What follows belongs to an exercise in optimizing a design on an open flow for small area; a production flow would make more cautious choices. At most, simulation tests tie the RTL to the original design; equivalence was not proved. The series may have gaps, and a smaller design here may also do less where the tests do not look. The RTL of run 5 was laid out without a check of its function.

==> flow/design.v <==
module cpu_rca #(parameter W = 32) (
	input [W-1:0] a,
	input [W-1:0] b,
	input ci,
	output [W-1:0] s,
	output co
);
	wire [W:0] c;
	assign c[0] = ci;
	genvar i;
	generate for (i = 0; i < W; i = i + 1) begin : bitn
		assign s[i] = a[i] ^ b[i] ^ c[i];
		assign c[i+1] = (a[i] & b[i]) | (c[i] & (a[i] ^ b[i]));
	end endgenerate
	assign co = c[W];
endmodule
module cpu_inc #(parameter W = 30) (
	input [W-1:0] a,
	output [W-1:0] s
);
	wire [W:0] c;
	assign c[0] = 1'b1;
	genvar i;
	generate for (i = 0; i < W; i = i + 1) begin : bitn
		assign s[i] = a[i] ^ c[i];
		assign c[i+1] = a[i] & c[i];
	end endgenerate
endmodule
module cpu_reg(
	input clk,
	input reset,
	input we,
	input [4:0] waddr,
	input [31:0] wdata,
	input [4:0] raddr,
	output [31:0] rdata
);
	localparam [31:0] WSLOT = (32'b1 << 0) | (32'b1 << 6) | (32'b1 << 12) |
	                          (32'b1 << 18) | (32'b1 << 24) | (32'b1 << 29);
	reg [31:0] slot [0:31];
	reg [4:0] rot;
	reg [31:0] valid;
	reg pvalid;
	reg [4:0] prd;
	reg [31:0] pdata;
	wire [4:0] pslot = prd + rot + 5'd1;
	genvar g;
	generate for (g = 0; g < 32; g = g + 1) begin : ring
		if (WSLOT[g]) begin : wr
			always @(posedge clk)
				slot[g] <= (pvalid && pslot == g) ? pdata : slot[(g + 31) % 32];
		end else begin : sh
			always @(posedge clk)
				slot[g] <= slot[(g + 31) % 32];
		end
	end endgenerate
	always @(posedge clk) begin
		if (reset) begin
			rot <= 5'd0;
			valid <= 32'b0;
			pvalid <= 1'b0;
		end else begin
			rot <= rot + 5'd1;
			if (we) valid <= valid | (32'b1 << waddr);
			if (we) pvalid <= 1'b1;
			else if (pvalid && WSLOT[pslot]) pvalid <= 1'b0;
		end
		if (we) begin
			prd <= waddr;
			pdata <= wdata;
		end
	end
	wire [4:0] rs = raddr + rot;
	wire [31:0] rslot = slot[rs];
	assign rdata = (pvalid && prd == raddr) ? pdata : (valid[raddr] ? rslot : 32'b0);
endmodule
module cpu(
	input clk_from_external,
	input [31:0] inputdata_from_external_bus,
	input reset_from_external,
	input interrupt_from_external,
	output reg [31:0] outputdata_to_external_bus,
	output reg [31:0] address_to_external_bus_from_cpu,
	output reg [3:0] control_output_to_external_bus,
	output reg interrupt_grant_from_pc
);
	wire clk = clk_from_external;
	wire reset = reset_from_external;
	wire irq = interrupt_from_external;
	wire [31:0] bus = inputdata_from_external_bus;
	reg [2:0] cnt;
	reg [2:0] icnt;
	reg [31:0] pc;
	reg [31:0] ir;
	reg [31:0] rs1_val;
	wire [6:0] opc = ir[6:0];
	wire [2:0] f3 = ir[14:12];
	wire [6:0] f7 = ir[31:25];
	wire is_lui   = opc == 7'b0110111;
	wire is_auipc = opc == 7'b0010111;
	wire is_br    = opc == 7'b1100011;
	wire is_st    = opc == 7'b0100011;
	wire is_opi   = opc == 7'b0010011;
	wire is_jal   = opc == 7'b1101111;
	wire is_jalr  = opc == 7'b1100111;
	wire is_op    = opc == 7'b0110011;
	wire is_ld    = opc == 7'b0000011;
	wire is_fence = opc == 7'b0001111;
	wire is_sys   = opc == 7'b1110011;
	wire reg_write = is_lui | is_auipc | is_opi | is_jal | is_jalr | is_op | is_sys;
	wire use_imm = is_lui | is_auipc | is_br | is_st | is_opi | is_ld | is_fence | is_sys;
	wire [31:0] imm_i = {{21{ir[31]}}, ir[30:20]};
	wire [31:0] imm_s = {{21{ir[31]}}, ir[30:25], ir[11:7]};
	wire [31:0] imm_b = {{20{ir[31]}}, ir[7], ir[30:25], ir[11:8], 1'b0};
	wire [31:0] imm_j = {{12{ir[31]}}, ir[19:12], ir[20], ir[30:21], 1'b0};
	wire [31:0] imm_u = {ir[31:12], 12'b0};
	reg [31:0] offset;
	always @(*) begin
		if (is_opi | is_jalr | is_ld) offset = imm_i;
		else if (is_auipc | is_st) offset = imm_s;
		else if (is_jal) offset = imm_j;
		else if (is_br) offset = imm_b;
		else if (is_lui) offset = imm_u;
		else offset = 32'b0;
	end
	localparam OP_ADD = 4'd0, OP_SUB = 4'd1, OP_AND = 4'd2, OP_OR = 4'd3, OP_XOR = 4'd4,
	           OP_SLL = 4'd5, OP_SRL = 4'd6, OP_LT = 4'd7, OP_GE = 4'd8, OP_LTU = 4'd9,
	           OP_GEU = 4'd10, OP_EQ = 4'd11, OP_NE = 4'd12;
	reg [3:0] aop;
	always @(*) begin
		aop = OP_ADD;
		if (is_br) begin
			case (f3)
				3'b000: aop = OP_EQ;
				3'b001: aop = OP_NE;
				3'b100: aop = OP_LT;
				3'b101: aop = OP_GE;
				3'b110: aop = OP_LTU;
				3'b111: aop = OP_GEU;
				default: aop = OP_ADD;
			endcase
		end else if (is_opi) begin
			case (f3)
				3'b001: aop = OP_SLL;
				3'b101: aop = (f7 == 7'b0000000 || f7 == 7'b0100000) ? OP_SRL : OP_ADD;
				3'b010: aop = OP_LT;
				3'b011: aop = OP_LTU;
				3'b100: aop = OP_XOR;
				3'b110: aop = OP_OR;
				3'b111: aop = OP_AND;
				default: aop = OP_ADD;
			endcase
		end else if (is_op) begin
			case (f3)
				3'b000: aop = (f7 == 7'b0100000) ? OP_SUB : OP_ADD;
				3'b001: aop = OP_SLL;
				3'b010: aop = OP_LT;
				3'b011: aop = OP_SLL;
				3'b100: aop = OP_XOR;
				3'b101: aop = OP_SRL;
				3'b110: aop = OP_OR;
				default: aop = OP_AND;
			endcase
		end
	end
	wire ir_load = irq ? (icnt[1:0] == 2'b10) : ((cnt == 3'd2) | ((cnt == 3'd5) & is_ld));
	wire step3 = ~irq & (cnt == 3'd3);
	wire we = step3 & reg_write;
	wire [31:0] rp;
	wire [31:0] wdata;
	cpu_reg register (
		.clk(clk),
		.reset(reset),
		.we(we),
		.waddr(ir[11:7]),
		.wdata(wdata),
		.raddr(ir_load ? bus[19:15] : ir[24:20]),
		.rdata(rp)
	);
	always @(posedge clk) begin
		if (ir_load) rs1_val <= rp;
		else if (we && ir[11:7] == ir[19:15]) rs1_val <= wdata;
	end
	reg [31:0] read2;
	always @(*) begin
		read2 = rp;
		if (is_st) begin
			if (f3 == 3'b000) read2 = {{24{rp[31]}}, rp[7:0]};
			else if (f3 == 3'b001) read2 = {{16{rp[31]}}, rp[15:0]};
		end
	end
	wire [31:0] in2 = use_imm ? offset : read2;
	wire sub = (aop == OP_SUB) | (aop == OP_LT) | (aop == OP_GE) | (aop == OP_LTU) | (aop == OP_GEU);
	wire [31:0] add_a = is_lui ? 32'b0 : (is_auipc ? pc : rs1_val);
	wire [31:0] add_b = sub ? ~in2 : in2;
	wire [31:0] sum;
	wire geu;
	cpu_rca #(32) alu_add (.a(add_a), .b(add_b), .ci(sub), .s(sum), .co(geu));
	wire lt = (rs1_val[31] ^ in2[31]) ? rs1_val[31] : ~geu;
	wire [31:0] xr = rs1_val ^ in2;
	wire eq = ~|xr;
	wire big = is_op & |in2[31:5];
	wire left = (aop == OP_SLL);
	wire [31:0] sh_in, sh_out;
	wire [31:0] sh_r = sh_in >> in2[4:0];
	genvar b;
	generate for (b = 0; b < 32; b = b + 1) begin : shrev
		assign sh_in[b] = left ? rs1_val[31 - b] : rs1_val[b];
		assign sh_out[b] = ~big & (left ? sh_r[31 - b] : sh_r[b]);
	end endgenerate
	reg cmp;
	reg [31:0] alu;
	always @(*) begin
		cmp = 1'b0;
		case (aop)
			OP_LT:  cmp = lt;
			OP_GE:  cmp = ~lt;
			OP_LTU: cmp = ~geu;
			OP_GEU: cmp = geu;
			OP_EQ:  cmp = eq;
			OP_NE:  cmp = ~eq;
			default: cmp = 1'b0;
		endcase
		case (aop)
			OP_ADD, OP_SUB: alu = sum;
			OP_AND: alu = rs1_val & in2;
			OP_OR:  alu = rs1_val | in2;
			OP_XOR: alu = xr;
			OP_SLL, OP_SRL: alu = sh_out;
			default: alu = {31'b0, cmp};
		endcase
	end
	wire [31:0] pc_4;
	assign pc_4[1:0] = pc[1:0];
	cpu_inc #(30) pc_inc (.a(pc[31:2]), .s(pc_4[31:2]));
	wire [31:0] pc_add;
	wire pc_add_co;
	assign pc_add = pc + (is_jalr ? alu : offset);
	wire take = (is_br & cmp) | is_jal | is_jalr;
	wire [31:0] pc_next = take ? pc_add : pc_4;
	assign wdata = (is_jal | is_jalr) ? pc_4 : alu;
	always @(posedge clk) begin
		if (reset) begin
			cnt <= 3'd0;
			icnt <= 3'd0;
			pc <= 32'b0;
			interrupt_grant_from_pc <= 1'b0;
			address_to_external_bus_from_cpu <= 32'b0;
			outputdata_to_external_bus <= 32'b0;
			control_output_to_external_bus <= 4'b0;
		end else if (irq) begin
			icnt <= icnt + 3'd1;
			interrupt_grant_from_pc <= (icnt[1:0] == 2'b00);
			case (icnt)
				3'd7: begin
					outputdata_to_external_bus <= read2;
					control_output_to_external_bus <= 4'b0100;
				end
				3'd2, 3'd6: begin
					ir <= bus;
					control_output_to_external_bus <= 4'b0100;
				end
				3'd3: begin
					outputdata_to_external_bus <= alu;
					control_output_to_external_bus <= 4'b0100;
				end
				default: control_output_to_external_bus <= 4'b1100;
			endcase
		end else begin
			cnt <= (cnt == 3'd5) ? 3'd0 : cnt + 3'd1;
			interrupt_grant_from_pc <= (cnt == 3'd0);
			case (cnt)
				3'd0: begin
					address_to_external_bus_from_cpu <= pc;
					control_output_to_external_bus <= 4'b0001;
				end
				3'd2: begin
					ir <= bus;
					control_output_to_external_bus <= 4'b1111;
				end
				3'd3: begin
					pc <= pc_next;
					if (is_st) begin
						address_to_external_bus_from_cpu <= alu;
						outputdata_to_external_bus <= read2;
						control_output_to_external_bus <= 4'b0011;
					end else if (is_ld) begin
						address_to_external_bus_from_cpu <= alu;
						control_output_to_external_bus <= 4'b0001;
					end else begin
						control_output_to_external_bus <= 4'b0000;
					end
				end
				3'd5: begin
					if (is_ld) begin
						ir <= bus;
						control_output_to_external_bus <= 4'b0001;
					end else begin
						control_output_to_external_bus <= 4'b0000;
					end
				end
				default: ;
			endcase
		end
	end
endmodule
==> flow/run.sh <==
#!/bin/bash
# synth_recipe.tcl (not shown) runs the flow's synth.tcl, then flattens the netlist and writes it again
# the make line also repeats each setting of config.mk as NAME=value (left out here)
make -C /OpenROAD-flow-scripts/flow DESIGN_CONFIG=/design/flow/config.mk WORK_HOME=/design/flow/orfs CLKGATE_MAP_FILE= SYNTH_SCRIPT=/design/flow/synth_recipe.tcl finish
==> flow/config.mk <==
export PLATFORM = sky130hd
export DESIGN_NAME = cpu
export DESIGN_NICKNAME = cpu
export VERILOG_FILES = /design/flow/design.v
export SDC_FILE = /design/flow/constraint.sdc
export NUM_CORES = 4
export LEC_CHECK = 0
export CAP_MARGIN = 20
export CORE_MARGIN = 2
export CORE_UTILIZATION = 65
export PLACE_DENSITY = 0.75
export SLEW_MARGIN = 20
==> flow/constraint.sdc <==
create_clock -name core_clock -period 14.0 [get_ports {clk_from_external}]
set_input_delay 2.8000 -clock core_clock [delete_from_list [all_inputs] [get_ports {clk_from_external}]]
set_output_delay 2.8000 -clock core_clock [all_outputs]
set_load 0.01 [all_outputs]
==> results.sh, run 1 <==
export IMPL_category_of_the_worst_setup_path_launch_point="primary input"
export IMPL_drt_pass1_iter_count=10
export IMPL_setup_slack_placement_ns=-9.12
export IMPL_inverters=114
export IMPL_layout_failed_checks="negative setup slack"
export IMPL_setup_violations=89
export IMPL_synth_edff_count=101
export IMPL_timing_critical_path_from="interrupt_from_external"
export IMPL_synth_xor_area_share_pct=1.59
export IMPL_final_layout_size_suffix_gt1_share_pct=27.4
export IMPL_cts_tree="yes"
export IMPL_post_synth_fa_ha_maj_area_fraction_pct=4.81
export IMPL_avgRoutedWirePerCell_um=31.7
export IMPL_top_level_ports=104
export IMPL_postSynthCellCount=4888
export IMPL_global_route_total_overflow=0
export IMPL_max_clock_path_buffers=3
export IMPL_seq_cell_share_pct=41.7
export IMPL_timing_hold_violations_final=0
export IMPL_cts_inserted_buffers=116
export IMPL_final_setup_skew_ns=0.0756
export IMPL_synthTopCellsByCount="sky130_fd_sc_hd__dfxtp_1 (1169), sky130_fd_sc_hd__nand2_1 (420), sky130_fd_sc_hd__a21oi_1 (308)"
export IMPL_outcome="failed layout checks"
export IMPL_ctsHoldBuffers=0
export IMPL_seq_area_um2=26400
export IMPL_number_of_antenna_violations_at_the_first_check_in_global_routing=10
export IMPL_num_multi_input_gates=3179
export IMPL_cp_slowest_stage_delay_ns=0.46
export IMPL_synth_distinct_cells=106
export IMPL_end_kind="register"
export IMPL_worst_hold_path_num_cells=0
export IMPL_slew_limit_headroom_pct=25.9
export IMPL_numClockSinks=1270
export IMPL_layout_area_overhead_vs_synth_pct=26.2
export IMPL_finalMaxSlewViolations=0
export IMPL_post_route_cell_area_um2=63400
export IMPL_drt_vias_per_instance=7.07
export IMPL_grt_busiest_layer="met2"
export IMPL_clock_tree_htree_level_count=3
export IMPL_clock_cell_area_share_pct=6.52
export IMPL_layout_cells_most_common_list="sky130_fd_sc_hd__dfxtp_1 (1169), sky130_fd_sc_hd__buf_4 (759), sky130_fd_sc_hd__nand2_1 (400)"
export IMPL_design_core_area_um2=76200
export IMPL_synth_mux_area_share_pct=7.13
export IMPL_crit_top_cell="sky130_fd_sc_hd__fa_2"
export IMPL_detailroute_wirelength_met2_um=89400
export IMPL_cpLargestDelayFamily="adder cells"
export IMPL_fraction_of_area_in_non_clock_buffers_pct=11.8
export IMPL_ff2ff_path_depth=83
export IMPL_fillers=4168
export IMPL_grt_first_pass_wirelength_um=305000
export IMPL_synth_simple_area_share_pct=10.8
export IMPL_num_clock_buffers=175
export IMPL_path_clk_slew_ns=0.07
export IMPL_registers_top_by_ff_count="register.slot"
export IMPL_yosysWarningCount=3
export IMPL_fp_dieH_um=282
export IMPL_final_min_period_over_clock_period_pct=157
export IMPL_route_detailed_drc=0
export IMPL_hold_class="reg2reg"
export IMPL_dominant_cell_by_count_in_the_synthesized_netlist="sky130_fd_sc_hd__dfxtp_1"
export IMPL_cp_endpoint="pc[30]$_SDFFE_PP0P_"
export IMPL_final_min_clock_period_ns=21.96
export IMPL_post_synthesis_instance_area_um2=50300
export IMPL_fin_ws_ns=-7.96
export IMPL_rr_endpoint="pc[30]$_SDFFE_PP0P_"
export IMPL_buffer_and_inverter_count_on_the_worst_path=6
export IMPL_hold_path_endpoint="register.slot[16][19]$_DFF_P_"
export IMPL_multi_input_comb_area_um2=23600
export IMPL_ys_dominant_reg_cell="sky130_fd_sc_hd__dfxtp_1"
export IMPL_launch_point_of_the_worst_reg_to_reg_path="ir[2]$_DFFE_PP_"
export IMPL_synth_top_cell_by_area="sky130_fd_sc_hd__dfxtp_1"
export IMPL_final_core_utilization_pct=83.3
export IMPL_timing_max_cap_violations=0
export IMPL_top_signal_layer_used="met5"
export IMPL_syn_area_per_cell_um2=10.3
export IMPL_ant_nets=0
export IMPL_timing_setup_tns_ns=-347.27
export IMPL_start_util_pct=66.0
Run 1, M1 wires:
Supply wires on this layer in gray.
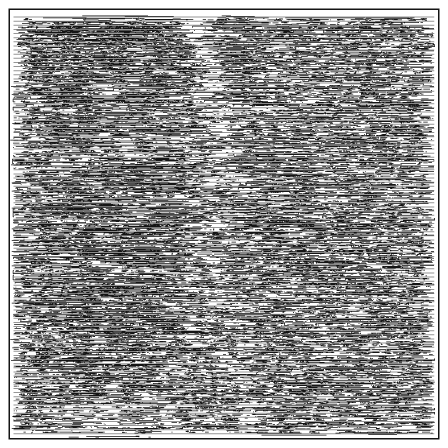
The layer holds 34% of the routed length. 5554 nets have wire on it. The layer carries 72.3 mm of wire. The wires run mostly horizontal.
vias after detailed routing: 47705
aggregate routed wire length: 214000 um
met1 routing resource usage after global routing: 61.5%

Run 1, M2 wires:
Bar = 100 um. Cells faint in the background.
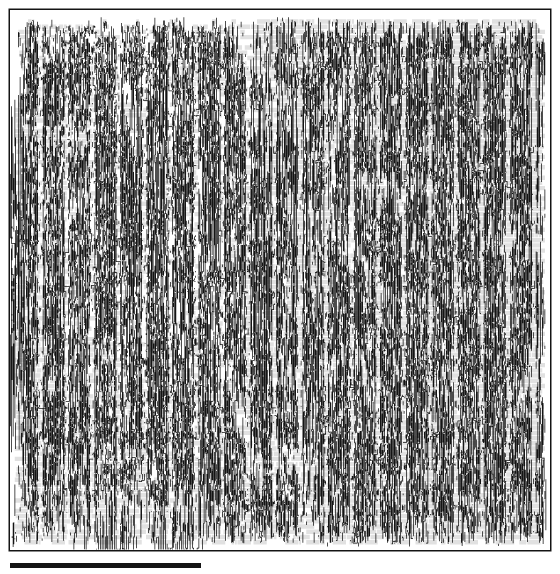
5218 nets have wire on it. The layer holds 42% of the routed length. The longest straight run is 114 um. The layer carries 89.4 mm of wire.
GR met2 Demand/Resource: 77.5%

Run 1, signal wires on met3:
Bar = 100 um.
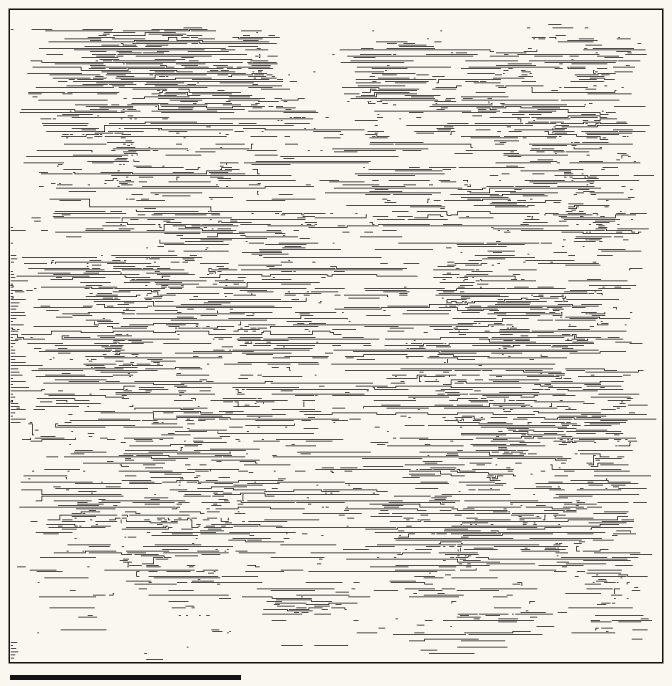
The wires run mostly horizontal. The longest straight run is 125 um.
met3 Use GR: 16.1%

Run 1, signal wires on met4:
Supply wires on this layer in gray.
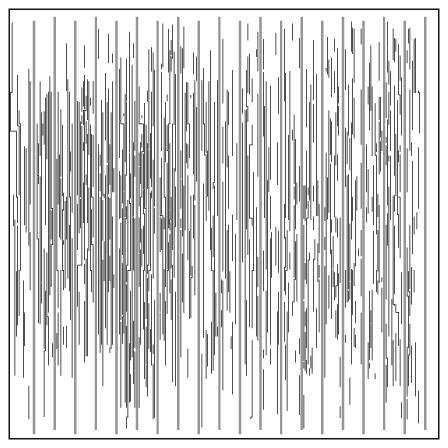

## Run 2: files that changed since run 1, shown whole
==> flow/design.v <==
module cpu_alu (
	input [31:0] a,         
	input [31:0] rs1,
	input [31:0] in2,
	input sub,
	input sel_sum,
	input sel_and,
	input sel_or,
	input sel_xor,
	input sel_sh,
	input left,
	input big,              
	input c_lt,
	input c_ge,
	input c_ltu,
	input c_geu,
	input c_eq,
	input c_ne,
	output [31:0] result,
	output cmp
);
	wire [31:0] b = in2 ^ {32{sub}};
	wire [31:0] p = a ^ b;
	wire [31:0] g = a & b;
	wire [32:0] c;
	cpu_cla carry (.p(p), .g(g), .cin(sub), .c(c));
	wire [31:0] sum = p ^ c[31:0];
	wire geu = c[32];
	wire eq = &p;
	wire lt = (rs1[31] ^ in2[31]) ? rs1[31] : ~geu;
	assign cmp = (c_lt & lt) | (c_ge & ~lt) | (c_ltu & ~geu) | (c_geu & geu) |
	             (c_eq & eq) | (c_ne & ~eq);
	wire [31:0] sh;
	cpu_shift shifter (.x(rs1), .n(in2[4:0]), .left(left), .zero(big), .y(sh));
	assign result = ({32{sel_sum}} & sum) | ({32{sel_and | sel_or}} & g) |
	                ({32{sel_xor | sel_or}} & p) | ({32{sel_sh}} & sh) |
	                {31'b0, cmp};
endmodule
module cpu_shift (
	input [31:0] x,
	input [4:0] n,
	input left,
	input zero,
	output [31:0] y
);
	wire [31:0] xi, yr;
	assign yr = xi >> n;
	genvar b;
	generate for (b = 0; b < 32; b = b + 1) begin : rev
		assign xi[b] = left ? x[31 - b] : x[b];
		assign y[b] = ~zero & (left ? yr[31 - b] : yr[b]);
	end endgenerate
endmodule
module cpu_cla (
	input [31:0] p,
	input [31:0] g,
	input cin,
	output [32:0] c
);
	assign c[0] = cin;
	genvar k;
	generate for (k = 0; k < 8; k = k + 1) begin : grp
		wire [3:0] gp = p[4*k+3:4*k];
		wire [3:0] gg = g[4*k+3:4*k];
		assign c[4*k+1] = gg[0] | (gp[0] & c[4*k]);
		assign c[4*k+2] = gg[1] | (gp[1] & c[4*k+1]);
		assign c[4*k+3] = gg[2] | (gp[2] & c[4*k+2]);
		wire G = gg[3] | (gp[3] & gg[2]) | (gp[3] & gp[2] & gg[1]) | (gp[3] & gp[2] & gp[1] & gg[0]);
		wire P = &gp;
		assign c[4*k+4] = G | (P & c[4*k]);
	end endgenerate
endmodule
module cpu_add (
	input [31:0] a,
	input [31:0] b,
	output [31:0] s
);
	wire [31:0] p = a ^ b;
	wire [32:0] c;
	cpu_cla carry (.p(p), .g(a & b), .cin(1'b0), .c(c));
	assign s = p ^ c[31:0];
endmodule
module cpu_inc #(parameter W = 30) (
	input [W-1:0] a,
	output [W-1:0] s
);
	wire [W:0] c;
	assign c[0] = 1'b1;
	genvar i;
	generate for (i = 0; i < W; i = i + 1) begin : bitn
		assign s[i] = a[i] ^ c[i];
		assign c[i+1] = a[i] & c[i];
	end endgenerate
endmodule
module cpu_control (
	input [31:0] ir,
	output is_st,
	output is_ld,
	output is_br,
	output is_jal,
	output is_jalr,
	output is_lui,
	output is_auipc,
	output is_op,
	output reg_write,
	output use_imm,
	output reg [31:0] offset,
	output sub,         
	output sel_sum,
	output sel_and,
	output sel_or,
	output sel_xor,
	output sel_sh,
	output left,        
	output c_lt,        
	output c_ge,
	output c_ltu,
	output c_geu,
	output c_eq,
	output c_ne
);
	wire [6:0] opc = ir[6:0];
	wire [2:0] f3 = ir[14:12];
	wire [6:0] f7 = ir[31:25];
	assign is_lui   = opc == 7'b0110111;
	assign is_auipc = opc == 7'b0010111;
	assign is_br    = opc == 7'b1100011;
	assign is_st    = opc == 7'b0100011;
	wire   is_opi   = opc == 7'b0010011;
	assign is_jal   = opc == 7'b1101111;
	assign is_jalr  = opc == 7'b1100111;
	assign is_op    = opc == 7'b0110011;
	assign is_ld    = opc == 7'b0000011;
	wire   is_fence = opc == 7'b0001111;
	wire   is_sys   = opc == 7'b1110011;
	assign reg_write = is_lui | is_auipc | is_opi | is_jal | is_jalr | is_op | is_sys;
	assign use_imm = is_lui | is_auipc | is_br | is_st | is_opi | is_ld | is_fence | is_sys;
	always @(*) begin
		if (is_opi | is_jalr | is_ld) offset = {{21{ir[31]}}, ir[30:20]};
		else if (is_auipc | is_st) offset = {{21{ir[31]}}, ir[30:25], ir[11:7]};
		else if (is_jal) offset = {{12{ir[31]}}, ir[19:12], ir[20], ir[30:21], 1'b0};
		else if (is_br) offset = {{20{ir[31]}}, ir[7], ir[30:25], ir[11:8], 1'b0};
		else if (is_lui) offset = {ir[31:12], 12'b0};
		else offset = 32'b0;
	end
	wire br_eq  = is_br & (f3 == 3'b000);
	wire br_ne  = is_br & (f3 == 3'b001);
	wire br_lt  = is_br & (f3 == 3'b100);
	wire br_ge  = is_br & (f3 == 3'b101);
	wire br_ltu = is_br & (f3 == 3'b110);
	wire br_geu = is_br & (f3 == 3'b111);
	wire opi_srl = is_opi & (f3 == 3'b101) & (f7 == 7'b0000000 || f7 == 7'b0100000);
	wire rr = is_opi | is_op;    
	wire r_sll = (is_opi & (f3 == 3'b001)) | (is_op & (f3 == 3'b001 || f3 == 3'b011));
	wire r_srl = opi_srl | (is_op & (f3 == 3'b101));
	wire r_slt = rr & (f3 == 3'b010);
	wire r_sltu = is_opi & (f3 == 3'b011);
	wire r_xor = rr & (f3 == 3'b100);
	wire r_or  = rr & (f3 == 3'b110);
	wire r_and = rr & (f3 == 3'b111);
	wire r_sub = is_op & (f3 == 3'b000) & (f7 == 7'b0100000);
	assign c_lt  = br_lt | r_slt;
	assign c_ge  = br_ge;
	assign c_ltu = br_ltu | r_sltu;
	assign c_geu = br_geu;
	assign c_eq  = br_eq;
	assign c_ne  = br_ne;
	wire cmp_op = c_lt | c_ge | c_ltu | c_geu | c_eq | c_ne;
	assign sub = r_sub | cmp_op;
	assign sel_sh = r_sll | r_srl;
	assign left = r_sll;
	assign sel_and = r_and;
	assign sel_or = r_or;
	assign sel_xor = r_xor;
	assign sel_sum = ~(cmp_op | sel_sh | r_and | r_or | r_xor);
endmodule
module cpu_reg(
	input clk,
	input reset,
	input we,
	input [4:0] waddr,
	input [31:0] wdata,
	input [4:0] raddr,
	output [31:0] rdata
);
	localparam [31:0] WSLOT = (32'b1 << 0) | (32'b1 << 6) | (32'b1 << 12) |
	                          (32'b1 << 18) | (32'b1 << 24) | (32'b1 << 29);
	reg [31:0] slot [0:31];
	reg [4:0] rot;
	reg [31:0] valid;
	reg pvalid;
	reg [4:0] prd;
	reg [31:0] pdata;
	wire [4:0] pslot = prd + rot + 5'd1;
	genvar g;
	generate for (g = 0; g < 32; g = g + 1) begin : ring
		if (WSLOT[g]) begin : wr
			always @(posedge clk)
				slot[g] <= (pvalid && pslot == g) ? pdata : slot[(g + 31) % 32];
		end else begin : sh
			always @(posedge clk)
				slot[g] <= slot[(g + 31) % 32];
		end
	end endgenerate
	always @(posedge clk) begin
		if (reset) begin
			rot <= 5'd0;
			valid <= 32'b0;
			pvalid <= 1'b0;
		end else begin
			rot <= rot + 5'd1;
			if (we) valid <= valid | (32'b1 << waddr);
			if (we) pvalid <= 1'b1;
			else if (pvalid && WSLOT[pslot]) pvalid <= 1'b0;
		end
		if (we) begin
			prd <= waddr;
			pdata <= wdata;
		end
	end
	wire [4:0] rs = raddr + rot;
	wire [31:0] rsel = 32'b1 << rs;
	wire [31:0] rslot;
	genvar q, z;
	generate for (q = 0; q < 32; q = q + 1) begin : rd
		wire [31:0] col;
		for (z = 0; z < 32; z = z + 1) begin : c
			assign col[z] = slot[z][q];
		end
		cpu_rmux m (.d(col), .sel(rsel), .y(rslot[q]));
	end endgenerate
	assign rdata = (pvalid && prd == raddr) ? pdata : (valid[raddr] ? rslot : 32'b0);
endmodule
module cpu_rmux (
	input [31:0] d,
	input [31:0] sel,
	output y
);
	assign y = |(d & sel);
endmodule
module cpu(
	input clk_from_external,
	input [31:0] inputdata_from_external_bus,
	input reset_from_external,
	input interrupt_from_external,
	output reg [31:0] outputdata_to_external_bus,
	output reg [31:0] address_to_external_bus_from_cpu,
	output reg [3:0] control_output_to_external_bus,
	output reg interrupt_grant_from_pc
);
	wire clk = clk_from_external;
	wire reset = reset_from_external;
	wire irq = interrupt_from_external;
	wire [31:0] bus = inputdata_from_external_bus;
	reg [2:0] cnt;        
	reg [2:0] icnt;       
	reg [31:0] pc;
	reg [31:0] ir;
	reg [31:0] rs1_val;
	wire is_st, is_ld, is_br, is_jal, is_jalr, is_lui, is_auipc, is_op;
	wire reg_write, use_imm;
	wire [31:0] offset;
	wire sub, sel_sum, sel_and, sel_or, sel_xor, sel_sh, left;
	wire c_lt, c_ge, c_ltu, c_geu, c_eq, c_ne;
	cpu_control control (
		.ir(ir),
		.is_st(is_st), .is_ld(is_ld), .is_br(is_br), .is_jal(is_jal),
		.is_jalr(is_jalr), .is_lui(is_lui), .is_auipc(is_auipc), .is_op(is_op),
		.reg_write(reg_write), .use_imm(use_imm), .offset(offset),
		.sub(sub), .sel_sum(sel_sum), .sel_and(sel_and), .sel_or(sel_or),
		.sel_xor(sel_xor), .sel_sh(sel_sh), .left(left),
		.c_lt(c_lt), .c_ge(c_ge), .c_ltu(c_ltu), .c_geu(c_geu), .c_eq(c_eq), .c_ne(c_ne)
	);
	wire ir_load = irq ? (icnt[1:0] == 2'b10) : ((cnt == 3'd2) | ((cnt == 3'd5) & is_ld));
	wire step3 = ~irq & (cnt == 3'd3);
	wire we = step3 & reg_write;
	wire [31:0] rp;
	wire [31:0] wdata;
	cpu_reg register (
		.clk(clk),
		.reset(reset),
		.we(we),
		.waddr(ir[11:7]),
		.wdata(wdata),
		.raddr(ir_load ? bus[19:15] : ir[24:20]),
		.rdata(rp)
	);
	always @(posedge clk) begin
		if (ir_load) rs1_val <= rp;
		else if (we && ir[11:7] == ir[19:15]) rs1_val <= wdata;
	end
	wire sb = is_st & (ir[14:12] == 3'b000);
	wire sh = is_st & (ir[14:12] == 3'b001);
	wire [31:0] read2 = {sb | sh ? {16{rp[31]}} : rp[31:16], sb ? {8{rp[31]}} : rp[15:8], rp[7:0]};
	wire [31:0] in2 = use_imm ? offset : read2;
	wire [31:0] add_a = is_lui ? 32'b0 : (is_auipc ? pc : rs1_val);
	wire big = is_op & |in2[31:5];
	wire [31:0] alu;
	wire cmp;
	cpu_alu alu_unit (
		.a(add_a), .rs1(rs1_val), .in2(in2),
		.sub(sub), .sel_sum(sel_sum), .sel_and(sel_and), .sel_or(sel_or),
		.sel_xor(sel_xor), .sel_sh(sel_sh), .left(left), .big(big),
		.c_lt(c_lt), .c_ge(c_ge), .c_ltu(c_ltu), .c_geu(c_geu), .c_eq(c_eq), .c_ne(c_ne),
		.result(alu), .cmp(cmp)
	);
	wire [31:0] pc_4;
	assign pc_4[1:0] = pc[1:0];
	cpu_inc #(30) pc_inc (.a(pc[31:2]), .s(pc_4[31:2]));
	wire [31:0] pc_add;
	cpu_add pc_adder (.a(pc), .b(is_jalr ? alu : offset), .s(pc_add));
	wire take = (is_br & cmp) | is_jal | is_jalr;
	wire [31:0] pc_next = take ? pc_add : pc_4;
	assign wdata = (is_jal | is_jalr) ? pc_4 : alu;
	always @(posedge clk) begin
		if (reset) begin
			cnt <= 3'd0;
			icnt <= 3'd0;
			pc <= 32'b0;
			interrupt_grant_from_pc <= 1'b0;
			address_to_external_bus_from_cpu <= 32'b0;
			outputdata_to_external_bus <= 32'b0;
			control_output_to_external_bus <= 4'b0;
		end else if (irq) begin
			icnt <= icnt + 3'd1;
			interrupt_grant_from_pc <= (icnt[1:0] == 2'b00);
			case (icnt)
				3'd7: begin
					outputdata_to_external_bus <= read2;
					control_output_to_external_bus <= 4'b0100;
				end
				3'd2, 3'd6: begin
					ir <= bus;
					control_output_to_external_bus <= 4'b0100;
				end
				3'd3: begin
					outputdata_to_external_bus <= alu;
					control_output_to_external_bus <= 4'b0100;
				end
				default: control_output_to_external_bus <= 4'b1100;
			endcase
		end else begin
			cnt <= (cnt == 3'd5) ? 3'd0 : cnt + 3'd1;
			interrupt_grant_from_pc <= (cnt == 3'd0);
			case (cnt)
				3'd0: begin
					address_to_external_bus_from_cpu <= pc;
					control_output_to_external_bus <= 4'b0001;
				end
				3'd2: begin
					ir <= bus;
					control_output_to_external_bus <= 4'b1111;
				end
				3'd3: begin
					pc <= pc_next;
					if (is_st) begin
						address_to_external_bus_from_cpu <= alu;
						outputdata_to_external_bus <= read2;
						control_output_to_external_bus <= 4'b0011;
					end else if (is_ld) begin
						address_to_external_bus_from_cpu <= alu;
						control_output_to_external_bus <= 4'b0001;
					end else begin
						control_output_to_external_bus <= 4'b0000;
					end
				end
				3'd5: begin
					if (is_ld) begin
						ir <= bus;
						control_output_to_external_bus <= 4'b0001;
					end else begin
						control_output_to_external_bus <= 4'b0000;
					end
				end
				default: ;
			endcase
		end
	end
endmodule
==> flow/config.mk <==
export PLATFORM = sky130hd
export DESIGN_NAME = cpu
export DESIGN_NICKNAME = cpu
export VERILOG_FILES = /design/flow/design.v
export SDC_FILE = /design/flow/constraint.sdc
export NUM_CORES = 4
export LEC_CHECK = 0
export CAP_MARGIN = 20
export CORE_MARGIN = 2
export CORE_UTILIZATION = 60
export CTS_BUF_LIST = sky130_fd_sc_hd__clkbuf_4
export PLACE_DENSITY = 0.7
export SLEW_MARGIN = 20
export SYNTH_HIERARCHICAL = 1
export SYNTH_MINIMUM_KEEP_SIZE = 0
Run 2, signal wires on met4:
Supply wires on this layer in gray.
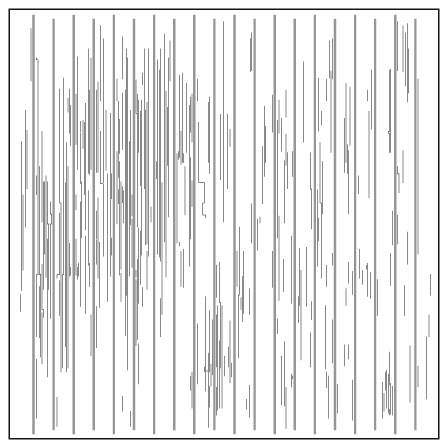
The layer carries 11900 um of wire. The longest straight run is 211 um. 192 nets have wire on it. The wires run mostly vertical. The layer holds 6.9% of the routed length.
vias after detailed routing: 39536
aggregate routed wire length: 173000 um

Run 2, signal wires on met3:
Bar = 100 um.
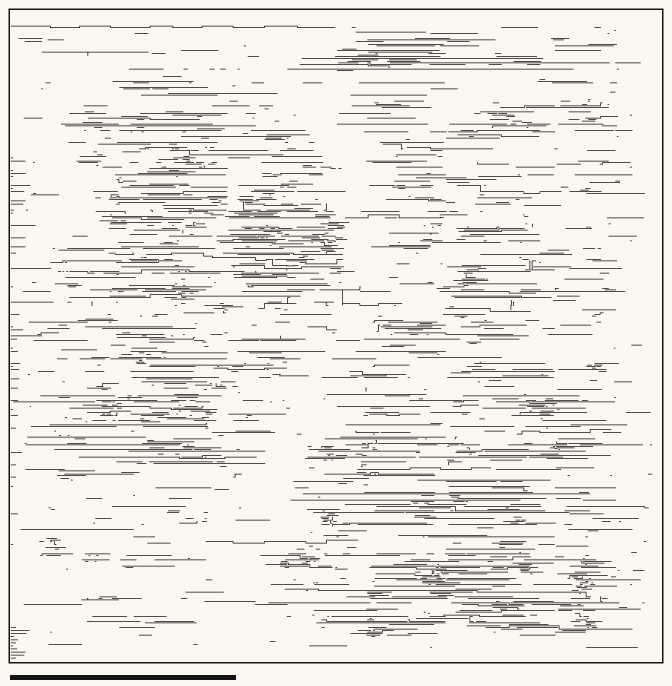
The layer carries 17600 um of wire. The wires run mostly horizontal. The longest straight run is 127 um.
met3 Use GR: 9.13%

==> results.sh, run 2 <==
export IMPL_top_signal_layer_used="met5"
export IMPL_finalMaxSlewViolations=0
export IMPL_number_of_antenna_violations_at_the_first_check_in_global_routing=5
export IMPL_slew_limit_headroom_pct=16.1
export IMPL_final_min_clock_period_ns=13.41
export IMPL_layout_cells_most_common="sky130_fd_sc_hd__dfxtp_1"
export IMPL_layout_cells_most_common_list="sky130_fd_sc_hd__dfxtp_1 (1169), sky130_fd_sc_hd__a22oi_1 (497), sky130_fd_sc_hd__clkbuf_4 (455)"
export IMPL_clock_tree_htree_level_count=5
export IMPL_detailroute_wirelength_met2_um=76300
export IMPL_end_kind="register"
export IMPL_worst_hold_path_num_cells=0
export IMPL_post_route_cell_area_um2=55600
export IMPL_grt_busiest_layer="met2"
export IMPL_ff2ff_path_depth=47
export IMPL_postSynthCellCount=4318
export IMPL_fillers=6187
export IMPL_setup_slack_placement_ns=-0.112
export IMPL_start_util_pct=60.6
export IMPL_category_of_the_worst_setup_path_launch_point="register"
export IMPL_outcome="complete, no violations"
export IMPL_drt_pass1_iter_count=7
export IMPL_path_clk_slew_ns=0.06
export IMPL_ant_nets=0
export IMPL_timing_hold_violations_final=0
export IMPL_final_core_utilization_pct=69.2
export IMPL_design_core_area_um2=80400
export IMPL_route_detailed_drc=0
export IMPL_syn_area_per_cell_um2=11.3
export IMPL_clock_cell_area_share_pct=6.83
export IMPL_timing_max_cap_violations=0
export IMPL_timing_setup_tns_ns=0
export IMPL_layout_area_overhead_vs_synth_pct=14.2
export IMPL_avgRoutedWirePerCell_um=29.0
export IMPL_post_synthesis_instance_area_um2=48700
export IMPL_hold_path_endpoint="register.slot[31][7]$_DFF_P_"
export IMPL_final_setup_skew_ns=0.141
export IMPL_max_clock_path_buffers=4
export IMPL_setup_violations=0
export IMPL_seq_cell_share_pct=47.5
export IMPL_grt_first_pass_wirelength_um=250000
export IMPL_final_min_period_over_clock_period_pct=95.8
export IMPL_num_multi_input_gates=2821
export IMPL_fraction_of_area_in_non_clock_buffers_pct=4.15
export IMPL_multi_input_comb_area_um2=21600
export IMPL_cp_endpoint="pc[23]$_SDFFE_PP0P_"
export IMPL_yosysWarningCount=10
export IMPL_ctsHoldBuffers=0
export IMPL_cts_inserted_buffers=323
export IMPL_cpLargestDelayFamily="compound AO/OA/AOI/OAI gates"
export IMPL_biggestCellCategory="flip-flops and latches"
export IMPL_buffer_and_inverter_count_on_the_worst_path=1
export IMPL_timing_critical_path_from="ir[3]$_DFFE_PP_"
export IMPL_final_layout_size_suffix_gt1_share_pct=20.8
export IMPL_cts_tree="yes"
export IMPL_grt_use_met1_pct=51.7
export IMPL_drt_vias_per_instance=6.62
export IMPL_fp_dieH_um=289
export IMPL_top_level_ports=104
export IMPL_numClockSinks=1270
export IMPL_registers_top_by_ff_count="register.slot"
export IMPL_inverters=41
export IMPL_num_clock_buffers=455
export IMPL_cp_slowest_stage_delay_ns=0.95
Run 2, M2 wires:
Bar = 100 um. Cells faint in the background.
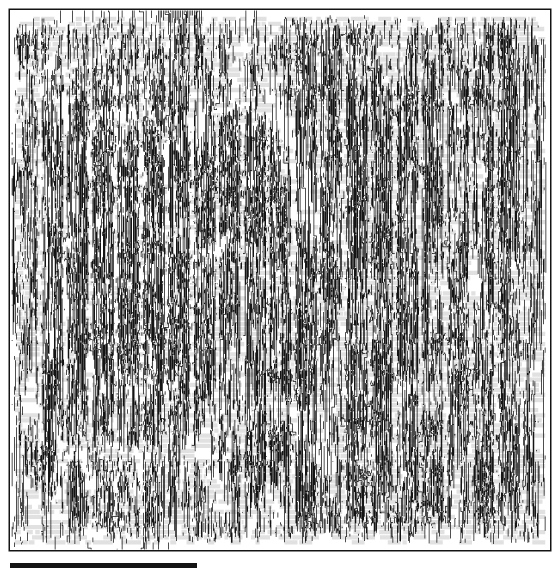
4224 nets have wire on it. The wires run mostly vertical. The longest straight run is 122 um. The layer holds 44% of the routed length. The layer carries 76.3 mm of wire.
GR met2 Demand/Resource: 62.9%

Run 2, M1 wires:
Supply wires on this layer in gray.
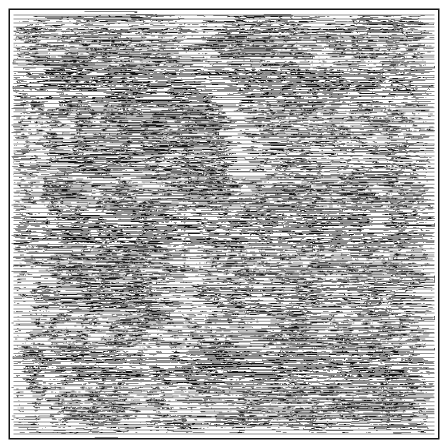

==> run 3, diff against run 2 <==
--- a/flow/config.mk
+++ b/flow/config.mk
@@ -7,9 +7,8 @@
 export LEC_CHECK = 0
 export CAP_MARGIN = 20
 export CORE_MARGIN = 2
-export CORE_UTILIZATION = 60
-export CTS_BUF_LIST = sky130_fd_sc_hd__clkbuf_4
-export PLACE_DENSITY = 0.7
+export CORE_UTILIZATION = 65
+export PLACE_DENSITY = 0.75
 export SLEW_MARGIN = 20
 export SYNTH_HIERARCHICAL = 1
 export SYNTH_MINIMUM_KEEP_SIZE = 0
Run 3, M1 wires:
Supply wires on this layer in gray.
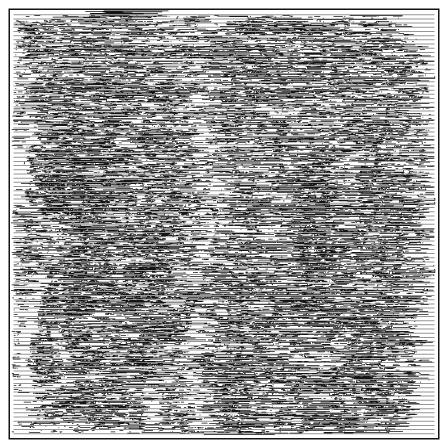
The wires run mostly horizontal. 4489 nets have wire on it. The layer carries 63.3 mm of wire.
vias after detailed routing: 38921
met1 routing resource usage after global routing: 54.3%

Run 3, signal wires on met3:
Bar = 100 um.
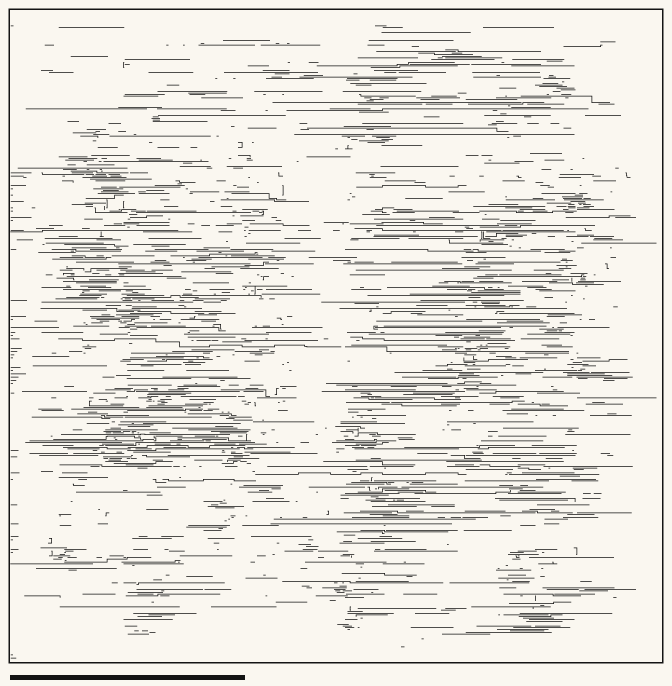
833 nets have wire on it. The longest straight run is 119 um. The layer holds 11% of the routed length.
aggregate routed wire length: 167000 um
met3 Use GR: 9.81%

==> results.sh, run 3 <==
export IMPL_design_core_area_um2=74300
export IMPL_hold_path_endpoint="register.slot[23][23]$_DFF_P_"
export IMPL_setup_slack_placement_ns=-0.299
export IMPL_cts_inserted_buffers=118
export IMPL_path_clk_slew_ns=0.06
export IMPL_route_detailed_drc=0
export IMPL_crit_top_cell="sky130_fd_sc_hd__xor2_1"
export IMPL_finalMaxSlewViolations=0
export IMPL_fraction_of_area_in_non_clock_buffers_pct=4.25
export IMPL_worst_hold_path_num_cells=0
export IMPL_top_signal_layer_used="met5"
export IMPL_num_multi_input_gates=2821
export IMPL_inverters=41
export IMPL_cpLargestDelayFamily="compound AO/OA/AOI/OAI gates"
export IMPL_clock_tree_htree_level_count=3
export IMPL_registers_top_by_ff_count="register.slot"
export IMPL_timing_hold_violations_final=0
export IMPL_final_layout_size_suffix_gt1_share_pct=17.4
export IMPL_numClockSinks=1270
export IMPL_drt_pass1_iter_count=10
export IMPL_setup_violations=0
export IMPL_timing_setup_tns_ns=0
export IMPL_detailroute_wirelength_met2_um=72700
export IMPL_layout_cells_most_common="sky130_fd_sc_hd__dfxtp_1"
export IMPL_ctsHoldBuffers=0
export IMPL_start_util_pct=65.6
export IMPL_layout_cells_most_common_list="sky130_fd_sc_hd__dfxtp_1 (1169), sky130_fd_sc_hd__a22oi_1 (497), sky130_fd_sc_hd__nor2_1 (276)"
export IMPL_use_met2_pct=64.6
export IMPL_number_of_antenna_violations_at_the_first_check_in_global_routing=7
export IMPL_final_setup_skew_ns=0.0566
export IMPL_top_level_ports=104
export IMPL_launch_point_of_the_worst_reg_to_reg_path="ir[2]$_DFFE_PP_"
export IMPL_biggestCellCategory="flip-flops and latches"
export IMPL_outcome="complete, no violations"
export IMPL_hold_class="reg2reg"
export IMPL_cp_endpoint="pc[26]$_SDFFE_PP0P_"
export IMPL_timing_max_cap_violations=0
export IMPL_timing_critical_path_from="interrupt_from_external"
export IMPL_ant_nets=0
export IMPL_clock_cell_area_share_pct=7.41
export IMPL_buffer_and_inverter_count_on_the_worst_path=3
export IMPL_final_min_clock_period_ns=13.60
export IMPL_final_core_utilization_pct=75.3
export IMPL_cts_tree="yes"
export IMPL_fillers=5017
export IMPL_grt_busiest_layer="met2"
export IMPL_seq_cell_share_pct=47.2
export IMPL_grt_first_pass_wirelength_um=244000
export IMPL_global_route_total_overflow=0
export IMPL_slew_limit_headroom_pct=21.0
export IMPL_fp_dieH_um=278
export IMPL_cp_slowest_stage_delay_ns=0.55
Run 3, signal wires on met4:
Supply wires on this layer in gray.
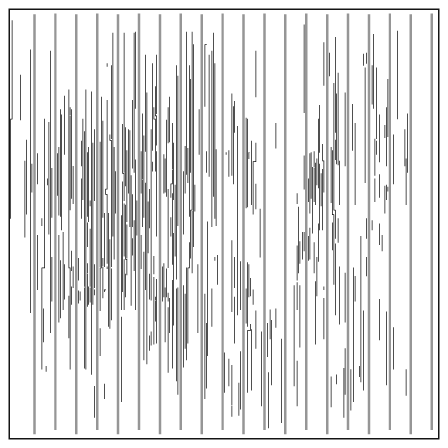
The longest straight run is 184 um. The wires run mostly vertical. The layer carries 13000 um of wire. 233 nets have wire on it. The layer holds 7.8% of the routed length.

Run 3, M2 wires:
Bar = 100 um. Cells faint in the background.
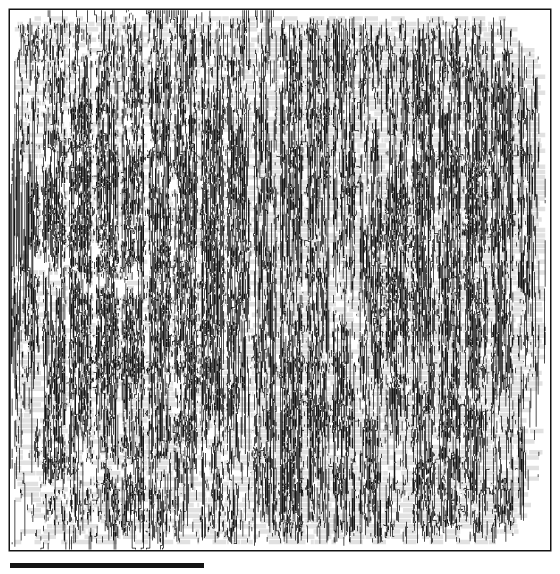

==> run 4, diff against run 3 <==
--- a/flow/design.v
+++ b/flow/design.v
@@ -236,7 +236,20 @@
 	input [31:0] sel,
 	output y
 );
-	assign y = |(d & sel);
+	wire [10:0] t;
+	genvar k;
+	generate for (k = 0; k < 10; k = k + 1) begin : grp
+		cpu_aoi222 a (.d(d[3*k+2:3*k]), .s(sel[3*k+2:3*k]), .yn(t[k]));
+	end endgenerate
+	assign t[10] = ~((d[30] & sel[30]) | (d[31] & sel[31]));
+	assign y = ~&t;
+endmodule
+module cpu_aoi222 (
+	input [2:0] d,
+	input [2:0] s,
+	output yn
+);
+	assign yn = ~((d[0] & s[0]) | (d[1] & s[1]) | (d[2] & s[2]));
 endmodule
 module cpu(
 	input clk_from_external,
==> flow/config.mk (replaced) <==
export PLATFORM = sky130hd
export DESIGN_NAME = cpu
export DESIGN_NICKNAME = cpu
export VERILOG_FILES = /design/flow/design.v
export SDC_FILE = /design/flow/constraint.sdc
export NUM_CORES = 4
export LEC_CHECK = 0
export CAP_MARGIN = 0
export CORE_MARGIN = 2
export CORE_UTILIZATION = 60
export CTS_BUF_LIST = sky130_fd_sc_hd__clkbuf_8
export CTS_CLUSTER_SIZE = 30
export PLACE_DENSITY = 0.7
export SLEW_MARGIN = 0
export SYNTH_HIERARCHICAL = 1
export SYNTH_MINIMUM_KEEP_SIZE = 0
Run 4, M2 wires:
Bar = 100 um. Cells faint in the background.
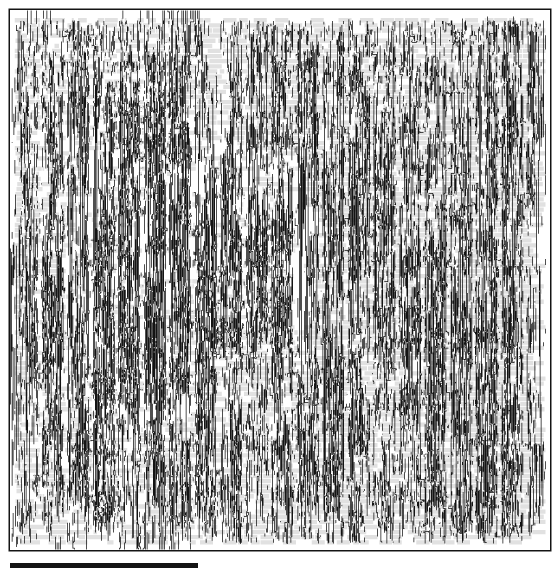
The wires run mostly vertical. The layer carries 72.3 mm of wire.
GR met2 Demand/Resource: 60.3%
vias after detailed routing: 37899
aggregate routed wire length: 167000 um

Run 4, signal wires on met3:
Bar = 100 um.
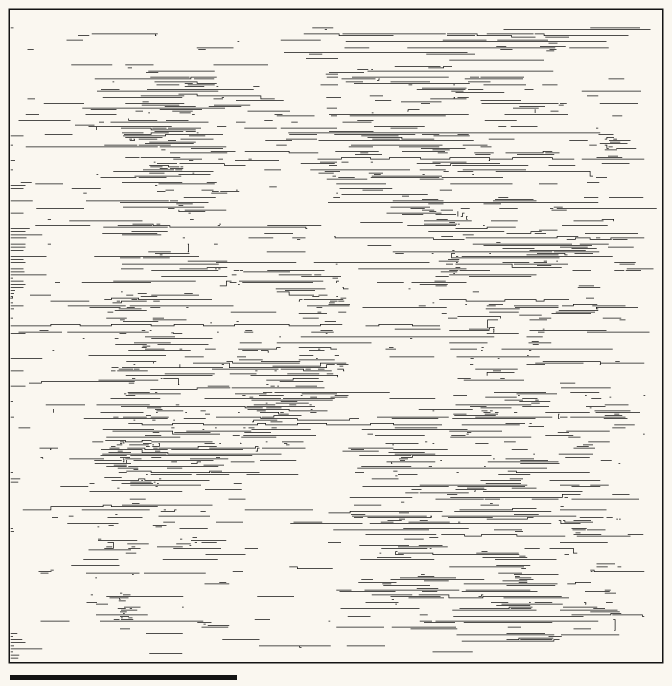
739 nets have wire on it. The wires run mostly horizontal. The longest straight run is 137 um. The layer carries 17600 um of wire.
met3 Use GR: 9.17%

Run 4, signal wires on met4:
Supply wires on this layer in gray.
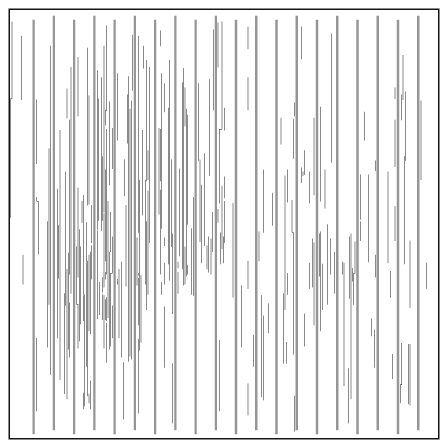
162 nets have wire on it. The layer holds 6.3% of the routed length. The longest straight run is 220 um. The wires run mostly vertical. The layer carries 10500 um of wire.

==> results.sh, run 4 <==
export IMPL_outcome="complete, no violations"
export IMPL_hold_class="reg2reg"
export IMPL_layout_cells_most_common="sky130_fd_sc_hd__dfxtp_1"
export IMPL_fin_ws_ns=0.735
export IMPL_grt_first_pass_wirelength_um=245000
export IMPL_path_clk_slew_ns=0.06
export IMPL_ant_nets=0
export IMPL_fraction_of_area_in_non_clock_buffers_pct=4.32
export IMPL_launch_point_of_the_worst_reg_to_reg_path="ir[3]$_DFFE_PP_"
export IMPL_num_multi_input_gates=2629
export IMPL_syn_area_per_cell_um2=11.6
export IMPL_drt_vias_per_instance=6.75
export IMPL_layout_cells_most_common_list="sky130_fd_sc_hd__dfxtp_1 (1169), sky130_fd_sc_hd__a222oi_1 (354), sky130_fd_sc_hd__nand2_1 (286)"
export IMPL_fillers=5874
export IMPL_timing_setup_tns_ns=0
export IMPL_hold_path_endpoint="register.slot[9][23]$_DFF_P_"
export IMPL_timing_hold_violations_final=0
export IMPL_ff2ff_path_depth=45
export IMPL_grt_use_met1_pct=53.0
export IMPL_inverters=41
export IMPL_top_level_ports=104
export IMPL_layout_area_overhead_vs_synth_pct=15.0
export IMPL_timing_max_cap_violations=0
export IMPL_timing_critical_path_from="interrupt_from_external"
export IMPL_slew_limit_headroom_pct=16.7
export IMPL_setup_slack_placement_ns=0.102
export IMPL_global_route_total_overflow=0
export IMPL_final_layout_size_suffix_gt1_share_pct=19.2
export IMPL_cpLargestDelayFamily="compound AO/OA/AOI/OAI gates"
export IMPL_clock_cell_area_share_pct=7.30
export IMPL_category_of_the_worst_setup_path_launch_point="primary input"
export IMPL_biggestCellCategory="flip-flops and latches"
export IMPL_final_setup_skew_ns=0.0705
export IMPL_setup_violations=0
Run 4, M1 wires:
Supply wires on this layer in gray.
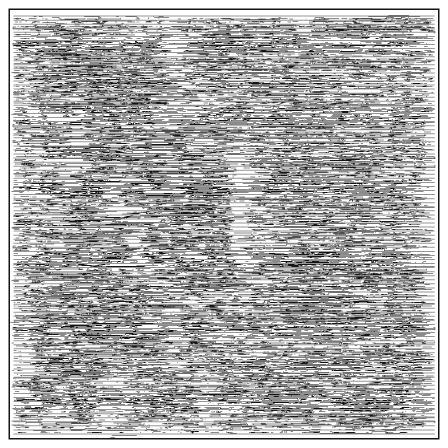

==> run 5: a larger rewrite; changed files in full <==
==> flow/design.v <==
`timescale 1ns / 1ps
module mux
(
input [31:0] inputdata_0 , 
input [31:0] inputdata_1 , 
input selecter ,
output reg [31:0] outputdata 
);
always @ (*) begin
if (selecter) begin 
outputdata <= inputdata_1;
end  
else begin 
outputdata <= inputdata_0;
end 
end 
endmodule
`timescale 1ns / 1ps
module cpu_alu( 
	input [31:0]rs1,    
	input [31:0]rs2,    
	input [3:0] alu_control,
	input [31:0] offset,    
	input input_alu_mux_select,  
	input shamt,
	input [31:0] pc,
	input LUI,
	input AUIPC,
	output reg zero ,
	output reg [31:0]result
);
	wire [31:0] input_2 ;
	wire signed [31:0] rs1_signed ;
	wire signed [31:0] input_2_signed;
	wire [4:0]shamt_imm ;
	localparam ADD = 4'b0001;
	localparam SUB  = 4'b0010;
	localparam AND = 4'b0011;
	localparam OR   = 4'b0100;
	localparam XOR = 4'b0101;
	localparam SHIFT_lift = 4'b0110;
	localparam SHIFT_right = 4'b0111;
	localparam COMPARE_large = 4'b1000;
	localparam COMPARE_small = 4'b1001;
	localparam COMPARE_equal = 4'b1010;
	localparam COMPARE_large_unsinged = 4'b1011;
	localparam COMPARE_small_unsinged = 4'b1100;
	localparam SHIFT_RIGHT_ARITHMATHIC = 4'b1101;
	localparam COMPARE_NOT_equal = 4'b1110;
	localparam COMPARE_LARGE_equal = 4'b1111;
	localparam COMPARE_LARGE_equal_unsigned = 4'b0000;
	mux input_alu_mux (
		.inputdata_0(rs2), 
		.inputdata_1(offset),   
		.selecter(input_alu_mux_select), 
		.outputdata(input_2)
	);
	assign rs1_signed = rs1;
	assign input_2_signed = input_2;
	assign shamt_imm = input_2[4:0];
	always @ (*) begin 
	result <= 0;
	zero <= 0;
	case (alu_control) 
		ADD : begin 
			if(LUI) begin
			result <= input_2_signed ;
			zero <= 0 ;
			end 
			else if (AUIPC) begin
			result <= pc + input_2_signed ;
			zero <= 0 ;
			end 
			else begin
			result <= rs1_signed + input_2_signed ; 
			zero <= 0 ;
			end 
		end 
		SUB : begin 
		result <= rs1_signed - input_2_signed ;
		zero <= 0 ;
		end 
		AND : begin 
		result <= rs1 & input_2 ;
		zero <= 0 ;
		end 
		OR : begin 
		result <= rs1 | input_2 ;
		zero <= 0 ;
		end 
		XOR : begin 
		result <= rs1 ^ input_2;
		zero <= 0 ;
		end 
		SHIFT_lift : begin 
			if (shamt) begin
			result <= ( rs1 << (shamt_imm) );
			zero <= 0 ;
			end
			else begin
			result <= ( rs1 << (input_2) );			
			zero <= 0 ;
			end 
		end 
		SHIFT_right : begin 
			if (shamt) begin		
			result <= ( rs1 >> (shamt_imm) );
			zero <= 0 ;
			end
			else begin
			result <= ( rs1 >> (input_2) );			
			zero <= 0 ;
			end 
		end 
		COMPARE_large : begin 
			if (rs1_signed > input_2_signed) begin
			result <= 1;
			zero <= 1 ;
			end 
			else begin 
			result <= 0;
			zero <= 0 ;
			end 
		end 
		COMPARE_LARGE_equal : begin 
			if (rs1_signed >= input_2_signed) begin
			result <= 1;
			zero <= 1 ;
			end 
			else begin 
			result <= 0;
			zero <= 0 ;
			end 
		end 
		COMPARE_LARGE_equal_unsigned : begin 
			if (rs1 >= input_2) begin
			result <= 1;
			zero <= 1 ;
			end 
			else begin 
			result <= 0;
			zero <= 0 ;
			end 
		end 
		COMPARE_small : begin 
			if (rs1_signed < input_2_signed) begin
			result <= 1;
			zero <= 1 ;
			end 
			else begin 
			result <= 0;
			zero <= 0 ;
			end 
		end 
		COMPARE_equal : begin 
			if (rs1_signed == input_2_signed) begin
			result <= 1;
			zero <= 1 ;
			end 
			else begin 
			result <= 0;
			zero <= 0 ;
			end 
		end 
		COMPARE_NOT_equal : begin 
			if (rs1_signed != input_2_signed) begin
			result <= 1 ;
			zero <= 1 ;
			end 
			else begin 
			result <= 0;
			zero <= 0 ;
			end 
		end 
		COMPARE_large_unsinged : begin 
			if (rs1 > input_2) begin
			result <= 1;
			zero <= 1 ;
			end 
			else begin 
			result <= 0;
			zero <= 0 ;
			end 
		end 
		COMPARE_small_unsinged : begin 
			if (rs1 < input_2) begin
			result <= 1;
			zero <= 1 ;
			end 
			else begin 
			result <= 0;
			zero <= 0 ;
			end 
		end 
		SHIFT_RIGHT_ARITHMATHIC : begin
			if (shamt) begin
			result <= ( rs1 >>> (shamt_imm) );
			zero <= 0 ;
			end
			else begin
			result <= ( rs1 >>> (input_2) );			
			zero <= 0 ;
			end 		
		end 
		endcase 	
	end 
endmodule
`timescale 1ns / 1ps
module cpu_control 
(
input [31:0] instruction,
output reg branch,
output reg WB,     
output reg jal,      
output reg jalr,
output reg reg_write,     
output reg reg_wirte_mux,   
output reg mem_write,       
output reg alu_input_mux,    
output reg store,
output reg load,
output reg I_type,
output reg S_type,
output reg B_type,
output reg U_type,
output reg J_type,
output reg shamt,
output reg LUI,
output reg AUIPC,
output reg[3:0] alu_control
);
wire[6:0] opcode;
wire[6:0] funct7;
wire[2:0] funct3;  
localparam LUI_opcode = 7'b0110111 ;
localparam AUIPC_opcode = 7'b0010111 ;
localparam BRANCH = 7'b1100011 ;
localparam STORE = 7'b0100011 ;
localparam IMMADIATE = 7'b0010011;
localparam JAL = 7'b1101111 ;
localparam JALR = 7'b1100111 ;
localparam NEED2var = 7'b0110011 ;    
localparam LOAD = 7'b0000011 ;
localparam FENCE = 7'b0001111 ;
localparam CSR_group = 7'b1110011 ;
assign opcode = instruction [6:0] ;
assign funct7  = instruction [31:25] ;
assign funct3 = instruction [14:12] ; 
always @ (*) begin 
	load <= 0;
	shamt <= 0;
	LUI <= 0;
	AUIPC <= 0;
	alu_control <= 4'b0001;
	case(opcode) 
		LUI_opcode : begin 
			branch<= 0;
			WB<= 0;     
			jal<= 0;      
			jalr<= 0;
			reg_write<= 1;     
			reg_wirte_mux<= 1;   
			mem_write<= 0;       
			alu_input_mux<= 1;    
			store<= 0;
			load <= 0;
			I_type<= 0;
			S_type<= 0;
			B_type<= 0;
			U_type<= 0;
			J_type<= 0;
			shamt <= 0;
			LUI <= 1;
			AUIPC <= 0;
			alu_control <= 4'b0001;
		end 
		AUIPC_opcode : begin 
			branch<= 0;
			WB<= 0;     
			jal<= 0;      
			jalr<= 0;
			reg_write<= 1;     
			reg_wirte_mux<= 1;   
			mem_write<= 0;       
			alu_input_mux<= 1;    
			store<= 0;
			load <= 0;
			I_type<= 0;
			S_type<= 1;
			B_type<= 0;
			U_type<= 0;
			J_type<= 0;
			shamt <= 0;
			LUI <= 0 ;
			AUIPC <= 1;
			alu_control <= 4'b0001;
		end 
		BRANCH :  begin  
			branch<= 1;
			WB<= 0;     
			jal<= 0;      
			jalr<= 0;
			reg_write<= 0;     
			reg_wirte_mux<= 0;   
			mem_write<= 0;       
			alu_input_mux<= 1;    
			store<= 0;
			I_type<= 0;
			S_type<= 0;
			B_type<= 1;
			U_type<= 0;
			J_type<= 0;
			shamt <= 0;
			LUI <= 0 ;
			AUIPC <= 0;
			if(funct3 == 3'b000)  begin    
			alu_control <= 4'b1010;
			end 
			else if (funct3 == 3'b001) begin   
			alu_control <= 4'b1110;
			end 
			else if (funct3 == 3'b100) begin     
			alu_control <= 4'b1001;
			end 
			else if (funct3 == 3'b101) begin   
			alu_control <= 4'b1111;
			end 
			else if (funct3 == 3'b110 ) begin   
			alu_control <= 4'b1100;
			end 
			else if (funct3 == 3'b111) begin   
			alu_control <= 4'b0000;
			end 
		end
		STORE : begin 
			branch<= 0;
			WB<= 1;     
			jal<= 0;      
			jalr<= 0;
			reg_write<= 0;     
			reg_wirte_mux<= 0;   
			mem_write<= 1;       
			alu_input_mux<= 1;    
			store<= 1;
			load <= 0;
			I_type<= 0;
			S_type<= 1;
			B_type<= 0;
			U_type<= 0;
			J_type<= 0;
			shamt <= 0;
			LUI <= 0 ;
			AUIPC <= 0;
			alu_control <= 4'b0001;
		end  
		IMMADIATE : begin
			branch<= 0;
			WB<= 0;     
			jal<= 0;      
			jalr<= 0;
			reg_write<= 1;     
			reg_wirte_mux<= 1;   
			mem_write<= 0;       
			alu_input_mux<= 1;    
			store<= 0;
			load <= 0;
			I_type<= 1;
			S_type<= 0;
			B_type<= 0;
			U_type<= 0;
			J_type<= 0;
			LUI <= 0 ;
			AUIPC <= 0;
			if (funct3 == 3'b001 ) begin  
			shamt <= 1;	 		
			alu_control <= 4'b0110;
			end 
			else if (funct3 == 3'b101 ) begin 
			shamt <= 1;	 		
				if (funct7 == 7'b0000000) begin   
				alu_control <= 4'b0111;
				end 
				else if (funct7 == 7'b0100000) begin  
				alu_control <= 4'b1101 ;
				end 
			end 
			else if (funct3 == 3'b000) begin    
			alu_control <= 4'b0001;
			end 
			else if (funct3 == 3'b010) begin   
			alu_control <= 4'b1001;
			end
			else if (funct3 == 3'b011) begin   
			alu_control <= 4'b1100;
			end 
			else if (funct3 == 3'b100) begin   
			alu_control <= 4'b0101;
			end 
			else if (funct3 == 3'b110) begin    
			alu_control <= 4'b0100;
			end 
			else if (funct3 == 3'b111) begin    
			alu_control <= 4'b0011;
			end 
		end 
		JAL : begin
			branch<= 0;
			WB<= 0;     
			jal<= 1;      
			jalr<= 0;
			reg_write<= 1;     
			reg_wirte_mux<= 0;   
			mem_write<= 0;       
			alu_input_mux<= 0;    
			store<= 0;
			I_type<= 0;
			S_type<= 0;
			B_type<= 0;
			U_type<= 0;
			J_type<= 1;
			shamt <= 0;
			LUI <= 0 ;
			LUI <= 0 ;
			AUIPC <= 0;
			alu_control <= 4'b0001;   
		end 
		JALR : begin
			branch<= 0;
			WB<= 0;     
			jal<= 0;      
			jalr<= 1;
			reg_write<= 1;     
			reg_wirte_mux<= 0;   
			mem_write<= 0;       
			alu_input_mux<= 0 ;    
			store<= 0;
			I_type<= 1;
			S_type<= 0;
			B_type<= 0;
			U_type<= 0;
			J_type<= 0;
			shamt <= 0;
			LUI <= 0 ;
			AUIPC <= 0;
			alu_control <= 4'b0001;
		end 
		NEED2var : begin
			branch<= 0;
			WB<= 0;     
			jal<= 0;      
			jalr<= 0;
			reg_write<= 1;     
			reg_wirte_mux<= 1;   
			mem_write<= 0;       
			alu_input_mux<= 0;    
			store<= 0;
			I_type<= 0;      
			S_type<= 0;
			B_type<= 0;
			U_type<= 0;
			J_type<= 0;
			shamt <= 0;
			LUI <= 0 ;
			AUIPC <= 0;
			if(funct3 == 3'b000) begin
				if(funct7 == 7'b0000000) begin   
				alu_control <= 4'b0001;
				end 
				else if(funct7 == 7'b0100000) begin   
				alu_control <= 4'b00010;
				end 	
			end 
			else if (funct3 == 3'b001 ) begin  
			alu_control <= 4'b0110; 
			end 
			else if (funct3 == 3'b010 ) begin   
			alu_control <= 4'b1001;
			end 
			else if (funct3 == 3'b011 ) begin   
			alu_control <= 4'b0110;
			end
			else if (funct3 == 3'b100) begin   
			alu_control <= 4'b0101;    
			end 
			else if (funct3 == 3'b101) begin   
			alu_control <= 4'b0111;    
			end 
			else if (funct3 == 3'b101) begin   
			alu_control <= 4'b1101;    
			end 
			else if(funct3 == 3'b110) begin  
			alu_control <= 4'b0100;
			end 
			else if(funct3 == 3'b111) begin  
			alu_control <= 4'b0011;
			end 
		end 
		LOAD : begin
			branch<= 0;
			WB<= 1;     
			jal<= 0;      
			jalr<= 0;
			reg_write<= 0;     
			reg_wirte_mux<= 1;   
			mem_write<= 0;       
			alu_input_mux<= 1;    
			store<= 0;
			load <= 1;
			I_type<= 1;
			S_type<= 0;
			B_type<= 0;
			U_type<= 0;
			J_type<= 0;
			shamt <= 0;
			LUI <= 0 ;
			AUIPC <= 0;
			alu_control <= 4'b0001;
		end 
		FENCE : begin
			branch<= 1;
			WB<= 0;     
			jal<= 0;      
			jalr<= 0;
			reg_write<= 0;     
			reg_wirte_mux<= 1;   
			mem_write<= 0;       
			alu_input_mux<= 1;    
			store<= 0;
			I_type<= 0;
			S_type<= 0;
			B_type<= 0;
			U_type<= 0;
			J_type<= 0;
			shamt <= 0;
			LUI <= 0 ;
			AUIPC <= 0;
		end 
		CSR_group : begin
			branch<= 0;
			WB<= 0;     
			jal<= 0;      
			jalr<= 0;
			reg_write<= 1;     
			reg_wirte_mux<= 1;   
			mem_write<= 0;       
			alu_input_mux<= 1;    
			store<= 0;
			I_type<= 0;
			S_type<= 0;
			B_type<= 0;
			U_type<= 0;
			J_type<= 0;
			shamt <= 0;
			LUI <= 0 ;
			AUIPC <= 0;
		end 
		default begin 
			branch<= 0;
			WB<= 0;     
			jal<= 0;      
			jalr<= 0;
			reg_write<= 0;     
			reg_wirte_mux<= 0;   
			mem_write<= 0;       
			alu_input_mux<= 0;    
			store<= 0;
			I_type<= 0;
			S_type<= 0;
			B_type<= 0;
			U_type<= 0;
			J_type<= 0;
			shamt <= 0;
			LUI <= 0 ;
			AUIPC <= 0;
		end 
	endcase 
end 
endmodule
`timescale 1ns / 1ps
module cpu_make_offset(
	input [31:0] instruction,
	input I_type,
	input S_type,
	input B_type,
	input U_type,
	input J_type,
	input LUI,
	input AUIPC,
	output reg [31:0] offset	
);
	wire [2:0] funct3 = instruction[14:12]; 
	wire [31:0] B_type_imm_merge;
	wire [31:0] S_type_imm_merge;
	wire [31:0] J_type_imm_merge;
	wire [31:0] U_type_imm_merge;
	wire [31:0] I_type_imm_merge;
	assign B_type_imm_merge = { {20{instruction[31]}},instruction[7],instruction[30:25],instruction[11:8],1'b0} ;
	assign S_type_imm_merge = {{21{instruction[31]}},instruction[30:25],instruction[11:8],instruction[7]} ;
	assign U_type_imm_merge = {instruction[31],instruction[30:21],instruction[19:12],{12{1'b0}}};  
	assign J_type_imm_merge = { {12{instruction[31]}},instruction[19:12],instruction[20],instruction[30:25],instruction[24:21],1'b0};
	assign I_type_imm_merge = {{21{instruction[31]}},instruction[30:20]};
	always @ ( * ) begin 
		if (I_type) begin 
		offset <= I_type_imm_merge ;
		end
		else if (U_type) begin
		offset <= U_type_imm_merge ;
		end 
		else if (S_type) begin		
		offset <= S_type_imm_merge ;		
		end 
		else if (J_type) begin
		offset <=  J_type_imm_merge;
		end 
		else if (B_type) begin
		offset <= B_type_imm_merge ;
		end 
		else if (LUI | AUIPC) begin
		offset <= {instruction[31:12],{(12){1'b0}}};
		end 
		else begin 
		offset <=0;
		end 
	end 
endmodule
`timescale 1ns / 1ps
module cpu_reg( 
input clk,
input write_strobe,
input [4:0] reg1,
input [4:0] reg2,
input [4:0] write_reg,
input [31:0] write_data,
input write,
input reset,
input load,
input store,
input [2:0] funct3,
output reg [31:0] read1,
output reg [31:0] read2
);
reg [31:0]register[31:0];
integer i;
wire [31:0] register_for_store; 
assign register_for_store = register[reg2] ;
	always @ ( * ) begin 
		read1 = register[reg1];
		if ( store ) begin
			if(funct3 == 3'b000 ) begin       
			read2 = { {(24){register_for_store[31]}} , {register_for_store[7:0]} };
			end 
			else if(funct3 == 3'b001 ) begin    
			read2 = { {(16){register_for_store[31]}} , {register_for_store[15:0]} };
			end 
			else  begin   
			read2 = register_for_store;
			end 
		end 
		else begin
		read2 = register[reg2];
		end 
	end 
	always @ ( posedge clk ) begin 
		if (reset) begin
			for(i=0 ; i<32 ; i = i+1) begin
			register[i] <= 32'b00000000_00000000_00000000_00000000 ;
			end
		end
		else if ( write && write_strobe ) begin
			if(load) begin
				if(funct3 == 3'b000 ) begin       
				register[write_reg] <= { {(24){write_data[31]}} , {write_data[7:0]} } ;
				end 
				else if(funct3 == 3'b001 ) begin    
				register[write_reg] <= { {(16){write_data[31]}} , {write_data[15:0]} } ;
				end 
				else if(funct3 == 3'b100 ) begin   
				register[write_reg] <= { {(24){1'b0}} , {write_data[7:0]} } ;				
				end 
				else if(funct3 == 3'b101 ) begin    
				register[write_reg] <= { {(16){1'b0}} , {write_data[15:0]} } ;				
				end 		
				else  begin    
				register[write_reg] <=  write_data ;				
				end 
			end 				
			else begin
			register[write_reg] <= write_data;
			end 				
		end 
	end 
endmodule
`timescale 1ns / 1ps
module cpu_io(
	input clk,
	input[31:0] address_from_pc,
	input[31:0] address_from_alu,
	input[31:0] data_from_register_value_2,
	input[31:0] data_from_bus,
	input store,
	input load,
	input reset,
	input interrupt,
	output reg [31:0] address_to_bus, 
	output reg [31:0] data_to_bus,
	output reg [31:0] data_to_cpu,
	output reg [3:0]control_to_bus
    );
	reg [2:0] counter ;
	reg [2:0] counter_for_interrupt;
	always @ ( posedge clk ) begin	
		if (reset) begin 		
		address_to_bus <= 0;
		data_to_bus <= 0 ;
		data_to_cpu <= 0;
		control_to_bus <= 0 ;
		counter <= 0 ;		
		counter_for_interrupt <= 0;
		end 		
		else begin
			if (interrupt) begin
			counter_for_interrupt <= counter_for_interrupt + 3'b001;	
				if (counter_for_interrupt == 3'b111 ) begin          
					data_to_bus <= data_from_register_value_2 ;   
					control_to_bus <= 4'b0100;   
					counter_for_interrupt <= 3'b000;		
				end 
				else if (counter_for_interrupt == 3'b000 ) begin        
					control_to_bus <= 4'b1100 ;  			
				end 
				else if (counter_for_interrupt == 3'b001 ) begin     
					control_to_bus <= 4'b1100;   
				end 
				else if (counter_for_interrupt == 3'b010 ) begin      
					data_to_cpu <= data_from_bus ;			
					control_to_bus <= 4'b0100;   
				end 	 	
				else if (counter_for_interrupt == 3'b011 ) begin          
					data_to_bus <= address_from_alu ;   
					control_to_bus <= 4'b0100;   
				end 
				else if (counter_for_interrupt == 3'b100 ) begin        
					control_to_bus <= 4'b1100 ;  			
				end 
				else if (counter_for_interrupt == 3'b101 ) begin     
					control_to_bus <= 4'b1100;   
				end 
				else if (counter_for_interrupt == 3'b110 ) begin      
					data_to_cpu <= data_from_bus ;			
					control_to_bus <= 4'b0100;   
				end 	 	
			end 
			else begin
			counter <= counter + 3'b001;
				if (counter == 3'b101 ) begin          
				counter <=  2'b00;
					if(load) begin
					control_to_bus <= 4'b0001 ;
					data_to_cpu <= data_from_bus;	  
					end 
					else begin
					control_to_bus <= 4'b0000;					
					end 
				end 
				else if (counter == 3'b011 ) begin        
					if(store) begin      
					address_to_bus <= address_from_alu ;
					data_to_bus <= data_from_register_value_2 ;
					control_to_bus <= 4'b0011 ;   
					end 				
					else if(load) begin    
					address_to_bus <= address_from_alu ;  
					control_to_bus <= 4'b0001 ;    
					end 		
					else begin
					control_to_bus <= 4'b0000;
					end 
				end 
				else if (counter == 3'b010 ) begin     
				data_to_cpu <= data_from_bus ;
				control_to_bus <= 4'b1111 ;		
				end 
				else if (counter == 3'b000 ) begin      
				address_to_bus <= address_from_pc ;
				control_to_bus <= 4'b0001;  
				end 	 	
				else if (counter == 3'b001 ) begin     
				end 
				else if (counter == 3'b100 ) begin     
				end 
			end 	
		end	
	end 	
endmodule
`timescale 1ns / 1ps
module cpu_pc( 
input clk,
input signed [31:0] offset,
input reset ,
input interrupt,
input branch,
input zero,
input jal,
input jalr,
input signed [31:0] result_from_alu,
output reg [31:0] pc,  
output reg interrupt_grant,
output write_strobe
);
reg [2:0] counter ;   
reg [1:0] counter_for_interrupt;
assign write_strobe = (counter == 3'b011) & ~interrupt;
			always @ (posedge clk) begin 			
				if (reset) begin 
				pc <= 0 ;
				counter <= 0 ;				
				counter_for_interrupt <= 0 ;
				interrupt_grant <= 0 ;
				end 
				else begin      
					if (interrupt) begin    
						counter_for_interrupt <=  counter_for_interrupt+ 2'b01 ;
						if (counter_for_interrupt == 2'b01 )begin      
						interrupt_grant <= 0 ;
						end 
						else if(counter_for_interrupt == 2'b00) begin    
						interrupt_grant <= 1 ;
						end 
						else if (counter_for_interrupt == 2'b11 )begin      
						counter_for_interrupt <= 2'b00;						
						interrupt_grant <= 0 ;
						end 
						else begin   
						interrupt_grant <= 0 ;
						end 	
					end 
					 else begin   
						counter <= counter + 3'b001 ;
						if(counter == 3'b000) begin            
						interrupt_grant <= 1 ;								
						end 
						else if (counter == 3'b001) begin           
						interrupt_grant <= 0 ;
						end 
						else if (counter == 3'b010) begin           
						interrupt_grant <= 0 ;
						end 
						else if (counter == 3'b011) begin         
						interrupt_grant <= 0 ;
							if (branch) begin
							pc <= (branch & zero)  ?  pc+offset   :  pc + 4  ;
							end 
							else if (jal) begin
							pc <= pc + offset; 
							end 
							else if (jalr) begin 
							pc <= pc+ result_from_alu;
							end 
							else begin
							pc <= pc  + 4 ;
							end 
						end 
						else if (counter == 3'b100) begin           
						interrupt_grant <= 0 ;
						end 
						else if (counter == 3'b101 )begin        
						interrupt_grant <= 0 ;
						counter <= 3'b000;
						end 
					end 
				end
			end
endmodule
`timescale 1ns / 1ps
module cpu(
input clk_from_external,
input [31:0] inputdata_from_external_bus,
input reset_from_external,
input interrupt_from_external,
output  [31:0] outputdata_to_external_bus,
output  [31:0] address_to_external_bus_from_cpu,
output  [3:0] control_output_to_external_bus,
output  interrupt_grant_from_pc
);
wire [31:0] pc_4;
wire reg_write_strobe;
wire [31:0] address_from_pc;
assign pc_4 = address_from_pc + 32'b00000000_00000000_00000000_00000100;
wire [31:0] address_to_bus_for_cpu_io;
wire [31:0] data_to_bus_for_cpu_io;
wire [31:0] data_to_cpu_for_cpu_io;
wire [3:0] control_to_bus_for_cpu_io;
wire [31:0]register_value_1;
wire [31:0]register_value_2;
wire [31:0] offset;
wire [3:0] alu_control_from_control;
wire [31:0]result_from_alu;
wire [31:0]regwrite_mux_dataout;
wire [31:0] load_mux_dataout;
assign address_to_external_bus_from_cpu = address_to_bus_for_cpu_io ;
assign  outputdata_to_external_bus = data_to_bus_for_cpu_io ;
assign  control_output_to_external_bus = control_to_bus_for_cpu_io ;
	cpu_pc cpu_pc_module (
		.clk(clk_from_external), 
		.offset(offset),
		.reset(reset_from_external),
		.interrupt(interrupt_from_external),
		.branch(branch_from_control),
		.zero(zero),
		.jal(jal_from_control),
		.jalr(jalr_from_control),
		.result_from_alu(result_from_alu),
		.pc(address_from_pc),
		.interrupt_grant(interrupt_grant_from_pc),
		.write_strobe(reg_write_strobe)
	);
	mux regwrite_mux (
			.inputdata_0(pc_4), 
			.inputdata_1(load_mux_dataout),    
			.selecter(reg_write_mux_from_control), 
			.outputdata(regwrite_mux_dataout)
		);
	cpu_io cpu_io_module (
		.clk(clk_from_external),   
		.address_from_pc(address_from_pc),    
		.address_from_alu(result_from_alu),     
		.data_from_register_value_2(register_value_2),   
		.data_from_bus(inputdata_from_external_bus),   
		.store(store_from_control),   
		.load(load_from_control),
		.reset(reset_from_external),
		.interrupt(interrupt_from_external),
		.address_to_bus(address_to_bus_for_cpu_io),   
		.data_to_bus(data_to_bus_for_cpu_io),   
		.data_to_cpu(data_to_cpu_for_cpu_io),   
		.control_to_bus(control_to_bus_for_cpu_io)  
	);
	cpu_reg register (
		.clk(clk_from_external),
		.write_strobe(reg_write_strobe),
		.reg1(data_to_cpu_for_cpu_io [19:15]), 
		.reg2(data_to_cpu_for_cpu_io [24:20]), 
		.write_reg(data_to_cpu_for_cpu_io[11:7]), 
		.write(reg_write_from_control),   
		.reset(reset_from_external), 
		.write_data(regwrite_mux_dataout),    
		.store(store_from_control),
		.load(load_from_control),
		.funct3(data_to_cpu_for_cpu_io[14:12]),
		.read1(register_value_1), 
		.read2(register_value_2)
	);
	cpu_control cpu_control_module (
		.instruction(data_to_cpu_for_cpu_io [31:0]), 
		.branch(branch_from_control), 
		.WB(wb_from_control), 
		.jal(jal_from_control), 
		.jalr(jalr_from_control),
		.reg_write(reg_write_from_control), 
		.reg_wirte_mux(reg_write_mux_from_control), 
		.mem_write(mem_write_from_control), 
		.alu_input_mux(alu_input_mux_from_control), 
		.store(store_from_control), 
		.load(load_from_control),
		.I_type(i_type_from_control), 
		.S_type(s_type_from_control), 
		.B_type(b_type_from_control), 
		.U_type(u_type_from_control), 
		.J_type(j_type_from_control),
		.alu_control(alu_control_from_control),
		.shamt(shamt_from_control),
		.LUI(LUI_from_control),
		.AUIPC(AUIPC_from_control)
	);
	cpu_make_offset makeoffset (
		.instruction(data_to_cpu_for_cpu_io [31:0]), 
		.I_type(i_type_from_control), 
		.S_type(s_type_from_control), 
		.B_type(b_type_from_control), 
		.U_type(u_type_from_control), 
		.J_type(j_type_from_control), 
		.LUI(LUI_from_control),
		.AUIPC(AUIPC_from_control),
		.offset(offset)
	);
	cpu_alu alu (
		.rs1(register_value_1), 
		.rs2(register_value_2), 
		.alu_control(alu_control_from_control),
		.offset(offset),
		.input_alu_mux_select(alu_input_mux_from_control),
		.shamt(shamt_from_control),
		.pc(address_from_pc),
		.LUI(LUI_from_control),
		.AUIPC(AUIPC_from_control),
		.zero(zero), 
		.result(result_from_alu)
	);
	mux load_mux (
		.inputdata_0(result_from_alu), 
		.inputdata_1(data_to_cpu_for_cpu_io), 
		.selecter(wb_from_control), 
		.outputdata(load_mux_dataout)
	);
endmodule
==> flow/config.mk <==
export PLATFORM = sky130hd
export DESIGN_NAME = cpu
export DESIGN_NICKNAME = cpu
export VERILOG_FILES = /design/flow/design.v
export SDC_FILE = /design/flow/constraint.sdc
export NUM_CORES = 4
export LEC_CHECK = 0
export CAP_MARGIN = 20
export CORE_MARGIN = 2
export CORE_UTILIZATION = 40
export PLACE_DENSITY = 0.6
export SLEW_MARGIN = 20
Run 5, M1 wires:
Supply wires on this layer in gray.
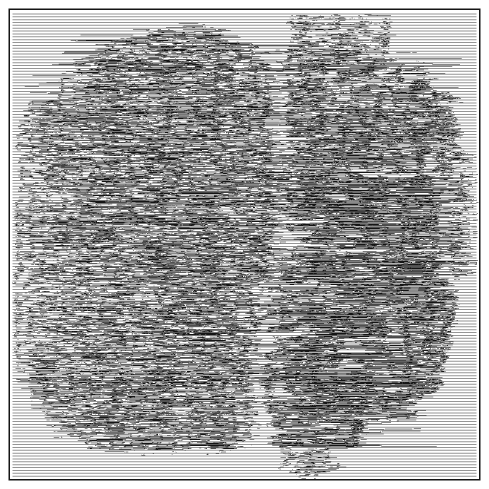
The layer holds 34% of the routed length. The longest straight run is 116 um. The layer carries 140 mm of wire.
aggregate routed wire length: 405000 um
met1 routing resource usage after global routing: 48.1%
vias after detailed routing: 70354

Run 5, signal wires on met4:
Supply wires on this layer in gray.
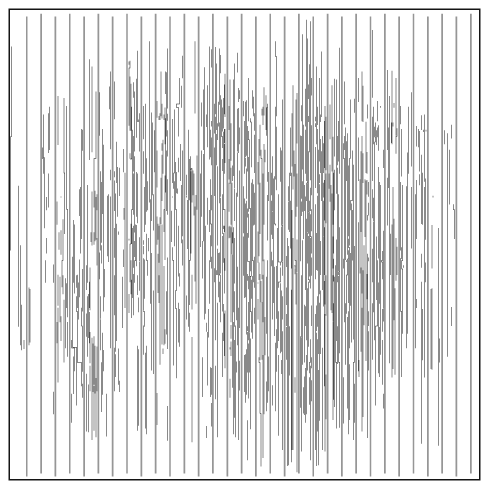
The layer carries 41.4 mm of wire. The longest straight run is 253 um. The wires run mostly vertical. 425 nets have wire on it. The layer holds 10% of the routed length.

Run 5, signal wires on met3:
Bar = 100 um.
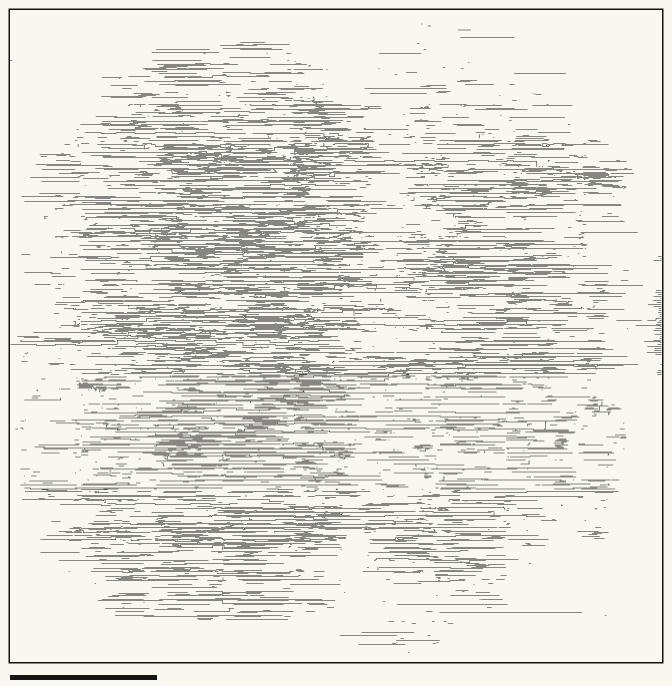
The wires run mostly horizontal. The layer holds 14% of the routed length. 1367 nets have wire on it. The layer carries 55.1 mm of wire. The longest straight run is 194 um.
met3 Use GR: 13.9%

==> results.sh, run 5 <==
export IMPL_outcome="complete, no violations"
export IMPL_multi_input_comb_area_um2=40700
export IMPL_layout_cells_most_common_list="sky130_fd_sc_hd__nor2_1 (1254), sky130_fd_sc_hd__edfxtp_1 (1024), sky130_fd_sc_hd__mux2i_1 (567)"
export IMPL_syn_area_per_cell_um2=10.6
export IMPL_final_signal_buffer_count=436
export IMPL_fp_dieH_um=444
export IMPL_fraction_of_area_in_non_clock_buffers_pct=4.29
export IMPL_ctsHoldBuffers=0
export IMPL_synth_mux_area_share_pct=17.9
export IMPL_final_layout_size_suffix_gt1_share_pct=16.3
export IMPL_cts_root_buffer="sky130_fd_sc_hd__clkbuf_16"
export IMPL_cts_tree="yes"
export IMPL_ys_dominant_reg_cell="sky130_fd_sc_hd__edfxtp_1"
export IMPL_drt_pass1_iter_count=9
export IMPL_detailroute_wirelength_met2_um=169000
export IMPL_inverters=163
export IMPL_clock_tree_htree_level_count=4
export IMPL_seq_area_um2=33900
export IMPL_yosysWarningCount=26
export IMPL_yosysSeqAreaShare_pct=43.6
export IMPL_postSynthCellCount=7344
export IMPL_num_multi_input_gates=5365
export IMPL_final_min_clock_period_ns=12.08
export IMPL_combinational_family_with_the_most_area_after_synthesis="multiplexers"
export IMPL_hold_class="reg2reg"
export IMPL_category_of_the_worst_setup_path_launch_point="register"
export IMPL_route_detailed_drc=0
export IMPL_grt_busiest_layer="met2"
export IMPL_cts_inserted_buffers=137
export IMPL_cp_slowest_stage_delay_ns=0.88
export IMPL_max_clock_path_buffers=3
export IMPL_ff2ff_path_depth=36
export IMPL_global_route_total_overflow=0
export IMPL_final_min_period_over_clock_period_pct=86.3
export IMPL_slew_limit_headroom_pct=5.82
export IMPL_fin_ws_ns=1.92
export IMPL_timing_setup_tns_ns=0
export IMPL_buffer_and_inverter_count_on_the_worst_path=4
export IMPL_synthTopCellsByCount="sky130_fd_sc_hd__nor2_1 (1259), sky130_fd_sc_hd__edfxtp_1 (1024), sky130_fd_sc_hd__mux2i_1 (567)"
export IMPL_rr_endpoint="cpu_pc_module.pc[28]$_SDFFE_PP0P_"
export IMPL_cpLargestDelayFamily="compound AO/OA/AOI/OAI gates"
export IMPL_timing_max_cap_violations=0
export IMPL_clock_cell_area_share_pct=4.98
export IMPL_setup_reg_to_reg_worst_slack_ns=1.92
export IMPL_grt_first_pass_wirelength_um=547000
export IMPL_synth_distinct_cells=122
export IMPL_clk_latency_ns=0.88
export IMPL_worst_hold_path_num_cells=2
export IMPL_synth_edff_count=1024
export IMPL_number_of_antenna_violations_at_the_first_check_in_global_routing=23
export IMPL_design_core_area_um2=193000
export IMPL_finalMaxSlewViolations=0
export IMPL_dominant_cell_by_count_in_the_synthesized_netlist="sky130_fd_sc_hd__nor2_1"
export IMPL_largest_register_ffs=1024
export IMPL_avgRoutedWirePerCell_um=40.8
export IMPL_detail_route_iter0_violations=12899
export IMPL_layout_area_overhead_vs_synth_pct=11.4
export IMPL_end_kind="register"
export IMPL_setup_violations=0
export IMPL_post_route_cell_area_um2=86400
export IMPL_cp_endpoint="cpu_pc_module.pc[28]$_SDFFE_PP0P_"
export IMPL_biggestCellCategory="multi-input combinational cells"
export IMPL_top_signal_layer_used="met5"
export IMPL_start_util_pct=40.3
export IMPL_synth_top_cell_by_area="sky130_fd_sc_hd__edfxtp_1"
export IMPL_top_level_ports=104
export IMPL_use_met2_pct=57.4
export IMPL_numClockSinks=1178
export IMPL_setup_slack_placement_ns=2.50
export IMPL_path_clk_slew_ns=0.06
export IMPL_dieWidth_um=444
export IMPL_fillers=18041
export IMPL_layout_cells_most_common="sky130_fd_sc_hd__nor2_1"
export IMPL_post_synthesis_instance_area_um2=77600
export IMPL_ant_nets=0
export IMPL_synth_xor_area_share_pct=1.40
export IMPL_post_synth_fa_ha_maj_area_fraction_pct=3.47
export IMPL_critical_path_depth=36
export IMPL_registers_top_by_ff_count="register.register"
export IMPL_final_core_utilization_pct=44.9
export IMPL_hold_path_endpoint="cpu_io_module.data_to_bus[26]$_SDFFE_PP0P_"
export IMPL_post_place_cells=9661
export IMPL_timing_hold_violations_final=0
export IMPL_final_setup_skew_ns=0.0938
export IMPL_synth_simple_area_share_pct=14.8
export IMPL_num_clock_buffers=177

==> re-timing with driven ports <==
Ports are ideal in the flow. The routed layouts listed here were re-timed in OpenROAD.
Step 1 sets driving cells, clkbuf_16 on the clock port and buf_2 on the other inputs (assumed; they add their load-dependent delay and slew).
Step 2 moves the port delays by t, midway between the first and last clock arrival at a register: inputs arrive t later, outputs are due t later. That takes back most of the time a late clock gives input paths.
Slacks: no drivers / after step 1 / after step 2; pairs: no drivers / after step 1.
run	t, ns	setup WS [ns]	hold WS [ns]	clock arrival spread, ns	pins driven straight from the clock port
run 1	0.803	-7.957 / -7.922 / -8.725	0.317 / 0.317 / 0.317	0.075 / 0.076	1
run 2	1.248	0.595 / 0.595 / -0.554	0.240 / 0.240 / 0.240	0.141 / 0.141	1
run 3	0.760	0.400 / 0.446 / -0.314	0.321 / 0.321 / 0.321	0.061 / 0.060	1
run 4	0.918	0.735 / 0.780 / -0.139	0.304 / 0.304 / 0.304	0.071 / 0.071	1
run 5	0.918	1.916 / 1.916 / 1.916	0.455 / 0.455 / 0.455	0.094 / 0.094	1
Met with ideal ports but missed after step 2: setup timing in run 2, run 3 and run 4. For run 2, which loses most, drivers alone change the setup slack by 0.000 ns; drivers and shift together by -1.149 ns.
